Context: an optimization exercise on an open-source flow, tuned for small area. The choices shown serve that exercise and are no tape-out recipe. RTL that was checked went through simulation tests only; none was proved equivalent to the original. The series may have gaps, and a smaller design here may also do less where the tests do not look. No functional check of the RTL was part of runs 1, 2 and 5.

## flow/design.v in outline (module list and top-level ports)
// module iir_fa: 4 lines
// module iir_ha: 4 lines
// module iir_benc: 5 lines
// module iir_biquad_axis: 7201 lines
module iir_biquad_axis #(
    parameter integer C_S_AXI_DATA_WIDTH = 32,
    parameter integer C_S_AXI_ADDR_WIDTH = 5,
    parameter integer DATA_WIDTH         = 32    
)(
    input  wire aclk,
    input  wire aresetn,    
    input  wire [DATA_WIDTH-1:0] s_axis_tdata,
    input  wire                  s_axis_tvalid,
    output wire                  s_axis_tready,
    input  wire                  s_axis_tlast,
    output wire [DATA_WIDTH-1:0] m_axis_tdata,
    output reg                   m_axis_tvalid,
    input  wire                  m_axis_tready,
    output reg                   m_axis_tlast,
    input  wire [C_S_AXI_ADDR_WIDTH-1:0] s_axi_awaddr,
    input  wire                          s_axi_awvalid,
    output wire                          s_axi_awready,
    input  wire [C_S_AXI_DATA_WIDTH-1:0] s_axi_wdata,
    input  wire [C_S_AXI_DATA_WIDTH/8-1:0] s_axi_wstrb,
    input  wire                          s_axi_wvalid,
    output wire                          s_axi_wready,
    output wire [1:0]                    s_axi_bresp,
    output wire                          s_axi_bvalid,
    input  wire                          s_axi_bready,
    input  wire [C_S_AXI_ADDR_WIDTH-1:0] s_axi_araddr,
    input  wire                          s_axi_arvalid,
    output wire                          s_axi_arready,
    output wire [C_S_AXI_DATA_WIDTH-1:0] s_axi_rdata,
    output wire [1:0]                    s_axi_rresp,
    output wire                          s_axi_rvalid,
    input  wire                          s_axi_rready
);
  // ...
==> flow/run.sh <==
#!/bin/bash
# synth_recipe.tcl (not shown) runs the flow's synth.tcl, then flattens the netlist and writes it again
# the make line also repeats each setting of config.mk as NAME=value (left out here)
make -C /OpenROAD-flow-scripts/flow DESIGN_CONFIG=/design/flow/config.mk WORK_HOME=/design/flow/orfs CLKGATE_MAP_FILE= SYNTH_SCRIPT=/design/flow/synth_recipe.tcl finish
==> flow/config.mk <==
export PLATFORM = sky130hd
export DESIGN_NAME = iir_biquad_axis
export DESIGN_NICKNAME = iir_biquad_axis
export VERILOG_FILES = /design/flow/design.v
export SDC_FILE = /design/flow/constraint.sdc
export NUM_CORES = 4
export LEC_CHECK = 0
export ABC_AREA = 1
export CAP_MARGIN = 5
export CORE_MARGIN = 2
export CORE_UTILIZATION = 40
export CTS_BUF_LIST = sky130_fd_sc_hd__clkbuf_4
export SLEW_MARGIN = 5
export SYNTH_HIERARCHICAL = 1
==> flow/constraint.sdc <==
create_clock -name core_clock -period 22.0 [get_ports {aclk}]
set_input_delay 4.4000 -clock core_clock [delete_from_list [all_inputs] [get_ports {aclk}]]
set_output_delay 4.4000 -clock core_clock [all_outputs]
set_load 0.01 [all_outputs]
Fig. 1: run 1, the clock network
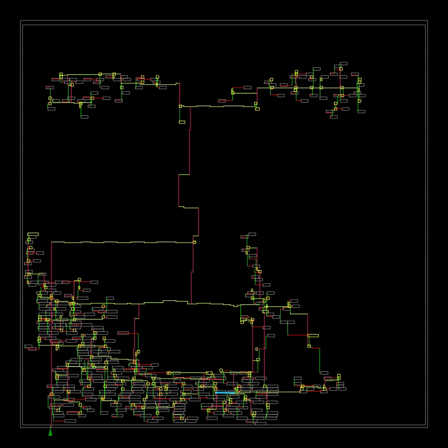
sequential cells: 359
CTS Buf Count: 102

Fig. 2: run 1, met1 routing
Drawn at 1 px/um. Supply wires on this layer in gray.
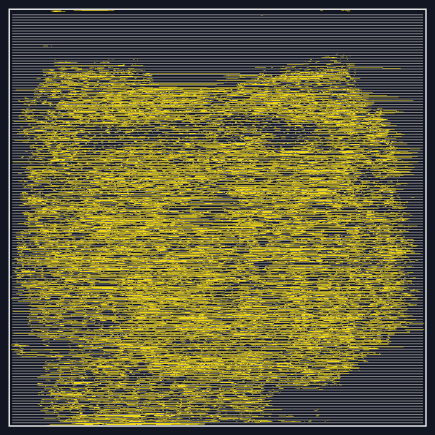
- nets with wire on the layer: 7329
- longest straight run: 149 um

Fig. 3: run 1, placed cells, one color a class
Drawn at 1 px/um. Fill, decap, tap and diode cells in gray.
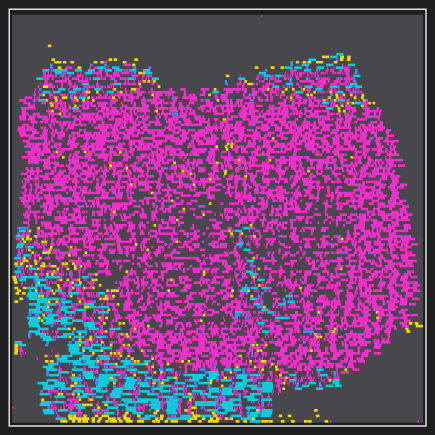
- other buffers and delay cells: yellow (cells 466; share of their area 5.5%)
- flip-flops: cyan (cells 359; share of their area 13%)
- clock drivers and dummy loads: blue (cells 179; share of their area 1.9%)
- all other logic: magenta (cells 5707; share of their area 79%)

==> results.sh, run 1 <==
export IMPL_maxCapViolations=0
export IMPL_synthesis_area_sq_mm=0.0677
export IMPL_synth_compound_area_share=0.134
export IMPL_vias=58712
export IMPL_yosysUniqueCellTypes=29
export IMPL_die_area_sq_mm=0.173
export IMPL_worst_setup_path_end_kind="register"
export IMPL_critPathKind="input port to register"
export IMPL_ys_warn_count=7
export IMPL_ios=164
export IMPL_crit_family="adder cells"
export IMPL_root_buffer="clkbuf_4"
export IMPL_cpMostUsedCell="fa_1"
export IMPL_critical_path_arrival_ns=21.58
export IMPL_die_y_um=415
export IMPL_postRouteAntennaNets=0
export IMPL_muxShareOfSynthArea=0
export IMPL_postLayoutCellArea_sq_mm=0.0733
export IMPL_async_flop_share=0
export IMPL_hold_violations=0
export IMPL_tightestPinTransition_ns=1.44
export IMPL_crit_fanout=15
export IMPL_clock_latency_ns=1.10
export IMPL_crit_path_start_kind="input port"
export IMPL_dp_hpwl_um=230000
export IMPL_yosys_area_share_simple=0.0469
export IMPL_clk_pin_slew_ns=0.06
export IMPL_syn_inst=6717
export IMPL_yosysTopAreaCell="fa_1"
export IMPL_cts_setup_buffers=0
export IMPL_track_usage=0.375
export IMPL_hold_path_cell_count=1
export IMPL_gp_congestion=1.08
export IMPL_io_buffers=151
export IMPL_die_width_um=415
export IMPL_netlist_area_leader_share=0.414
export IMPL_synthFlopType="edfxtp_1"
export IMPL_finalSetupTns_ns=0
export IMPL_synth_seq_area_share=0.139
export IMPL_grt_pass1_wl_um=456000
export IMPL_core_sq_mm=0.168
export IMPL_fin_crit_sh=0.939
export IMPL_cts_tree="yes"
export IMPL_relSlewSlack=0.0408
export IMPL_fp_row_count=150
export IMPL_status="complete, no violations"
export IMPL_required_ns=22.93
export IMPL_routed_wl_um=327000
export IMPL_nFillCells=16041
export IMPL_cts_buffer_depth=3
export IMPL_path_buf_inv=4
export IMPL_hold_class="register to register"
export IMPL_firstDrtPassIters=7
export IMPL_grt_overflow=0
export IMPL_avgSynthCellArea_sq_um=10.1
export IMPL_nets=8198
export IMPL_ys_seq_elements=359
export IMPL_finalSetupViolations=0
export IMPL_crit_cells=48
export IMPL_initial_core_util=0.404
export IMPL_placed_cell_area_sq_mm=0.0720
export IMPL_cts_resized=0
export IMPL_max_clock_freq_mhz=48.4
export IMPL_viasPerCell=6.57
export IMPL_drtIter0Drc=9337
export IMPL_wl_per_cell_um=36.6
export IMPL_slowest_stage="fa_1"
export IMPL_numClockSinks=359
==> run 1: per-layer routing <==
| metal | wire length [um] | part of all wire | global-route usage |
|---|---|---|---|
| met1 | 109000 | 0.33 | 0.436 |
| met2 | 137000 | 0.42 | 0.542 |
| met3 | 49300 | 0.15 | 0.163 |
| met4 | 32200 | 0.099 | 0.291 |
| met5 | 446 | 0.0014 | 0.0128 |
==> run 1: worst reg2reg max path: cells and delay by family, from the launching register on <==
| kind | cells | cell delay, ns |
|---|---|---|
| buffers and inverters | 5 | 0.42 |
| flip-flops | 1 | 0.50 |
| AND/OR/NAND/NOR | 6 | 0.82 |
| XOR/XNOR | 1 | 0.22 |
| adder cells (fa/ha/maj) | 42 | 18.23 |
| AO/OA/AOI/OAI | 1 | 0.23 |
==> run 1: final cells by class <==
cell class / count / area (sq um) / share of cell area
clock buffer: 140 / 1050 / 0.0143
timing repair buffer: 466 / 3870 / 0.0528
sequential: 359 / 9430 / 0.129
tap: 2204 / 2760 / 0.0376
multi-input combinational: 5176 / 53900 / 0.735
clock inverter: 39 / 270 / 0.00369
antenna: 15 / 37.5 / 0.000512
inverter: 531 / 2000 / 0.0272
==> run 1: cells in the final DEF, fill, tap and decap left out, drive strengths merged, types with 19 or more instances in the layout <==
cell / n
a21oi: 214
conb: 19
nand3: 100
o22ai: 1200
fa: 1400
nand2: 526
dfxtp: 135
nand4: 24
buf: 316
o21ai: 83
ha: 74
inv: 516
xor2: 1360
clkdlybuf4s50: 150
clkinv: 52
xnor2: 40
nor2: 125
edfxtp: 224
clkbuf: 140
==> run 1: synth_stat cells (43+ instances only) <==
cell type,count
o21ai_0,43
fa_1,1400
nand2_1,526
inv_1,487
edfxtp_1,224
nand3_1,97
ha_1,74
o22ai_1,1200
clkbuf_1,469
nor2_1,125
buf_2,175
a21oi_1,194
xor2_1,1360
dfxtp_1,135
==> run 1: stage by stage <==
step / utilization / hold WS [ns] / setup slack (ns) / std cells
2_1_floorplan: - / 0.444 / 1.99 / 6735
3_3_place_gp: 0.429 / 0.428 / 0.534 / 8736
3_5_place_dp: 0.429 / 0.431 / 0.500 / 8736
4_1_cts: 0.437 / 0.440 / 1.55 / 8915
5_1_grt: 0.437 / 0.471 / 0.780 / 8919
6_report: 0.437 / 0.439 / 1.35 / 8930
==> run 1: logic make-up (layout without fill, tap and decap cells) <==
group                    after synthesis  count (layout)
AO/OA/AOI/OAI                       1497            1497
adder cells (fa/ha/maj)             1474            1474
XOR/XNOR                            1400            1400
buffers and inverters               1200            1176
AND/OR/NAND/NOR                      786             786
flip-flops                           359             359
other                                  1              34
==> inputs of run 2 (changes only) <==
--- a/flow/config.mk
+++ b/flow/config.mk
@@ -7,8 +7,7 @@
 export LEC_CHECK = 0
 export ABC_AREA = 1
-export CAP_MARGIN = 5
+export CAP_MARGIN = 20
 export CORE_MARGIN = 2
 export CORE_UTILIZATION = 40
-export CTS_BUF_LIST = sky130_fd_sc_hd__clkbuf_4
-export SLEW_MARGIN = 5
+export SLEW_MARGIN = 20
 export SYNTH_HIERARCHICAL = 1
Fig. 4: run 2, the clock network
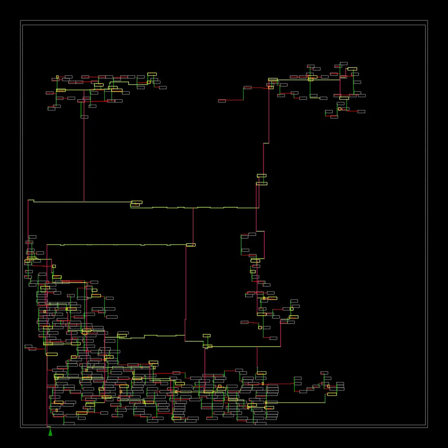
CTS Buf Count: 45
clock latency (worst-skew pair): 0.71 ns
Setup Skew: 0.0881 ns

Fig. 5: run 2, met1 routing
Drawn at 1 px/um. Supply wires on this layer in gray.
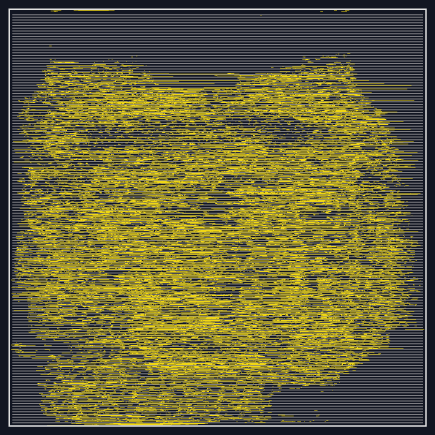
- longest straight run: 148 um
- wire length on this layer: 109 mm

==> run 2 against run 1 <==
Effect of this change: die area is the same; global-route usage shrank 0.067 points; final cell count shrank 1.1%; first-iteration DRC count shrank 5.2%; sequential cell count is the same; cell area grew 0.32%; synthesized cell count is the same; fmax shrank 1.6%; utilization grew 0.14 points; worst hold slack lost 0.027 ns; critical endpoint is now y_l[13]$_SDFFE_PP0P_; highest routed layer unchanged.
==> results.sh, run 2 <==
export IMPL_cts_resized=0
export IMPL_cts_setup_buffers=0
export IMPL_grt_max_degree=73
export IMPL_cpMostUsedCell="fa_1"
export IMPL_ys_seq_elements=359
export IMPL_wl_per_cell_um=37.1
export IMPL_tightestPinTransition_ns=1.33
export IMPL_nets=8143
export IMPL_drtIter0Drc=8856
export IMPL_firstDrtPassIters=10
export IMPL_cts_buffer_depth=3
export IMPL_area_growth_pct=8.67
export IMPL_fin_crit_sh=0.954
export IMPL_dp_slack_ns=0.526
export IMPL_relSlewSlack=0.110
export IMPL_postRouteAntennaNets=0
export IMPL_synth_seq_area_share=0.139
export IMPL_root_buffer="clkbuf_16"
export IMPL_critical_path_arrival_ns=21.51
export IMPL_hold_class="register to register"
export IMPL_worst_setup_path_end_kind="register"
export IMPL_netlist_top_cells_count="1400 x fa_1, 1360 x xor2_1, 1200 x o22ai_1"
export IMPL_core_sq_mm=0.168
export IMPL_crit_fanout=15
export IMPL_critPathKind="input port to register"
export IMPL_netlist_area_leader_share=0.414
export IMPL_status="complete, no violations"
export IMPL_viasPerCell=6.63
export IMPL_grt_overflow=0
export IMPL_die_area_sq_mm=0.173
export IMPL_track_usage=0.375
export IMPL_fp_row_count=150
export IMPL_yosysUniqueCellTypes=29
export IMPL_vias=58531
export IMPL_routed_wl_um=327000
export IMPL_layout_common_cells="1400 x fa_1, 1360 x xor2_1, 1200 x o22ai_1"
export IMPL_die_y_um=415
export IMPL_avgSynthCellArea_sq_um=10.1
export IMPL_io_buffers=151
export IMPL_cts_tree="yes"
export IMPL_hold_path_cell_count=2
export IMPL_clk_pin_slew_ns=0.07
export IMPL_drv_slew=0
export IMPL_numClockSinks=359
export IMPL_maxCapViolations=0
export IMPL_hold_violations=0
export IMPL_ios=164
export IMPL_dp_hpwl_um=230000
export IMPL_synthFlopType="edfxtp_1"
export IMPL_layout_setup_ws_ns=1.02
export IMPL_async_flop_share=0
export IMPL_synthesis_area_sq_mm=0.0677
export IMPL_finalSetupTns_ns=0
export IMPL_grt_pass1_wl_um=456000
export IMPL_slowest_stage="clkdlybuf4s50_1"
export IMPL_ys_warn_count=7
export IMPL_finalSetupViolations=0
export IMPL_final_common_cell="fa_1"
export IMPL_die_width_um=415
export IMPL_yosysTopAreaCell="fa_1"
export IMPL_max_clock_freq_mhz=47.7
export IMPL_initial_core_util=0.404
export IMPL_gp_congestion=1.08
export IMPL_crit_path_start_kind="input port"
export IMPL_syn_inst=6717
Fig. 6: run 2, routed metal, one color a layer
Drawn at 1 px/um.
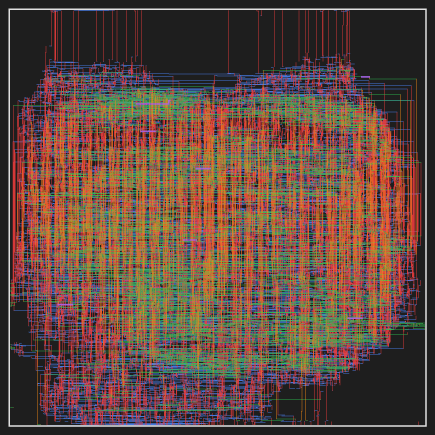
- met3: green (wire length 51.6 mm)
- met2: red (wire length 135 mm)
- met5: purple (wire length 112 um)
- met1: blue (wire length 109 mm)
- met4: orange (wire length 32.2 mm)

==> run 2: cell counts after synthesis <==
Identical to the previous run, type by type.
==> run 2: per-stage QoR <==
stage / util / cell area, sq um / cells / hold WS, ns
floorplan: - / 67800 / 6735 / 0.444
global placement: 0.429 / 72000 / 8736 / 0.428
detailed placement: 0.430 / 72000 / 8737 / 0.432
CTS: 0.439 / 73500 / 8819 / 0.440
global route: 0.439 / 73500 / 8820 / 0.462
finish: 0.439 / 73600 / 8828 / 0.412
==> run 2: cell families (layout without fill, tap and decap cells) <==
logic type                 after synthesis  count (layout)  synth area share
AOI/OAI and AO/OA                     1497            1497             0.134
adders and majority gates             1474            1474             0.428
xor gates and xnor gates              1400            1400             0.181
buffers and inverters                 1200            1081            0.0709
and+or+nand+nor                        786             786            0.0469
DFF                                    359             359             0.139
other                                    1              27         0.0000554
==> run 2: per-layer routing <==
| layer | track usage | vias to the layer above | routed length [um] |
|---|---|---|---|
| li1 | - | 21949 | - |
| met1 | 0.437 | 29378 | 109000 |
| met2 | 0.541 | 5505 | 135000 |
| met3 | 0.170 | 1685 | 51600 |
| met4 | 0.278 | 14 | 32200 |
| met5 | 0.00111 | - | 111 |
==> run 2: worst max-delay path, delay by kind of cell <==
family | cells | cell delay (ns)
AO/OA/AOI/OAI | 1 | 0.22
XOR/XNOR | 1 | 0.27
adder cells (fa/ha/maj) | 36 | 15.05
buffers and inverters | 5 | 1.13
AND/OR/NAND/NOR | 6 | 0.44
==> run 2: layout make-up <==
class	count	area, sq um
antenna	8	20.0
clock buffer	62	1270
clock inverter	20	259
fill	15856	94000
inverter	531	2000
multi-input combinational	5176	53900
sequential	359	9430
tap	2204	2760
timing repair buffer	468	3910
--- run 3: outline of the changes from run 2 ---
flow/design.v: 7216 -> 7388 lines; modules unchanged: 3
  iir_biquad_axis: edited, 7201 -> 7373 lines
--- a/flow/config.mk
+++ b/flow/config.mk
@@ -7,7 +7,10 @@
 export LEC_CHECK = 0
 export ABC_AREA = 1
-export CAP_MARGIN = 20
+export CAP_MARGIN = 5
 export CORE_MARGIN = 2
-export CORE_UTILIZATION = 40
-export SLEW_MARGIN = 20
+export CORE_UTILIZATION = 60
+export CTS_BUF_LIST = sky130_fd_sc_hd__clkbuf_4
+export CTS_CLUSTER_SIZE = 30
+export PLACE_DENSITY = 0.75
+export SLEW_MARGIN = 5
 export SYNTH_HIERARCHICAL = 1
Fig. 7: run 3, placed cells, one color a class
Drawn at 1.5 px/um. Fill, decap, tap and diode cells in gray.
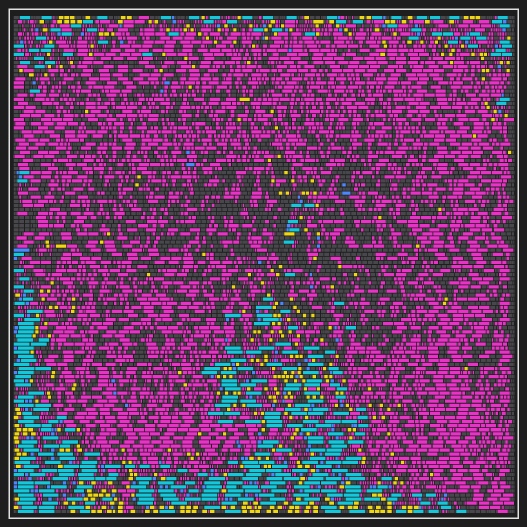
- all other logic: magenta (cells 5613; share of their area 79%)
- clock drivers and dummy loads: blue (cells 181; share of their area 1.8%)
- flip-flops: cyan (cells 359; share of their area 14%)
- other buffers and delay cells: yellow (cells 456; share of their area 5.5%)

Fig. 8: run 3, the clock network
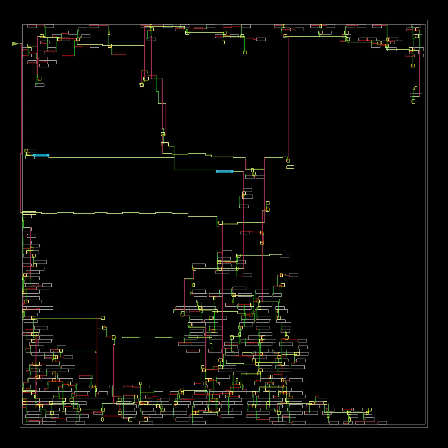
Sink Count: 359
clock latency (worst-skew pair): 1.12 ns
clkbuf count: 135

==> run 3 against run 2 <==
Effect of this change: clock-buffer cell count up 73; first-iteration DRC count grew 11%; routed wire length fell by 2.8%; worst setup slack better by 0.40 ns; register-to-register slack about the same; area after synthesis fell by 0.93%; final cell count decreased by 8.0%; utilization grew 21 points; critical endpoint is now y_l[0]$_SDFFE_PP0P_; largest cell class unchanged; highest routed layer unchanged.
==> results.sh, run 3 <==
export IMPL_netlist_area_leader_share=0.419
export IMPL_drv_slew=0
export IMPL_cpMostUsedCell="fa_1"
export IMPL_status="complete, no violations"
export IMPL_initial_core_util=0.605
export IMPL_yosysUniqueCellTypes=33
export IMPL_routed_wl_um=318000
export IMPL_relSlewSlack=0.0364
export IMPL_grt_overflow=0
export IMPL_critical_path_arrival_ns=21.53
export IMPL_io_buffers=151
export IMPL_crit_path_start_kind="input port"
export IMPL_dp_hpwl_um=229000
export IMPL_yosysMostFrequentCell="fa_1"
export IMPL_die_y_um=338
export IMPL_drtIter0Drc=9870
export IMPL_max_clock_freq_mhz=48.6
export IMPL_clk_pin_slew_ns=0.08
export IMPL_synthFlopType="edfxtp_1"
export IMPL_cts_resized=0
export IMPL_numCtsBuffers=99
export IMPL_viasPerCell=7.39
export IMPL_slowest_stage="fa_1"
export IMPL_grt_max_degree=64
export IMPL_nets=8093
export IMPL_die_area_sq_mm=0.114
export IMPL_avgSynthCellArea_sq_um=10.1
export IMPL_cts_setup_buffers=0
export IMPL_worst_setup_path_end_kind="register"
export IMPL_synth_seq_area_share=0.141
export IMPL_hold_violations=0
export IMPL_fp_row_count=122
export IMPL_vias=60029
export IMPL_ys_seq_elements=359
export IMPL_core_sq_mm=0.111
export IMPL_ys_warn_count=7
export IMPL_seq_area_sq_mm=0.00943
export IMPL_track_usage=0.559
export IMPL_critPathKind="input port to register"
export IMPL_nFillCells=9052
export IMPL_die_width_um=338
export IMPL_netlist_top_cells_count="1402 x fa_1, 1280 x xor2_1, 1200 x o22ai_1"
export IMPL_async_flop_share=0
export IMPL_crit_fanout=16
export IMPL_wl_per_cell_um=39.1
export IMPL_dp_slack_ns=0.522
export IMPL_grt_pass1_wl_um=452000
export IMPL_cts_tree="yes"
export IMPL_finalSetupTns_ns=0
export IMPL_ios=164
export IMPL_root_buffer="clkbuf_4"
export IMPL_final_common_cell="fa_1"
export IMPL_layout_common_cells="1402 x fa_1, 1280 x xor2_1, 1200 x o22ai_1"
Fig. 9: run 3, wires at chosen ports, followed through buffers
Drawn at 1.5 px/um.
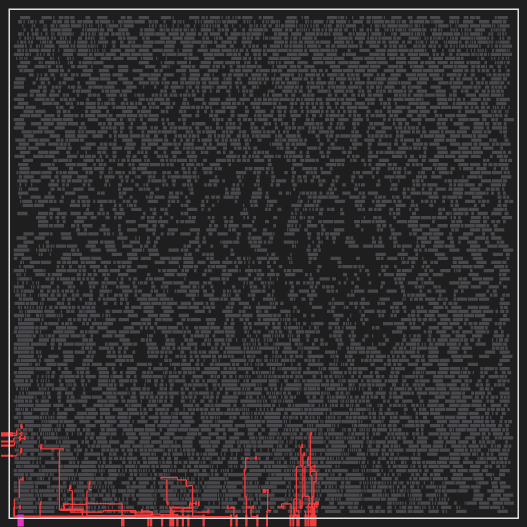
- `s_axi_wstrb`: magenta (bits 4; direction input; end cells 0; buffers 0)
- `s_axi_wdata`: red (bits 32; direction input; end cells 33; buffers 32; wire 1340 um)

==> run 3: routing by layer <==
metal / part of all wire / vias up / GRT usage
met5: 0.00072 / - / 0.0117
li1: - / 22023 / -
met1: 0.32 / 29517 / 0.661
met3: 0.18 / 2034 / 0.305
met4: 0.098 / 14 / 0.406
met2: 0.40 / 6441 / 0.764
==> run 3: cell families after synthesis <==
group                      after synthesis  synth area share
AOI/OAI and AO/OA                     1512             0.136
xor gates and xnor gates              1320             0.172
adders and majority gates             1476             0.432
buffers and inverters                 1110            0.0662
DFF                                    359             0.141
other                                    1         0.0000559
and+or+nand+nor                        852            0.0520
==> run 3: worst max-delay path: cells and delay by family <==
family	cells	cell delay, ns
AOI/OAI and AO/OA	1	0.22
buffers and inverters	5	1.32
and+or+nand+nor	5	0.44
adders and majority gates	35	14.90
xor gates and xnor gates	1	0.20
==> run 3: cell type report <==
cell class,count,area share
inverter,434,0.0227
clock inverter,46,0.00361
antenna,22,0.000767
timing repair buffer,456,0.0535
multi-input combinational,5179,0.748
clock buffer,135,0.0141
tap,1488,0.0260
sequential,359,0.131
==> run 3: metrics by stage <==
stage           util  instances  instance area, sq um  hold slack [ns]
2_1_floorplan      -       6648                 67100            0.443
3_3_place_gp   0.635       7916                 70400            0.422
3_5_place_dp   0.635       7916                 70400            0.442
4_1_cts        0.647       8097                 71700            0.429
5_1_grt        0.647       8102                 71700            0.450
6_report       0.647       8119                 71700            0.410
==> inputs of run 4 (changes only) <==
--- a/flow/config.mk
+++ b/flow/config.mk
@@ -9,8 +9,6 @@
 export CAP_MARGIN = 5
 export CORE_MARGIN = 2
-export CORE_UTILIZATION = 60
+export CORE_UTILIZATION = 40
 export CTS_BUF_LIST = sky130_fd_sc_hd__clkbuf_4
-export CTS_CLUSTER_SIZE = 30
-export PLACE_DENSITY = 0.75
 export SLEW_MARGIN = 5
 export SYNTH_HIERARCHICAL = 1
Fig. 10: run 4, routed metal, one color a layer
Drawn at 1 px/um.
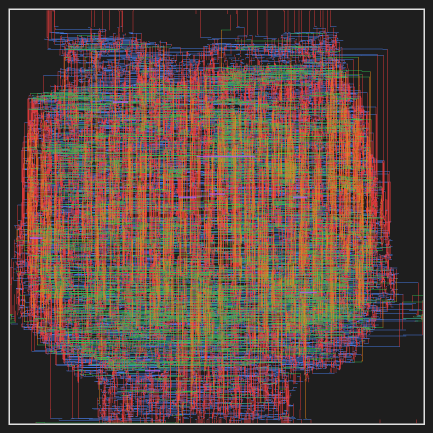
- met1: blue (wire length 110 mm)
- met3: green (wire length 50.9 mm)
- met4: orange (wire length 23.5 mm)
- met5: purple (wire length 154 um)
- met2: red (wire length 131 mm)

Fig. 11: run 4, the clock network
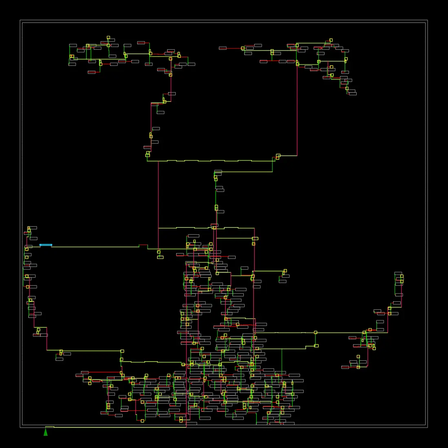
clock latency (worst-skew pair): 1.10 ns
CTS Buf Count: 104

==> run 4 against run 3 <==
Effect of this change: clock-buffer cell count is 14 higher; highest routed layer unchanged; sequential share of layout area shrank 0.13 points; die area is 49% higher; worst setup slack gained 0.041 ns.
==> results.sh, run 4 <==
export IMPL_status="complete, no violations"
export IMPL_cts_tree="yes"
export IMPL_cts_resized=0
export IMPL_cts_buffer_depth=3
export IMPL_ys_warn_count=7
export IMPL_gp_congestion=1.05
export IMPL_root_buffer="clkbuf_4"
export IMPL_initial_core_util=0.402
export IMPL_fin_crit_sh=0.933
export IMPL_relSlewSlack=0.0634
export IMPL_fp_row_count=150
export IMPL_final_common_cell="fa_1"
export IMPL_maxCapViolations=0
export IMPL_cts_setup_buffers=0
export IMPL_netlist_area_leader_share=0.419
export IMPL_area_growth_pct=8.01
export IMPL_critical_path_arrival_ns=21.49
export IMPL_routed_wl_um=316000
export IMPL_die_width_um=413
export IMPL_io_buffers=151
export IMPL_postLayoutCellArea_sq_mm=0.0724
export IMPL_layout_common_cells="1402 x fa_1, 1280 x xor2_1, 1200 x o22ai_1"
export IMPL_die_area_sq_mm=0.171
export IMPL_drv_slew=0
export IMPL_postRouteAntennaNets=0
export IMPL_ios=164
export IMPL_netlist_top_cells_count="1402 x fa_1, 1280 x xor2_1, 1200 x o22ai_1"
export IMPL_slowest_stage="fa_1"
export IMPL_synth_seq_area_share=0.141
export IMPL_clk_pin_slew_ns=0.06
export IMPL_nets=8080
export IMPL_async_flop_share=0
export IMPL_drtIter0Drc=8808
export IMPL_hold_path_cell_count=1
export IMPL_tightestPinTransition_ns=1.40
export IMPL_yosysMostFrequentCell="fa_1"
export IMPL_die_y_um=413
export IMPL_dp_hpwl_um=227000
export IMPL_hold_violations=0
export IMPL_finalClockSkew_ns=0.0615
export IMPL_firstDrtPassIters=7
export IMPL_track_usage=0.369
export IMPL_syn_inst=6630
export IMPL_wl_per_cell_um=35.9
export IMPL_vias=57922
export IMPL_critPathKind="input port to register"
export IMPL_worst_setup_path_end_kind="register"
export IMPL_core_sq_mm=0.167
export IMPL_nFillCells=15794
export IMPL_finalSetupViolations=0
export IMPL_crit_fanout=15
export IMPL_required_ns=22.95
export IMPL_placed_cell_area_sq_mm=0.0711
Fig. 12: run 4, met1 routing
Drawn at 1 px/um. Supply wires on this layer in gray.
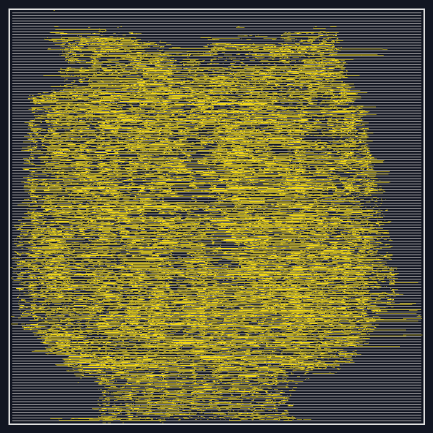
- main direction: horizontal
- nets with wire on the layer: 7242

-- run 4: metrics by stage --
stage / utilization / setup slack (ns)
floorplan: - / 1.82
finish: 0.434 / 1.46
detailed placement: 0.426 / 0.444
CTS: 0.434 / 1.58
global route: 0.434 / 0.910
global placement: 0.426 / 0.536
-- run 4: cell type report --
| cell class | count | area, sq um | area share |
|---|---|---|---|
| timing repair buffer | 438 | 3670 | 0.0506 |
| multi-input combinational | 5179 | 53600 | 0.740 |
| clock buffer | 149 | 1120 | 0.0154 |
| sequential | 359 | 9430 | 0.130 |
| tap | 2204 | 2760 | 0.0381 |
| clock inverter | 29 | 170 | 0.00235 |
| inverter | 434 | 1630 | 0.0225 |
| antenna | 10 | 25.0 | 0.000345 |
-- run 4: cell families after synthesis --
kind of cell	count (synthesis)	synth area share
flip-flops	359	0.141
AND/OR/NAND/NOR	852	0.0520
XOR/XNOR	1320	0.172
other	1	0.0000559
adder cells (fa/ha/maj)	1476	0.432
AO/OA/AOI/OAI	1512	0.136
buffers and inverters	1110	0.0662
-- run 4: critical path: cells and delay by family --
kind | cells | cell delay [ns]
xor+xnor | 1 | 0.23
compound gates | 1 | 0.15
fa+ha+maj | 35 | 15.02
buf+inv | 4 | 0.85
simple gates | 6 | 0.81
-- run 4: routing by layer --
layer / vias to the layer above / part of all wire / global-route usage
li1: 21931 / - / -
met1: 29234 / 0.35 / 0.449
met2: 5344 / 0.41 / 0.528
met3: 1397 / 0.16 / 0.174
met4: 16 / 0.075 / 0.223
met5: - / 0.00048 / 0.00254
--- run 5: outline of the changes from run 4 ---
flow/design.v: 7388 -> 7418 lines; modules unchanged: 3
  iir_biquad_axis: edited, 7373 -> 7403 lines
==> flow/flow/run.sh (new file) <==
#!/bin/bash
# Layout flow: the standard flow, with the port buffers made from the
# smallest buffer cell (buf_1) instead of the resizer's default choice.
set -o pipefail
export BUFFER_PORTS_ARGS="-buffer_cell sky130_fd_sc_hd__buf_1"
bash standard.sh > standard.log 2>&1
==> flow/standard.sh (new file) <==
#!/bin/bash
# synth_recipe.tcl (not shown) runs the flow's synth.tcl, then flattens the netlist and writes it again
# the make line also repeats each setting of config.mk as NAME=value (left out here)
make -C /OpenROAD-flow-scripts/flow DESIGN_CONFIG=/design/flow/config.mk WORK_HOME=/design/flow/orfs CLKGATE_MAP_FILE= SYNTH_SCRIPT=/design/flow/synth_recipe.tcl "${@:-finish}"
removed: flow/run.sh
Fig. 13: run 5, the clock network
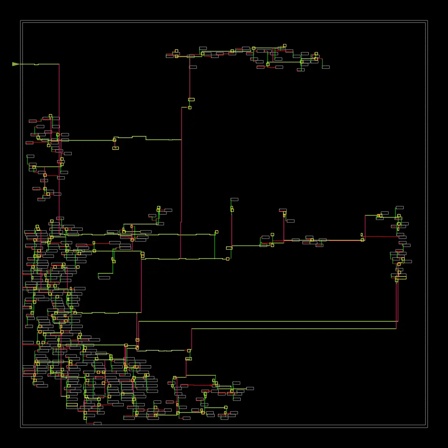
clkbuf count: 133
CTS Buf Count: 99
clock latency (worst-skew pair): 1.17 ns
Setup Skew: 0.207 ns

Fig. 14: run 5, wires at chosen ports, followed through buffers
Drawn at 1 px/um.
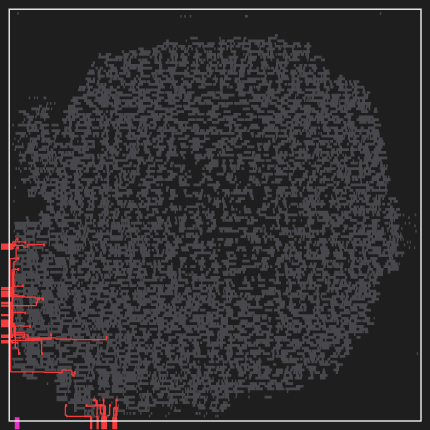
- `s_axi_wstrb`: magenta (bits 4; direction input; end cells 0; buffers 0)
- `s_axi_wdata`: red (bits 32; direction input; end cells 33; buffers 32; wire 1090 um)

==> run 5 against run 4 <==
Effect of this change: sequential share of layout area is 0.37 points higher; via count is essentially flat; still clean; critical endpoint is now y_l[6]$_SDFFE_PP0P_.
==> results.sh, run 5 <==
export IMPL_dp_cells=8368
export IMPL_critPathKind="register to register"
export IMPL_final_common_cell="fa_1"
export IMPL_timing_hold_ws_ns=0.408
export IMPL_initial_core_util=0.401
export IMPL_ys_warn_count=7
export IMPL_synthFlopType="edfxtp_1"
export IMPL_vias=57923
export IMPL_hold_violations=0
export IMPL_grt_pass1_wl_um=438000
export IMPL_yosysUniqueCellTypes=38
export IMPL_core_sq_mm=0.164
export IMPL_layout_setup_ws_ns=1.70
export IMPL_area_growth_pct=6.71
export IMPL_nFillCells=15783
export IMPL_worst_setup_path_end_kind="register"
export IMPL_cts_setup_buffers=0
export IMPL_wl_per_cell_um=36.3
export IMPL_crit_cells=57
export IMPL_synth_seq_area_share=0.143
export IMPL_viasPerCell=6.77
export IMPL_cpMostUsedCell="fa_1"
export IMPL_stdcell_count=8559
export IMPL_ys_seq_elements=359
export IMPL_routed_wl_um=311000
export IMPL_tightestPinTransition_ns=1.36
export IMPL_grt_max_degree=123
export IMPL_finalSetupViolations=0
export IMPL_max_clock_freq_mhz=49.3
export IMPL_root_buffer="clkbuf_4"
export IMPL_track_usage=0.366
export IMPL_async_flop_share=0
export IMPL_nets=7815
export IMPL_die_area_sq_mm=0.168
export IMPL_required_ns=23.05
export IMPL_hold_path_cell_count=2
export IMPL_dp_slack_ns=1.63
export IMPL_firstDrtPassIters=9
export IMPL_die_width_um=410
export IMPL_hold_class="register to register"
export IMPL_gp_congestion=1.06
export IMPL_path_buf_inv=6
export IMPL_fp_row_count=149
export IMPL_yosysTopAreaCell="fa_1"
export IMPL_fin_crit_sh=0.923
export IMPL_critical_path_arrival_ns=21.35
export IMPL_crit_path_start_kind="register"
export IMPL_grt_overflow=0
export IMPL_io_buffers=151
export IMPL_clk_pin_slew_ns=0.07
export IMPL_numClockSinks=359
export IMPL_crit_family="adder cells"
export IMPL_status="complete, no violations"
export IMPL_cts_buffer_depth=3
export IMPL_cts_hold_buf=0
export IMPL_avgSynthCellArea_sq_um=10.3
export IMPL_maxCapViolations=0
export IMPL_yosysMostFrequentCell="fa_1"
export IMPL_die_y_um=410
export IMPL_ios=164
export IMPL_syn_inst=6407
export IMPL_layout_common_cells="1374 x fa_1, 1280 x xor2_1, 1218 x o22ai_1"
export IMPL_slowest_stage="o21ai_2"
export IMPL_grt_antenna_before_repair=17
export IMPL_crit_fanout=16
export IMPL_drtIter0Drc=9084
export IMPL_netlist_area_leader_share=0.417
export IMPL_finalSetupTns_ns=0
export IMPL_synthesis_area_sq_mm=0.0660
export IMPL_drv_slew=0
export IMPL_dp_hpwl_um=216000
export IMPL_netlist_top_cells_count="1374 x fa_1, 1280 x xor2_1, 1218 x o22ai_1"
export IMPL_cts_resized=0
export IMPL_cts_tree="yes"
export IMPL_postRouteAntennaNets=0
export IMPL_relSlewSlack=0.0916
Fig. 15: run 5, routed metal, one color a layer
Drawn at 1 px/um.
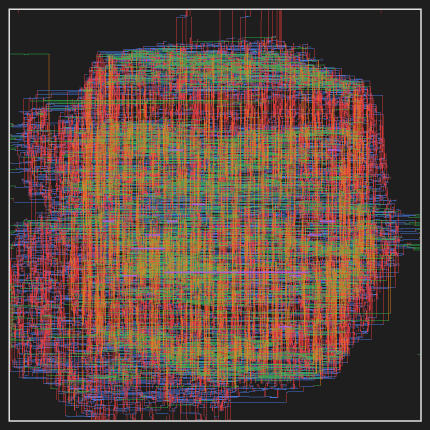
- met4: orange (wire length 30.2 mm)
- met1: blue (wire length 106 mm)
- met5: purple (wire length 305 um)
- met2: red (wire length 125 mm)
- met3: green (wire length 49.4 mm)

==> run 5: kinds of logic (layout without fill, tap and decap cells) <==
| family | Yosys count | in the layout | share of synthesized area |
|---|---|---|---|
| adders and majority gates | 1446 | 1446 | 0.430 |
| and+or+nand+nor | 494 | 494 | 0.0296 |
| AOI/OAI and AO/OA | 1672 | 1672 | 0.155 |
| xor gates and xnor gates | 1320 | 1320 | 0.175 |
| buffers and inverters | 1115 | 1045 | 0.0669 |
| other | 1 | 34 | 0.0000568 |
| DFF | 359 | 359 | 0.143 |
==> run 5: per-layer routing <==
metal	vias to the layer above	part of all wire	global-route usage
li1	21517	-	-
met1	28910	0.34	0.446
met2	5797	0.40	0.507
met3	1673	0.16	0.163
met4	26	0.097	0.275
met5	-	0.00098	0.00144
==> run 5: per-stage QoR <==
step	area, sq um	util
2_1_floorplan	66100	-
3_3_place_gp	69100	0.420
3_5_place_dp	69100	0.420
4_1_cts	70400	0.428
5_1_grt	70400	0.428
6_report	70400	0.428
==> run 5: cell type report <==
cell class	instances	area, sq um	area share
Inverter	458	1720	0.0244
Tap cell	2189	2740	0.0389
Clock buffer	133	998	0.0142
Timing Repair Buffer	412	2570	0.0365
Sequential cell	359	9430	0.134
Clock inverter	42	283	0.00401
Multi-Input combinational cell	4951	52700	0.748
Antenna cell	15	37.5	0.000533
==> run 5: worst reg2reg max path, delay by kind of cell (launching register included) <==
family / cells / cell delay, ns
xor+xnor: 1 / 0.20
buf+inv: 6 / 0.70
flops: 1 / 0.45
simple gates: 4 / 0.62
fa+ha+maj: 41 / 17.09
compound gates: 5 / 1.13
==> inputs of run 6 (changes only) <==
--- a/flow/design.v
+++ b/flow/design.v
@@ -148,21 +148,20 @@
         end
     endgenerate
-    reg  [15:0] x1_l, x2_l, y2_l, y_l;
-    reg  [15:0] x1_r, x2_r, y2_r, y_r;
+    reg  [15:0] x1_l_n, x2_l_n, y2_l_n, y_l;
+    reg  [15:0] x1_r_n, x2_r_n, y2_r_n, y_r;
     wire [15:0] y1_l, y1_r, yn_l, yn_r;
     wire [33:0] acc_l, acc_r;
+    wire [15:0] xl_n = ~s_axis_tdata[31:16];
+    wire [15:0] xr_n = ~s_axis_tdata[15:0];
+    wire [15:0] y1_l_n = ~y1_l, y1_r_n = ~y1_r;
     always @(posedge aclk) begin
         if (core_reset) begin
-            x1_l <= 16'd0; x2_l <= 16'd0; y2_l <= 16'd0; y_l <= 16'd0;
-            x1_r <= 16'd0; x2_r <= 16'd0; y2_r <= 16'd0; y_r <= 16'd0;
+            x1_l_n <= 16'hffff; x2_l_n <= 16'hffff; y2_l_n <= 16'hffff; y_l <= 16'd0;
+            x1_r_n <= 16'hffff; x2_r_n <= 16'hffff; y2_r_n <= 16'hffff; y_r <= 16'd0;
         end else if (axis_fire) begin
-            x2_l <= x1_l; x1_l <= s_axis_tdata[31:16]; y2_l <= y1_l; y_l <= yn_l;
-            x2_r <= x1_r; x1_r <= s_axis_tdata[15:0];  y2_r <= y1_r; y_r <= yn_r;
+            x2_l_n <= x1_l_n; x1_l_n <= xl_n; y2_l_n <= y1_l_n; y_l <= yn_l;
+            x2_r_n <= x1_r_n; x1_r_n <= xr_n; y2_r_n <= y1_r_n; y_r <= yn_r;
         end
     end
-    wire [15:0] xl_n = ~s_axis_tdata[31:16];
-    wire [15:0] xr_n = ~s_axis_tdata[15:0];
-    wire [15:0] x1_l_n = ~x1_l, x2_l_n = ~x2_l, y1_l_n = ~y1_l, y2_l_n = ~y2_l;
-    wire [15:0] x1_r_n = ~x1_r, x2_r_n = ~x2_r, y1_r_n = ~y1_r, y2_r_n = ~y2_r;
     wire l_p1;
     wire l_p2;
Fig. 16: run 6, clock tree after CTS
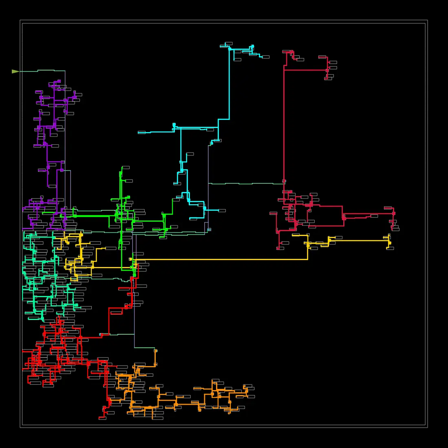
Root Buffer: clkbuf_4
htree depth: 3
CTS Buf Count: 104

Fig. 17: run 6, the clock network
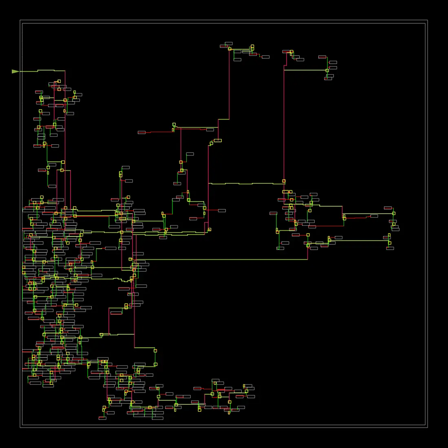
clkbuf count: 147
clock latency (worst-skew pair): 1.18 ns
Setup Skew: 0.156 ns

==> run 6 against run 5 <==
Effect of this change: cell area rose by 0.29%; critical endpoint is now y_l[7]$_SDFFE_PP0P_; sequential cell count did not move; register-to-register slack improved by 0.08 ns; largest cell class unchanged; still clean; clock-buffer cell count rose by 14; utilization barely moved.
==> results.sh, run 6 <==
export IMPL_grt_pass1_wl_um=430000
export IMPL_avgSynthCellArea_sq_um=10.2
export IMPL_synth_compound_area_share=0.146
export IMPL_finalSetupViolations=0
export IMPL_nFillCells=16015
export IMPL_required_ns=23.00
export IMPL_layout_setup_ws_ns=1.79
export IMPL_ys_warn_count=7
export IMPL_utilization=0.429
export IMPL_maxCapViolations=0
export IMPL_syn_inst=6490
export IMPL_area_growth_pct=6.44
export IMPL_die_y_um=411
export IMPL_grt_max_degree=90
export IMPL_fp_row_count=149
export IMPL_hold_class="register to register"
export IMPL_cpMostUsedCell="fa_1"
export IMPL_initial_core_util=0.403
export IMPL_drv_slew=0
export IMPL_io_buffers=151
export IMPL_die_width_um=411
export IMPL_tightestPinTransition_ns=1.35
export IMPL_status="complete, no violations"
export IMPL_netlist_top_cells_count="1374 x fa_1, 1280 x xor2_1, 1217 x o22ai_1"
export IMPL_final_common_cell="fa_1"
export IMPL_viasPerCell=6.68
export IMPL_slowest_stage="fa_1"
export IMPL_relSlewSlack=0.0971
export IMPL_yosysTopAreaCell="fa_1"
export IMPL_postRouteAntennaNets=0
export IMPL_cts_buffer_depth=3
export IMPL_yosysUniqueCellTypes=36
export IMPL_critical_path_arrival_ns=21.21
export IMPL_track_usage=0.356
export IMPL_grt_overflow=0
export IMPL_cts_tree="yes"
export IMPL_dp_hpwl_um=213000
export IMPL_die_area_sq_mm=0.169
export IMPL_netlist_area_leader_share=0.414
export IMPL_async_flop_share=0
export IMPL_gp_congestion=1.08
export IMPL_drtIter0Drc=8835
export IMPL_nets=7841
export IMPL_yosys_area_share_simple=0.0410
export IMPL_worst_setup_path_end_kind="register"
export IMPL_numClockSinks=359
export IMPL_crit_path_start_kind="register"
export IMPL_max_clock_freq_mhz=49.5
export IMPL_vias=57442
export IMPL_core_sq_mm=0.165
export IMPL_fin_crit_sh=0.919
export IMPL_ys_seq_elements=359
export IMPL_synth_xor_area_frac=0.174
export IMPL_layout_common_cells="1374 x fa_1, 1280 x xor2_1, 1217 x o22ai_1"
export IMPL_finalSetupTns_ns=0
export IMPL_clk_pin_slew_ns=0.07
export IMPL_muxShareOfSynthArea=0
export IMPL_crit_fanout=16
export IMPL_hold_path_cell_count=2
export IMPL_synth_top_family_by_area="adder cells"
export IMPL_synthFlopType="edfxtp_1"
export IMPL_firstDrtPassIters=7
export IMPL_hold_violations=0
export IMPL_synthAdderAreaFrac=0.428
export IMPL_synth_seq_area_share=0.142
Fig. 18: run 6, met1 routing
Drawn at 1 px/um. Supply wires on this layer in gray.
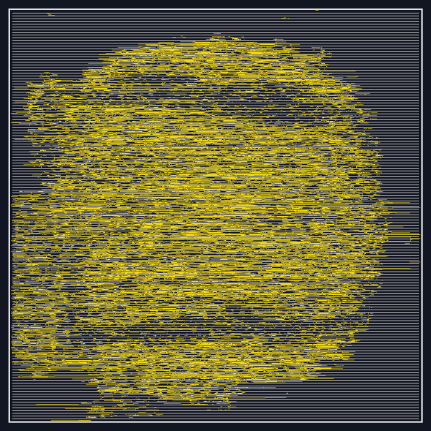
- longest straight run: 174 um
- wire length on this layer: 103 mm
- share of all routed wire: 34%

-- run 6: changes by cell type after synthesis, moves of 27 or more --
cell,change
o211ai_1,+59
buf_2,+36
nand2_1,+132
nand3_1,+62
clkinv_1,-92
o21ai_0,-77
inv_1,+27
clkbuf_1,+57
a21oi_1,-88
-- run 6: per-layer routing --
| layer | up-vias | wire length [um] | GRT usage | part of all wire |
|---|---|---|---|---|
| met3 | 1523 | 48600 | 0.158 | 0.16 |
| met2 | 5650 | 123000 | 0.491 | 0.40 |
| met1 | 28656 | 103000 | 0.432 | 0.34 |
| met4 | 26 | 29400 | 0.274 | 0.097 |
| met5 | - | 534 | 0.0158 | 0.0018 |
| li1 | 21587 | - | - | - |
-- run 6: kinds of logic (layout without fill, tap and decap cells) --
logic type	Yosys count	count (layout)
flip-flops	359	359
AND/OR/NAND/NOR	681	681
XOR/XNOR	1320	1320
AO/OA/AOI/OAI	1546	1546
adder cells (fa/ha/maj)	1446	1446
buffers and inverters	1137	1019
other	1	39
-- run 6: final cells by class --
cell class / instances / area [sq um] / share of cell area
clock inverters: 42 / 239 / 0.00338
diodes: 20 / 50.0 / 0.000708
well taps: 2189 / 2740 / 0.0388
multi-input cells: 5012 / 52900 / 0.748
repair buffers: 447 / 2790 / 0.0395
clock buffers: 147 / 1100 / 0.0156
flip-flops and latches: 359 / 9430 / 0.133
inverters: 383 / 1440 / 0.0204
-- run 6: worst max-delay path, delay by kind of cell, from the launching register on --
family | cells | cell delay [ns]
xor+xnor | 1 | 0.25
flops | 1 | 0.47
fa+ha+maj | 41 | 17.01
buf+inv | 6 | 0.63
simple gates | 4 | 0.79
compound gates | 5 | 0.98
-- run 6: through the flow --
stage	std cells	cell area, sq um	hold slack, ns
floorplan	6508	66400	0.454
global placement	8390	69300	0.422
detailed placement	8390	69300	0.441
CTS	8579	70600	0.448
global route	8586	70600	0.476
finish	8599	70600	0.421
==> inputs of run 7 (changes only) <==
==> flow/flow/run.sh (replaced) <==
#!/bin/bash
# Layout flow: the standard flow (standard.sh), with
#  - the port buffers made from the smallest buffer cell (buf_1);
#  - clock tree synthesis with sink clusters of up to 5 flip-flops and no
#    dummy loads.
set -o pipefail
export BUFFER_PORTS_ARGS="-buffer_cell sky130_fd_sc_hd__buf_1"
export CTS_ARGS="-sink_clustering_enable -repair_clock_nets -buf_list sky130_fd_sc_hd__clkbuf_4 -sink_clustering_size 5 -sink_clustering_max_diameter 50 -dont_use_dummy_load"
bash standard.sh > standard.log 2>&1
Fig. 19: run 7, placed cells, one color a class
Drawn at 1 px/um. Fill, decap, tap and diode cells in gray.
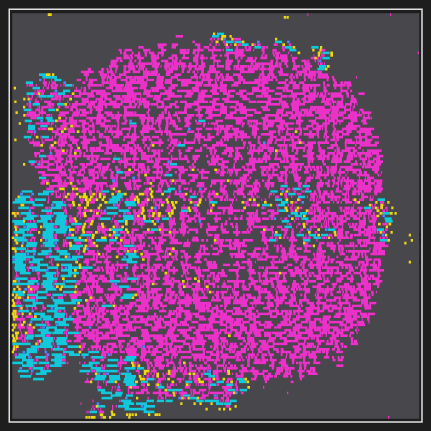
- all other logic: magenta (cells 5395; share of their area 81%)
- flip-flops: cyan (cells 359; share of their area 14%)
- cells driving clock nets: blue (cells 92; share of their area 1.0%)
- other buffers and delay cells: yellow (cells 447; share of their area 4.2%)

Fig. 20: run 7, the clock network
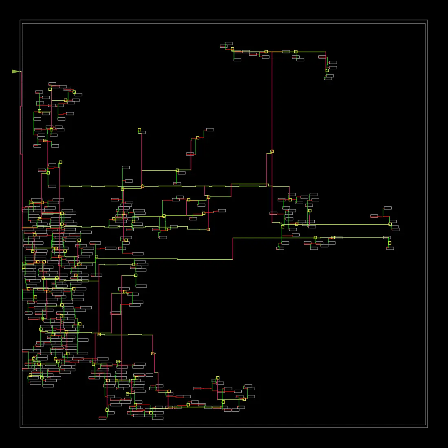
clkbuf count: 92
Setup Skew: 0.150 ns
clock latency (worst-skew pair): 1.07 ns
CTS Buf Count: 92

==> run 7 against run 6 <==
Effect of this change: worst setup slack improved by 0.042 ns; critical path depth stayed put; sequential cell count unchanged; clock skew down 0.0060 ns; utilization fell by 0.39 points; clock-buffer cell count shrank 55; fmax grew 0.21%; global-route usage about the same; critical endpoint is now y_l[4]$_SDFFE_PP0P_.
==> results.sh, run 7 <==
export IMPL_status="complete, no violations"
export IMPL_h_tree_depth=3
export IMPL_cts_resized=0
export IMPL_viasPerCell=6.75
export IMPL_relSlewSlack=0.102
export IMPL_dp_hpwl_um=213000
export IMPL_dp_cells=8390
export IMPL_initial_core_util=0.403
export IMPL_netlist_top_cells_count="1374 x fa_1, 1280 x xor2_1, 1217 x o22ai_1"
export IMPL_routed_wl_um=304000
export IMPL_synthAdderAreaFrac=0.428
export IMPL_yosysTopAreaCell="fa_1"
export IMPL_tightestPinTransition_ns=1.34
export IMPL_nFillCells=16055
export IMPL_synth_compound_area_share=0.146
export IMPL_hold_path_cell_count=1
export IMPL_cpMostUsedCell="fa_1"
export IMPL_grt_antenna_before_repair=15
export IMPL_area_growth_pct=5.47
export IMPL_worst_setup_path_end_kind="register"
export IMPL_hold_violations=0
export IMPL_io_buffers=151
export IMPL_cts_buffer_depth=3
export IMPL_drtIter0Drc=8845
export IMPL_stdcell_count=8505
export IMPL_slowest_stage="fa_1"
export IMPL_crit_path_start_kind="register"
export IMPL_fp_row_count=149
export IMPL_muxShareOfSynthArea=0
export IMPL_netlist_area_leader_share=0.414
export IMPL_root_buffer="clkbuf_4"
export IMPL_clk_pin_slew_ns=0.07
export IMPL_wl_per_cell_um=35.8
export IMPL_ys_warn_count=7
export IMPL_postRouteAntennaNets=0
export IMPL_nets=7829
export IMPL_fin_crit_sh=0.917
export IMPL_hold_class="register to register"
export IMPL_critical_path_arrival_ns=21.16
export IMPL_grt_max_degree=90
export IMPL_firstDrtPassIters=9
export IMPL_die_y_um=411
export IMPL_vias=57447
export IMPL_die_area_sq_mm=0.169
export IMPL_cts_setup_buffers=0
export IMPL_synth_xor_area_frac=0.174
export IMPL_max_clock_freq_mhz=49.6
export IMPL_critPathKind="register to register"
export IMPL_yosysUniqueCellTypes=36
export IMPL_rsz0062_at_grt="no"
export IMPL_ys_seq_elements=359
export IMPL_grt_overflow=0
export IMPL_grt_pass1_wl_um=429000
export IMPL_core_sq_mm=0.165
export IMPL_gp_congestion=1.08
export IMPL_track_usage=0.356
export IMPL_final_common_cell="fa_1"
export IMPL_die_width_um=411
export IMPL_yosys_area_share_simple=0.0410
export IMPL_synthFlopType="edfxtp_1"
export IMPL_drv_slew=0
export IMPL_crit_fanout=16
export IMPL_synth_edf_count=224
export IMPL_layout_common_cells="1374 x fa_1, 1280 x xor2_1, 1217 x o22ai_1"
export IMPL_numClockSinks=359
export IMPL_async_flop_share=0
export IMPL_synthesis_area_sq_mm=0.0664
export IMPL_required_ns=22.98
export IMPL_maxCapViolations=0
export IMPL_syn_inst=6490
Fig. 21: run 7, wires at chosen ports, followed through buffers
Drawn at 1 px/um.
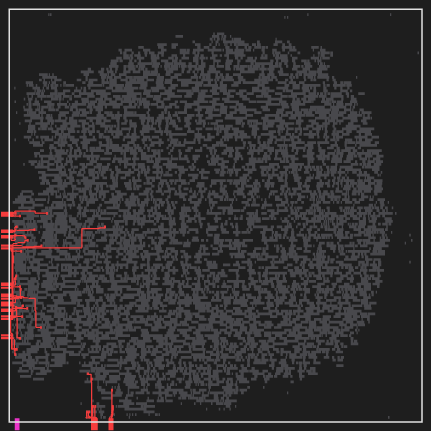
- `s_axi_wstrb`: magenta (bits 4; direction input; end cells 0; buffers 0)
- `s_axi_wdata`: red (bits 32; direction input; end cells 33; buffers 32; wire 921 um)

run 7: critical path, delay by kind of cell, from the launching register on:
family | cells | cell delay, ns
XOR/XNOR | 1 | 0.25
buffers and inverters | 6 | 0.64
AND/OR/NAND/NOR | 4 | 0.79
AO/OA/AOI/OAI | 5 | 0.96
flip-flops | 1 | 0.47
adder cells (fa/ha/maj) | 41 | 17.00
run 7: kinds of logic (layout without fill, tap and decap cells):
family / Yosys count / after routing
compound gates: 1546 / 1546
fa+ha+maj: 1446 / 1446
xor+xnor: 1320 / 1320
buf+inv: 1137 / 922
simple gates: 681 / 681
flops: 359 / 359
other cells: 1 / 42
run 7: metal layers:
| layer | up-vias | part of all wire | wire [um] | track usage |
|---|---|---|---|---|
| met4 | 8 | 0.096 | 29200 | 0.270 |
| met1 | 28638 | 0.34 | 103000 | 0.430 |
| met5 | - | 0.0011 | 323 | 0.0119 |
| met3 | 1556 | 0.16 | 49000 | 0.158 |
| li1 | 21483 | - | - | - |
| met2 | 5762 | 0.40 | 123000 | 0.495 |
run 7: stage by stage:
step / hold WS, ns / area (sq um) / setup slack (ns) / utilization
2_1_floorplan: 0.454 / 66400 / 3.22 / -
3_3_place_gp: 0.422 / 69300 / 1.92 / 0.420
3_5_place_dp: 0.441 / 69300 / 1.75 / 0.420
4_1_cts: 0.446 / 69900 / 1.75 / 0.424
5_1_grt: 0.475 / 70000 / 1.09 / 0.425
6_report: 0.440 / 70000 / 1.83 / 0.425
run 7: final cells by class:
| cell class | instances | area [sq um] | share of cell area |
|---|---|---|---|
| Tap cell | 2189 | 2740 | 0.0391 |
| Timing Repair Buffer | 447 | 2790 | 0.0399 |
| Clock buffer | 92 | 691 | 0.00987 |
| Inverter | 383 | 1440 | 0.0206 |
| Sequential cell | 359 | 9430 | 0.135 |
| Multi-Input combinational cell | 5012 | 52900 | 0.755 |
| Antenna cell | 23 | 57.6 | 0.000822 |
==> inputs of run 8 (changes only) <==
==> flow/flow/run.sh (replaced) <==
#!/bin/bash
# Layout flow: the standard flow (standard.sh), with
#  - the port buffers made from the smallest buffer cell (buf_1);
#  - clock tree synthesis with sink clusters of up to 10 flip-flops and no
#    dummy loads.
set -o pipefail
export BUFFER_PORTS_ARGS="-buffer_cell sky130_fd_sc_hd__buf_1"
export CTS_ARGS="-sink_clustering_enable -repair_clock_nets -buf_list sky130_fd_sc_hd__clkbuf_8 -sink_clustering_size 10 -sink_clustering_max_diameter 60 -dont_use_dummy_load"
bash standard.sh > standard.log 2>&1
Fig. 22: run 8, placed cells, one color a class
Drawn at 1 px/um. Fill, decap, tap and diode cells in gray.
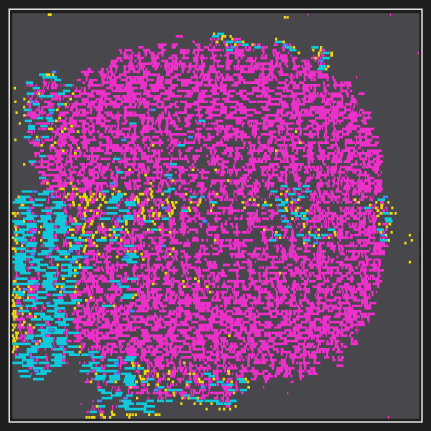
- flip-flops: cyan (cells 359; share of their area 14%)
- all other logic: magenta (cells 5395; share of their area 81%)
- other buffers and delay cells: yellow (cells 447; share of their area 4.2%)
- cells driving clock nets: blue (cells 53; share of their area 1.1%)

Fig. 23: run 8, the clock network
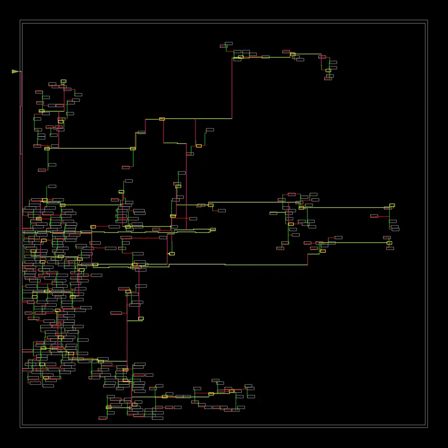
Setup Skew: 0.0889 ns

==> run 8 against run 7 <==
Effect of this change: final cell count down 0.58%; clock-buffer cell count down 39; synthesized cell count unchanged; non-clock buffer count did not move; clock skew shrank 0.061 ns; utilization is essentially flat; global-route usage fell by 0.10 points; sequential share of layout area about the same; register-to-register slack barely moved; area after synthesis stayed put; critical endpoint is now y_l[14]$_SDFFE_PP0P_.
==> results.sh, run 8 <==
export IMPL_io_buffers=151
export IMPL_firstDrtPassIters=10
export IMPL_nets=7790
export IMPL_root_buffer="clkbuf_8"
export IMPL_hold_violations=0
export IMPL_dp_hpwl_um=213000
export IMPL_dp_cells=8390
export IMPL_grt_pass1_wl_um=429000
export IMPL_numCtsBuffers=53
export IMPL_drv_slew=0
export IMPL_numClockSinks=359
export IMPL_avgSynthCellArea_sq_um=10.2
export IMPL_synth_edf_count=224
export IMPL_cpMostUsedCell="fa_1"
export IMPL_yosysMostFrequentCell="fa_1"
export IMPL_ios=164
export IMPL_final_common_cell="fa_1"
export IMPL_yosysTopAreaCell="fa_1"
export IMPL_rsz0062_at_grt="no"
export IMPL_core_sq_mm=0.165
export IMPL_clk_pin_slew_ns=0.07
export IMPL_gp_congestion=1.08
export IMPL_worst_setup_path_end_kind="register"
export IMPL_area_growth_pct=5.49
export IMPL_postLayoutCellArea_sq_mm=0.0700
export IMPL_layout_setup_ws_ns=1.84
export IMPL_clock_latency_ns=0.77
export IMPL_relSlewSlack=0.103
export IMPL_vias=57123
export IMPL_critical_path_arrival_ns=20.80
export IMPL_die_area_sq_mm=0.169
export IMPL_fp_row_count=149
export IMPL_stdcell_count=8456
export IMPL_drtIter0Drc=8765
export IMPL_syn_inst=6490
export IMPL_h_tree_depth=2
export IMPL_synth_seq_area_share=0.142
export IMPL_initial_core_util=0.403
export IMPL_die_y_um=411
export IMPL_routed_wl_um=304000
export IMPL_yosysUniqueCellTypes=36
export IMPL_wl_per_cell_um=35.9
export IMPL_ys_warn_count=7
export IMPL_netlist_top_cells_count="1374 x fa_1, 1280 x xor2_1, 1217 x o22ai_1"
export IMPL_viasPerCell=6.76
export IMPL_cts_tree="yes"
export IMPL_finalSetupTns_ns=0
export IMPL_status="complete, no violations"
export IMPL_cts_resized=0
export IMPL_required_ns=22.64
export IMPL_synthFlopType="edfxtp_1"
export IMPL_hold_class="register to register"
export IMPL_critPathKind="register to register"
export IMPL_maxCapViolations=0
export IMPL_slowest_stage="fa_1"
Fig. 24: run 8, met1 routing
Drawn at 1 px/um. Supply wires on this layer in gray.
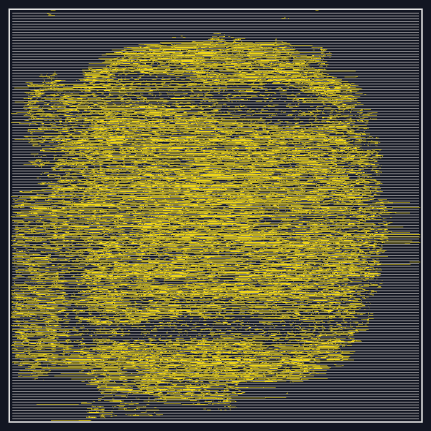
- share of all routed wire: 34%
- longest straight run: 174 um
- main direction: horizontal
- nets with wire on the layer: 6936

[run 8: cell counts after synthesis]
No cell type changed its count.
[run 8: logic make-up after synthesis]
| family | after synthesis | share of synthesized area |
|---|---|---|
| compound gates | 1546 | 0.146 |
| fa+ha+maj | 1446 | 0.428 |
| xor+xnor | 1320 | 0.174 |
| buf+inv | 1137 | 0.0691 |
| simple gates | 681 | 0.0410 |
| flops | 359 | 0.142 |
| other cells | 1 | 0.0000565 |
[run 8: final cells by class]
class                   count  area (sq um)
clock buffers              53           729
repair buffers            447          2790
multi-input cells        5012         52900
well taps                2189          2740
diodes                     13          32.5
flip-flops and latches    359          9430
inverters                 383          1440
fillers                 16041         94800
[run 8: critical path, delay by kind of cell, from the launching register on]
family | cells | cell delay, ns
DFF | 1 | 0.47
buffers and inverters | 6 | 0.63
AOI/OAI and AO/OA | 5 | 0.98
adders and majority gates | 41 | 16.97
and+or+nand+nor | 4 | 0.79
xor gates and xnor gates | 1 | 0.24
[run 8: routing by layer]
layer	routed length, um	vias to the layer above	share of wire	track usage
li1	-	21341	-	-
met1	103000	28633	0.34	0.429
met5	208	-	0.00068	0.00594
met2	123000	5610	0.41	0.495
met4	28700	12	0.094	0.260
met3	48500	1527	0.16	0.161
[run 8: per-stage QoR]
stage	hold slack (ns)	util
after floorplan	0.454	-
after global placement	0.422	0.420
after detailed placement	0.441	0.420
after CTS	0.446	0.425
after global routing	0.474	0.425
final	0.437	0.425
==> inputs of run 9 (changes only) <==
==> flow/flow/run.sh (replaced) <==
#!/bin/bash
# Layout flow: the standard flow (standard.sh), with
#  - the port buffers made from the smallest buffer cell (buf_1);
#  - clock tree synthesis with sink clusters of up to 14 flip-flops and no
#    dummy loads.
set -o pipefail
export BUFFER_PORTS_ARGS="-buffer_cell sky130_fd_sc_hd__buf_1"
export CTS_ARGS="-sink_clustering_enable -repair_clock_nets -buf_list sky130_fd_sc_hd__clkbuf_8 -sink_clustering_size 14 -sink_clustering_max_diameter 70 -dont_use_dummy_load"
bash standard.sh > standard.log 2>&1
Fig. 25: run 9, routed metal, one color a layer
Drawn at 1 px/um.
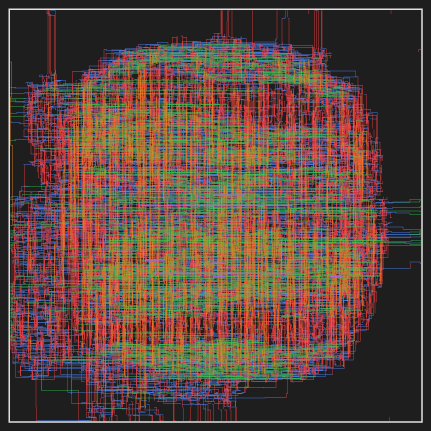
- met1: blue (wire length 103 mm)
- met4: orange (wire length 29.6 mm)
- met3: green (wire length 48.9 mm)
- met5: purple (wire length 371 um)
- met2: red (wire length 122 mm)

Fig. 26: run 9, the clock network
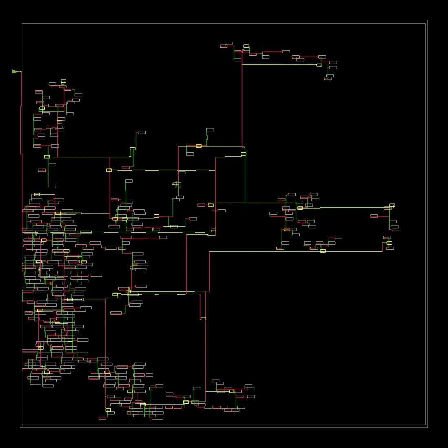
CTS Buf Count: 44
clkbuf count: 44

==> run 9 against run 8 <==
Effect of this change: cell area fell by 0.16%; die area did not move; global-route usage barely moved; clock-buffer cell count fell by 9; non-clock buffer count did not move; utilization fell by 0.069 points; via count barely moved; sequential share of layout area barely moved; critical path type unchanged; largest cell class unchanged.
==> results.sh, run 9 <==
export IMPL_async_flop_share=0
export IMPL_crit_path_start_kind="register"
export IMPL_rsz0062_at_grt="no"
export IMPL_avgSynthCellArea_sq_um=10.2
export IMPL_h_tree_depth=2
export IMPL_nets=7781
export IMPL_clk_pin_slew_ns=0.07
export IMPL_initial_core_util=0.403
export IMPL_viasPerCell=6.76
export IMPL_synth_seq_area_share=0.142
export IMPL_yosysTopAreaCell="fa_1"
export IMPL_netlist_top_cells_count="1374 x fa_1, 1280 x xor2_1, 1217 x o22ai_1"
export IMPL_track_usage=0.355
export IMPL_core_sq_mm=0.165
export IMPL_cts_resized=0
export IMPL_nFillCells=16059
export IMPL_synth_edf_count=224
export IMPL_maxCapViolations=0
export IMPL_syn_inst=6490
export IMPL_finalClockSkew_ns=0.116
export IMPL_synthTopCellsByArea="fa_1 41%, xor2_1 17%, o22ai_1 11%"
export IMPL_worst_setup_path_end_kind="register"
export IMPL_status="complete, no violations"
export IMPL_gp_congestion=1.08
export IMPL_layout_common_cells="1374 x fa_1, 1280 x xor2_1, 1217 x o22ai_1"
export IMPL_synthesis_area_sq_mm=0.0664
export IMPL_critical_path_arrival_ns=20.90
export IMPL_root_buffer="clkbuf_8"
export IMPL_ys_seq_elements=359
export IMPL_hold_class="register to register"
export IMPL_drv_slew=0
export IMPL_die_y_um=411
export IMPL_final_common_cell="fa_1"
export IMPL_required_ns=22.72
export IMPL_grt_antenna_before_repair=18
export IMPL_finalSetupViolations=0
export IMPL_cts_buffer_depth=3
export IMPL_wl_met2_um=122000
export IMPL_dp_hpwl_um=213000
export IMPL_top_layer="met5"
export IMPL_fin_crit_sh=0.917
export IMPL_crit_fanout=16
export IMPL_finalSetupTns_ns=0
export IMPL_grt_max_degree=90
export IMPL_cts_tree="yes"
export IMPL_wl_per_cell_um=36.0
export IMPL_utilization=0.424
export IMPL_slowest_stage="fa_1"
export IMPL_numClockSinks=359
export IMPL_cts_hold_buf=0
export IMPL_ys_warn_count=7
export IMPL_die_area_sq_mm=0.169
export IMPL_hold_violations=0
export IMPL_postRouteAntennaNets=0
export IMPL_cpMostUsedCell="fa_1"
export IMPL_wl_met3_um=48900
export IMPL_yosysUniqueCellTypes=36
export IMPL_clock_latency_ns=0.79
export IMPL_die_width_um=411
export IMPL_yosysMostFrequentCell="fa_1"
export IMPL_critPathKind="register to register"
export IMPL_grt_pass1_wl_um=429000
export IMPL_synthFlopType="edfxtp_1"
export IMPL_cts_setup_buffers=0
export IMPL_tightestPinTransition_ns=1.37
export IMPL_grt_overflow=0
export IMPL_fp_row_count=149
export IMPL_vias=57106
export IMPL_max_clock_freq_mhz=49.6
export IMPL_io_buffers=151
export IMPL_routed_wl_um=304000
export IMPL_relSlewSlack=0.0838
export IMPL_dp_slack_ns=1.75
export IMPL_netlist_area_leader_share=0.414
export IMPL_ios=164
export IMPL_hold_path_cell_count=1
export IMPL_drtIter0Drc=9118
export IMPL_firstDrtPassIters=9
export IMPL_layout_setup_ws_ns=1.82
Fig. 27: run 9, wires at chosen ports, followed through buffers
Drawn at 1 px/um.
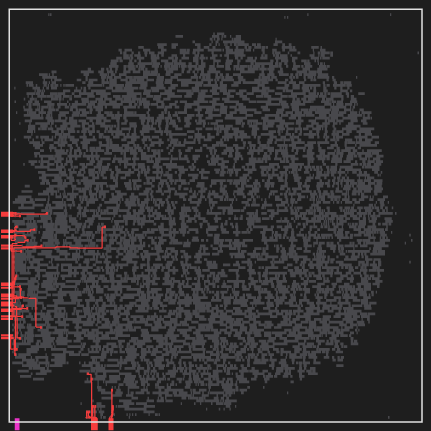
- `s_axi_wstrb`: magenta (bits 4; direction input; end cells 0; buffers 0)
- `s_axi_wdata`: red (bits 32; direction input; end cells 33; buffers 32; wire 907 um)

[run 9: cell counts after synthesis]
No cell type changed its count.
[run 9: cell families (layout without fill, tap and decap cells)]
logic type | count (synthesis) | count (layout) | share of synthesized area
simple gates | 681 | 681 | 0.0410
flops | 359 | 359 | 0.142
compound gates | 1546 | 1546 | 0.146
xor+xnor | 1320 | 1320 | 0.174
buf+inv | 1137 | 874 | 0.0691
fa+ha+maj | 1446 | 1446 | 0.428
other cells | 1 | 36 | 0.0000565
[run 9: per-layer routing]
layer | track usage | vias up
met5 | 0.0150 | -
li1 | - | 21331
met1 | 0.431 | 28531
met3 | 0.160 | 1569
met4 | 0.262 | 14
met2 | 0.493 | 5661
[run 9: cell type report]
type | count | area (sq um) | area share
inverters | 383 | 1440 | 0.0206
well taps | 2189 | 2740 | 0.0392
diodes | 17 | 42.5 | 0.000609
clock buffers | 44 | 606 | 0.00866
repair buffers | 447 | 2790 | 0.0399
flip-flops and latches | 359 | 9430 | 0.135
multi-input cells | 5012 | 52900 | 0.756
[run 9: through the flow]
stage,instances,area (sq um),hold WS [ns]
2_1_floorplan,6508,66400,0.454
3_3_place_gp,8390,69300,0.422
3_5_place_dp,8390,69300,0.441
4_1_cts,8434,69900,0.445
5_1_grt,8438,69900,0.473
6_report,8451,69900,0.438
[run 9: worst max-delay path: cells and delay by family (launching register included)]
| kind | cells | cell delay (ns) |
|---|---|---|
| AND/OR/NAND/NOR | 4 | 0.78 |
| buffers and inverters | 6 | 0.63 |
| XOR/XNOR | 1 | 0.24 |
| adder cells (fa/ha/maj) | 41 | 17.00 |
| AO/OA/AOI/OAI | 5 | 0.99 |
| flip-flops | 1 | 0.48 |
## Run 10: large edit since run 9, in outline
flow/design.v: 7417 -> 7422 lines; modules unchanged: 2
  iir_benc: edited, 5 -> 5 lines
  iir_inv: new, 3 lines
  iir_biquad_axis: edited, 7402 -> 7404 lines
==> module iir_benc as of run 10 <==
module iir_benc (input wire c2, input wire c1, input wire c0,
                 output wire one, output wire two);
    assign one = c1 ^ c0;
    assign two = (c2 ^ c1) & (c1 ~^ c0);
endmodule
==> module iir_inv as of run 10 <==
module iir_inv (input wire a, output wire y);
    assign y = ~a;
endmodule
==> flow/flow/run.sh (replaced) <==
#!/bin/bash
# Layout flow: the standard flow (standard.sh), with
#  - the port buffers made from the smallest buffer cell (buf_1);
#  - clock tree synthesis with sink clusters of up to 18 flip-flops and no
#    dummy loads.
set -o pipefail
export BUFFER_PORTS_ARGS="-buffer_cell sky130_fd_sc_hd__buf_1"
export CTS_ARGS="-sink_clustering_enable -repair_clock_nets -buf_list sky130_fd_sc_hd__clkbuf_8 -sink_clustering_size 18 -sink_clustering_max_diameter 80 -dont_use_dummy_load"
bash standard.sh > standard.log 2>&1
--- a/flow/config.mk
+++ b/flow/config.mk
@@ -7,5 +7,5 @@
 export LEC_CHECK = 0
 export ABC_AREA = 1
-export CAP_MARGIN = 5
+export CAP_MARGIN = 10
 export CORE_MARGIN = 2
 export CORE_UTILIZATION = 40
Fig. 28: run 10, met1 routing
Drawn at 1 px/um. Supply wires on this layer in gray.
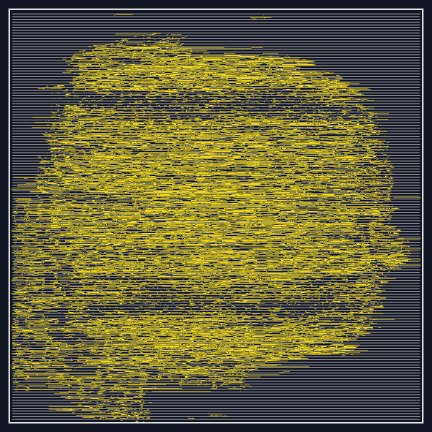
- nets with wire on the layer: 6908
- wire length on this layer: 99.1 mm

Fig. 29: run 10, the clock network
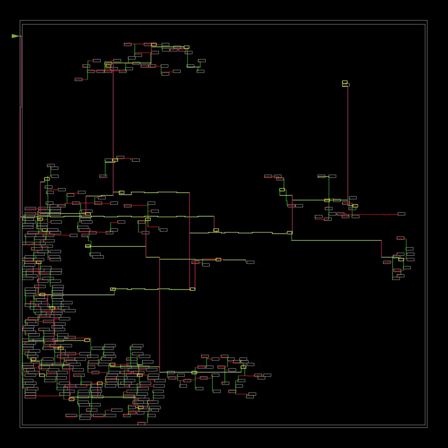
clkbuf count: 35
clock latency (worst-skew pair): 0.73 ns
Setup Skew: 0.122 ns

==> run 10 against run 9 <==
Effect of this change: non-clock buffer count decreased by 27; final cell count increased by 0.43%; sequential share of layout area increased by 0.062 points; register-to-register slack got worse by 0.07 ns; via count decreased by 2.9%.
==> results.sh, run 10 <==
export IMPL_status="complete, no violations"
export IMPL_vias=55462
export IMPL_yosysUniqueCellTypes=35
export IMPL_drv_slew=0
export IMPL_firstDrtPassIters=8
export IMPL_rsz0062_at_grt="no"
export IMPL_crit_family="adder cells"
export IMPL_syn_inst=6559
export IMPL_layout_common_cells="1374 x fa_1, 1320 x xor2_1, 1210 x o22ai_1"
export IMPL_clk_pin_slew_ns=0.11
export IMPL_netlist_top_cells_count="1374 x fa_1, 1320 x xor2_1, 1210 x o22ai_1"
export IMPL_finalSetupViolations=0
export IMPL_critPathKind="register to register"
export IMPL_tightestPinTransition_ns=1.46
export IMPL_slowest_stage="fa_1"
export IMPL_finalSetupTns_ns=0
export IMPL_maxCapViolations=0
export IMPL_numClockSinks=359
export IMPL_area_growth_pct=4.50
export IMPL_synthesis_area_sq_mm=0.0666
export IMPL_stdcell_count=8487
export IMPL_timing_hold_ws_ns=0.462
export IMPL_gr_usage_met3=0.139
export IMPL_max_clock_freq_mhz=49.4
export IMPL_root_buffer="clkbuf_8"
export IMPL_h_tree_depth=2
export IMPL_hold_class="register to register"
export IMPL_dp_hpwl_um=207000
export IMPL_synthTopCellsByArea="fa_1 41%, xor2_1 17%, o22ai_1 11%"
export IMPL_crit_fanout=16
export IMPL_placed_cell_area_sq_mm=0.0691
export IMPL_cts_buffer_depth=3
export IMPL_cts_resized=0
export IMPL_routed_wl_um=288000
export IMPL_fp_row_count=149
export IMPL_synthFlopType="edfxtp_1"
export IMPL_initial_core_util=0.403
export IMPL_postRouteAntennaNets=0
export IMPL_gp_congestion=1.07
export IMPL_fin_crit_sh=0.920
export IMPL_crit_path_start_kind="register"
export IMPL_path_buf_inv=6
export IMPL_ios=164
export IMPL_grt_max_degree=95
export IMPL_nets=7823
export IMPL_dp_cells=8441
export IMPL_synth_edf_count=224
export IMPL_ys_seq_elements=359
export IMPL_cpMostUsedCell="fa_1"
export IMPL_nFillCells=16081
export IMPL_dp_slack_ns=1.74
export IMPL_yosysMostFrequentCell="fa_1"
export IMPL_numCtsBuffers=35
export IMPL_worst_setup_path_end_kind="register"
export IMPL_async_flop_share=0
export IMPL_cts_setup_buffers=0
export IMPL_die_area_sq_mm=0.170
export IMPL_yosysTopAreaCell="fa_1"
export IMPL_cts_hold_buf=0
export IMPL_netlist_area_leader_share=0.413
Fig. 30: run 10, placed cells, one color a class
Drawn at 1 px/um. Fill, decap, tap and diode cells in gray.
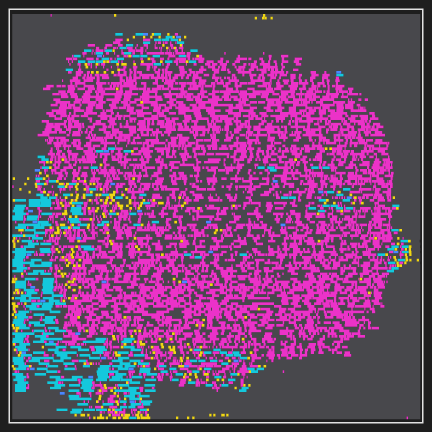
- flip-flops: cyan (cells 359; share of their area 14%)
- all other logic: magenta (cells 5473; share of their area 81%)
- cells driving clock nets: blue (cells 35; share of their area 0.72%)
- other buffers and delay cells: yellow (cells 420; share of their area 3.9%)

-- run 10: cell count changes after synthesis, moves of 13 or more --
| cell | previous run | this run |
|---|---|---|
| a21oi_1 | 115 | 137 |
| a22o_1 | 0 | 13 |
| a22oi_1 | 37 | 55 |
| buf_2 | 202 | 164 |
| clkbuf_1 | 492 | 529 |
| inv_1 | 359 | 450 |
| nand2_1 | 373 | 279 |
| nand3_1 | 95 | 53 |
| nand4_1 | 0 | 15 |
| nor2_1 | 200 | 322 |
| o21ai_0 | 27 | 12 |
| o21ai_1 | 50 | 0 |
| xnor2_1 | 40 | 0 |
| xor2_1 | 1280 | 1320 |
-- run 10: cells by family after synthesis --
kind of cell	after synthesis	synth area share
AOI/OAI and AO/OA	1527	0.145
adders and majority gates	1446	0.427
xor gates and xnor gates	1320	0.174
buffers and inverters	1226	0.0726
and+or+nand+nor	680	0.0405
DFF	359	0.142
other	1	0.0000563
-- run 10: worst reg2reg max path, delay by kind of cell, from the launching register on --
| family | cells | cell delay [ns] |
|---|---|---|
| fa+ha+maj | 41 | 17.06 |
| compound gates | 5 | 0.88 |
| simple gates | 4 | 0.77 |
| xor+xnor | 1 | 0.20 |
| buf+inv | 6 | 0.88 |
| flops | 1 | 0.45 |
-- run 10: layout make-up --
class | instances | area, sq um | share of cell area
Antenna cell | 11 | 27.5 | 0.000396
Inverter | 481 | 1810 | 0.0260
Timing Repair Buffer | 420 | 2590 | 0.0372
Tap cell | 2189 | 2740 | 0.0394
Multi-Input combinational cell | 4992 | 52500 | 0.755
Clock buffer | 35 | 482 | 0.00692
Sequential cell | 359 | 9430 | 0.136
-- run 10: per-layer routing --
layer	part of all wire	wire length [um]	up-vias
met5	0.0012	333	-
met4	0.099	28600	22
met3	0.15	43800	1266
met2	0.40	116000	5111
met1	0.34	99100	27664
li1	-	-	21399
==> inputs of run 11 (changes only) <==
==> flow/flow/run.sh (replaced) <==
#!/bin/bash
# Layout flow: the standard flow (standard.sh), with
#  - the port buffers made from the smallest buffer cell (buf_1);
#  - clock tree synthesis with sink clusters of up to 14 flip-flops and no
#    dummy loads.
set -o pipefail
export BUFFER_PORTS_ARGS="-buffer_cell sky130_fd_sc_hd__buf_1"
export CTS_ARGS="-sink_clustering_enable -repair_clock_nets -buf_list sky130_fd_sc_hd__clkbuf_8 -sink_clustering_size 14 -sink_clustering_max_diameter 70 -dont_use_dummy_load"
bash standard.sh > standard.log 2>&1
--- a/flow/config.mk
+++ b/flow/config.mk
@@ -11,4 +11,5 @@
 export CORE_UTILIZATION = 40
 export CTS_BUF_LIST = sky130_fd_sc_hd__clkbuf_4
+export PLACE_DENSITY = 0.65
 export SLEW_MARGIN = 5
 export SYNTH_HIERARCHICAL = 1
Fig. 31: run 11, clock tree after CTS
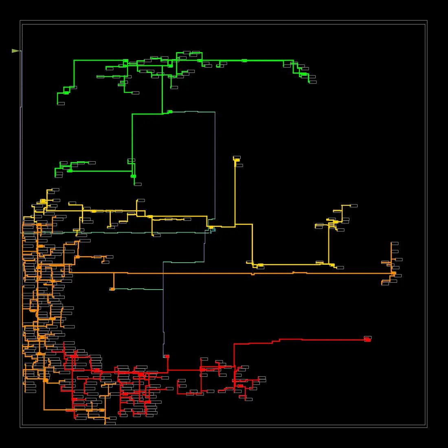
Root Buffer: clkbuf_8
CTS Buf Count: 41
htree depth: 2

Fig. 32: run 11, the clock network
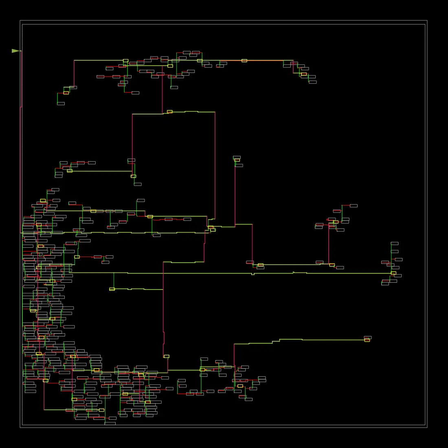
clock latency (worst-skew pair): 0.83 ns
Setup Skew: 0.169 ns
clkbuf count: 41

==> run 11 against run 10 <==
Effect of this change: die area stayed put; sequential share of layout area hardly changed.
==> results.sh, run 11 <==
export IMPL_track_usage=0.343
export IMPL_crit_path_start_kind="register"
export IMPL_cpMostUsedCell="fa_1"
export IMPL_layout_setup_ws_ns=1.75
export IMPL_hold_class="register to register"
export IMPL_wl_per_cell_um=34.5
export IMPL_worst_setup_path_end_kind="register"
export IMPL_ys_warn_count=7
export IMPL_postLayoutCellArea_sq_mm=0.0697
export IMPL_initial_core_util=0.403
export IMPL_io_buffers=151
export IMPL_area_growth_pct=4.67
export IMPL_synth_compound_area_share=0.145
export IMPL_die_area_sq_mm=0.170
export IMPL_crit_cells=57
export IMPL_routed_wl_um=293000
export IMPL_numClockSinks=359
export IMPL_avgSynthCellArea_sq_um=10.2
export IMPL_yosysTopAreaCell="fa_1"
export IMPL_critical_path_arrival_ns=20.93
export IMPL_synthesis_area_sq_mm=0.0666
export IMPL_vias=57058
export IMPL_core_sq_mm=0.165
export IMPL_status="complete, no violations"
export IMPL_grt_pass1_wl_um=419000
export IMPL_synth_xor_area_frac=0.174
export IMPL_drv_slew=0
export IMPL_finalSetupViolations=0
export IMPL_ys_seq_elements=359
export IMPL_synth_top_family_by_area="adder cells"
export IMPL_dp_slack_ns=1.76
export IMPL_fin_crit_sh=0.921
export IMPL_cts_buffer_depth=3
export IMPL_netlist_top_cells_count="1374 x fa_1, 1320 x xor2_1, 1210 x o22ai_1"
export IMPL_gp_congestion=1.10
export IMPL_hold_path_cell_count=1
export IMPL_synth_edf_count=224
export IMPL_cts_setup_buffers=0
export IMPL_die_y_um=412
export IMPL_critPathKind="register to register"
Fig. 33: run 11, met1 routing
Drawn at 1 px/um. Supply wires on this layer in gray.
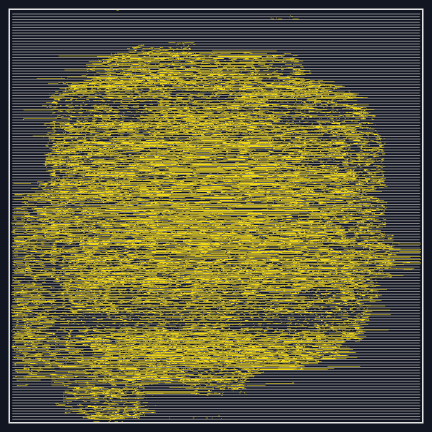
- main direction: horizontal
- share of all routed wire: 35%
- longest straight run: 180 um

## run 11: cell counts after synthesis
Identical to the previous run, type by type.
## run 11: cell families after synthesis
group / after synthesis
AO/OA/AOI/OAI: 1527
AND/OR/NAND/NOR: 680
flip-flops: 359
adder cells (fa/ha/maj): 1446
other: 1
buffers and inverters: 1226
XOR/XNOR: 1320
## run 11: area by class of cell
cell class | instances | share of cell area
inverter | 481 | 0.0259
antenna | 17 | 0.000610
sequential | 359 | 0.135
timing repair buffer | 420 | 0.0373
tap | 2189 | 0.0393
clock buffer | 41 | 0.00810
multi-input combinational | 4992 | 0.753
## run 11: worst register-to-register path, delay by kind of cell (launching register included)
family	cells	cell delay (ns)
compound gates	5	0.96
xor+xnor	1	0.19
simple gates	5	0.88
fa+ha+maj	41	17.04
flops	1	0.44
buf+inv	5	0.69
## run 11: metrics by stage
stage               hold WS (ns)   util  std cells
floorplan                  0.454      -       6577
CTS                        0.436  0.422       8482
finish                     0.446  0.422       8499
detailed placement         0.434  0.418       8441
global route               0.468  0.422       8483
global placement           0.419  0.418       8441
## run 11: layer usage
metal / vias up / track usage / share of wire
li1: 21412 / - / -
met1: 28501 / 0.429 / 0.35
met2: 5566 / 0.473 / 0.40
met3: 1551 / 0.135 / 0.15
met4: 28 / 0.263 / 0.098
met5: - / 0.0119 / 0.0018
==> inputs of run 12 (changes only) <==
--- a/flow/config.mk
+++ b/flow/config.mk
@@ -11,5 +11,4 @@
 export CORE_UTILIZATION = 40
 export CTS_BUF_LIST = sky130_fd_sc_hd__clkbuf_4
-export PLACE_DENSITY = 0.65
 export SLEW_MARGIN = 5
 export SYNTH_HIERARCHICAL = 1
Fig. 34: run 12, met1 routing
Drawn at 1 px/um. Supply wires on this layer in gray.
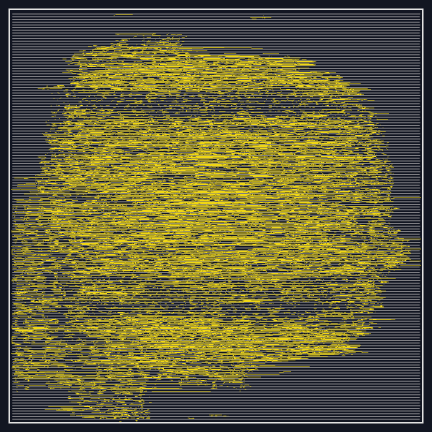
- share of all routed wire: 34%
- wire length on this layer: 99.0 mm
- nets with wire on the layer: 6934
- longest straight run: 196 um
- main direction: horizontal

Fig. 35: run 12, wires at chosen ports, followed through buffers
Drawn at 1 px/um.
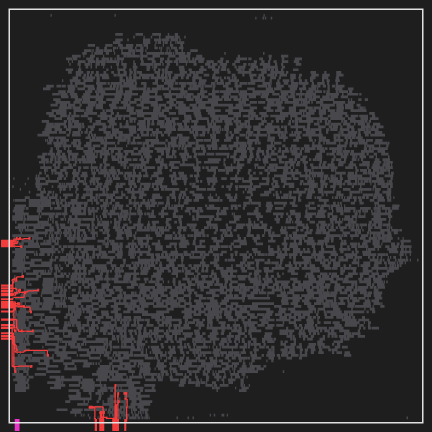
- `s_axi_wstrb`: magenta (bits 4; direction input; end cells 0; buffers 0)
- `s_axi_wdata`: red (bits 32; direction input; end cells 33; buffers 32; wire 704 um)

==> run 12 against run 11 <==
Effect of this change: still clean; worst hold slack gained 0.012 ns; final cell count is essentially flat; non-clock buffer count is the same; clock skew shrank 0.021 ns; synthesized cell count is the same; register-to-register slack is essentially flat.
==> results.sh, run 12 <==
export IMPL_status="complete, no violations"
export IMPL_nets=7829
export IMPL_ios=164
export IMPL_clk_pin_slew_ns=0.09
export IMPL_io_buffers=151
export IMPL_hold_path_cell_count=1
export IMPL_avgSynthCellArea_sq_um=10.2
export IMPL_numCtsBuffers=41
export IMPL_die_width_um=412
export IMPL_critPathKind="register to register"
export IMPL_root_buffer="clkbuf_8"
export IMPL_synthesis_area_sq_mm=0.0666
export IMPL_crit_path_start_kind="register"
export IMPL_netlist_area_leader_share=0.413
export IMPL_rsz0062_at_grt="no"
export IMPL_core_sq_mm=0.165
export IMPL_finalSetupTns_ns=0
export IMPL_cts_tree="yes"
export IMPL_ys_warn_count=7
export IMPL_layout_common_cells="1374 x fa_1, 1320 x xor2_1, 1210 x o22ai_1"
export IMPL_grt_overflow=0
export IMPL_crit_fanout=16
export IMPL_grt_max_degree=95
export IMPL_placed_cell_area_sq_mm=0.0691
export IMPL_cts_resized=0
export IMPL_gp_congestion=1.07
export IMPL_finalSetupViolations=0
export IMPL_area_growth_pct=4.63
export IMPL_final_common_cell="fa_1"
export IMPL_drv_slew=0
export IMPL_wl_per_cell_um=34.0
export IMPL_die_area_sq_mm=0.170
export IMPL_worst_setup_path_end_kind="register"
export IMPL_maxCapViolations=0
export IMPL_syn_inst=6559
export IMPL_fin_crit_sh=0.920
export IMPL_synth_seq_area_share=0.142
export IMPL_relSlewSlack=0.0275
export IMPL_postRouteAntennaNets=0
export IMPL_cts_setup_buffers=0
export IMPL_vias=55545
export IMPL_netlist_top_cells_count="1374 x fa_1, 1320 x xor2_1, 1210 x o22ai_1"
export IMPL_initial_core_util=0.403
export IMPL_required_ns=22.63
export IMPL_ys_seq_elements=359
export IMPL_track_usage=0.337
export IMPL_die_y_um=412
export IMPL_critical_path_arrival_ns=20.88
export IMPL_synth_edf_count=224
export IMPL_synthFlopType="edfxtp_1"
export IMPL_yosysUniqueCellTypes=35
Fig. 36: run 12, clock tree after CTS
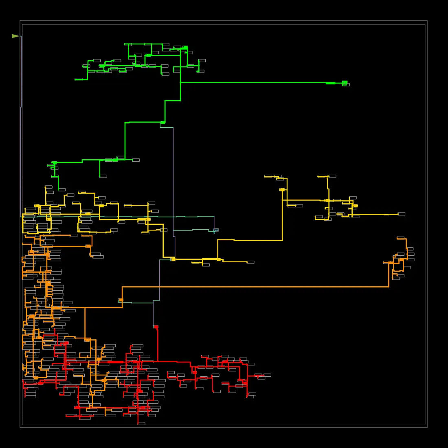

-- run 12: cell families (layout without fill, tap and decap cells) --
group | Yosys count | count (layout) | share of synthesized area
buf+inv | 1226 | 942 | 0.0726
other cells | 1 | 32 | 0.0000563
fa+ha+maj | 1446 | 1446 | 0.427
compound gates | 1527 | 1527 | 0.145
flops | 359 | 359 | 0.142
xor+xnor | 1320 | 1320 | 0.174
simple gates | 680 | 680 | 0.0405
-- run 12: worst max-delay path, delay by kind of cell (launching register included) --
kind	cells	cell delay, ns
AOI/OAI and AO/OA	5	0.88
and+or+nand+nor	4	0.76
xor gates and xnor gates	1	0.20
DFF	1	0.45
adders and majority gates	41	16.99
buffers and inverters	6	0.87
-- run 12: layout make-up --
type,instances,area (sq um)
Antenna cell,13,32.5
Sequential cell,359,9430
Tap cell,2189,2740
Timing Repair Buffer,420,2590
Clock buffer,41,564
Multi-Input combinational cell,4992,52500
Fill cell,16057,95500
Inverter,481,1810
-- run 12: per-stage QoR --
step	std cells	hold WS [ns]	setup slack [ns]
global placement	8441	0.419	1.85
global route	8484	0.477	0.892
CTS	8482	0.454	1.75
detailed placement	8441	0.444	1.74
floorplan	6577	0.454	3.17
finish	8495	0.458	1.75
-- run 12: per-layer routing --
metal  global-route usage  routed length (um)  share of wire
met5             0.000848                 263        0.00091
met2                0.468              117000           0.40
met4                0.265               27900          0.097
met1                0.410               99000           0.34
met3                0.143               44600           0.15

==> layout pictures side by side <==
Met1 routing.
image #1
Drawn at 1.5 px/um. Supply wires on this layer in gray.
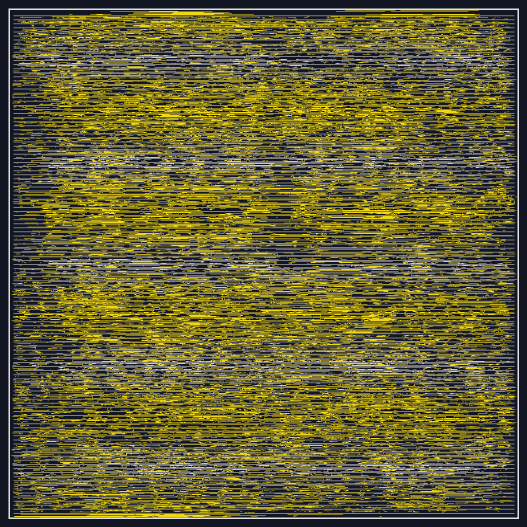
image #2
Drawn at 1 px/um. Supply wires on this layer in gray.
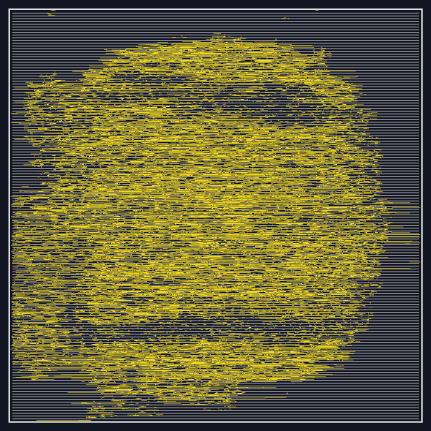
image #3
Drawn at 1 px/um. Supply wires on this layer in gray.
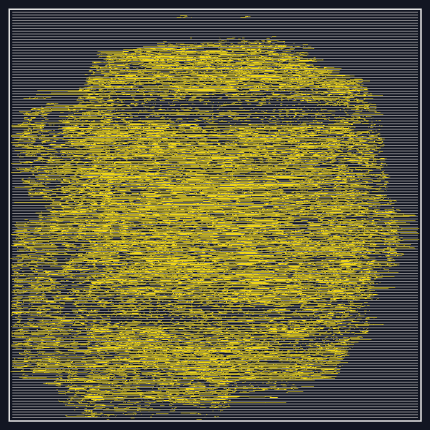
- image #1 = run 3
- image #2 = run 9
- image #3 = run 5

[what the ideal ports hide]
No port has a modelled driver above. Below, the same layouts with a new extraction and two added sets of constraints. Step 1: set_driving_cell puts a clkbuf_16 on aclk and a buf_2 on each other input, an assumption about the parent block. Step 2 also shifts input and output timing later by t, the mid clock arrival at the registers, as if the neighbouring blocks saw the same clock. a / b / c = ideal ports / drivers / drivers and shift; a / b = the first two.
| run | t (ns) | slack for setup (ns) | worst register clock-pin slew, ns |
|---|---|---|---|
| run 1 | 1.142 | 1.350 / 1.412 / 0.270 | 0.09 / 0.09 |
| run 2 | 0.752 | 1.020 / 1.072 / 0.321 | 0.07 / 0.07 |
| run 3 | 1.114 | 1.424 / 1.478 / 0.364 | 0.08 / 0.08 |
| run 4 | 1.140 | 1.465 / 1.481 / 0.341 | 0.08 / 0.08 |
| run 5 | 1.146 | 1.701 / 1.701 / 1.701 | 0.09 / 0.09 |
| run 6 | 1.190 | 1.785 / 1.785 / 1.785 | 0.09 / 0.09 |
| run 7 | 1.059 | 1.827 / 1.827 / 1.827 | 0.08 / 0.08 |
| run 8 | 0.804 | 1.838 / 1.838 / 1.838 | 0.08 / 0.08 |
| run 9 | 0.814 | 1.820 / 1.820 / 1.820 | 0.10 / 0.10 |
| run 10 | 0.750 | 1.752 / 1.752 / 1.752 | 0.12 / 0.12 |
| run 11 | 0.829 | 1.747 / 1.747 / 1.747 | 0.10 / 0.10 |
| run 12 | 0.790 | 1.755 / 1.755 / 1.755 | 0.09 / 0.09 |
After both steps setup and hold are still met in every run listed. The setup slack of run 4, which loses most, moves by +0.016 ns with the drivers and by -1.124 ns with both steps.
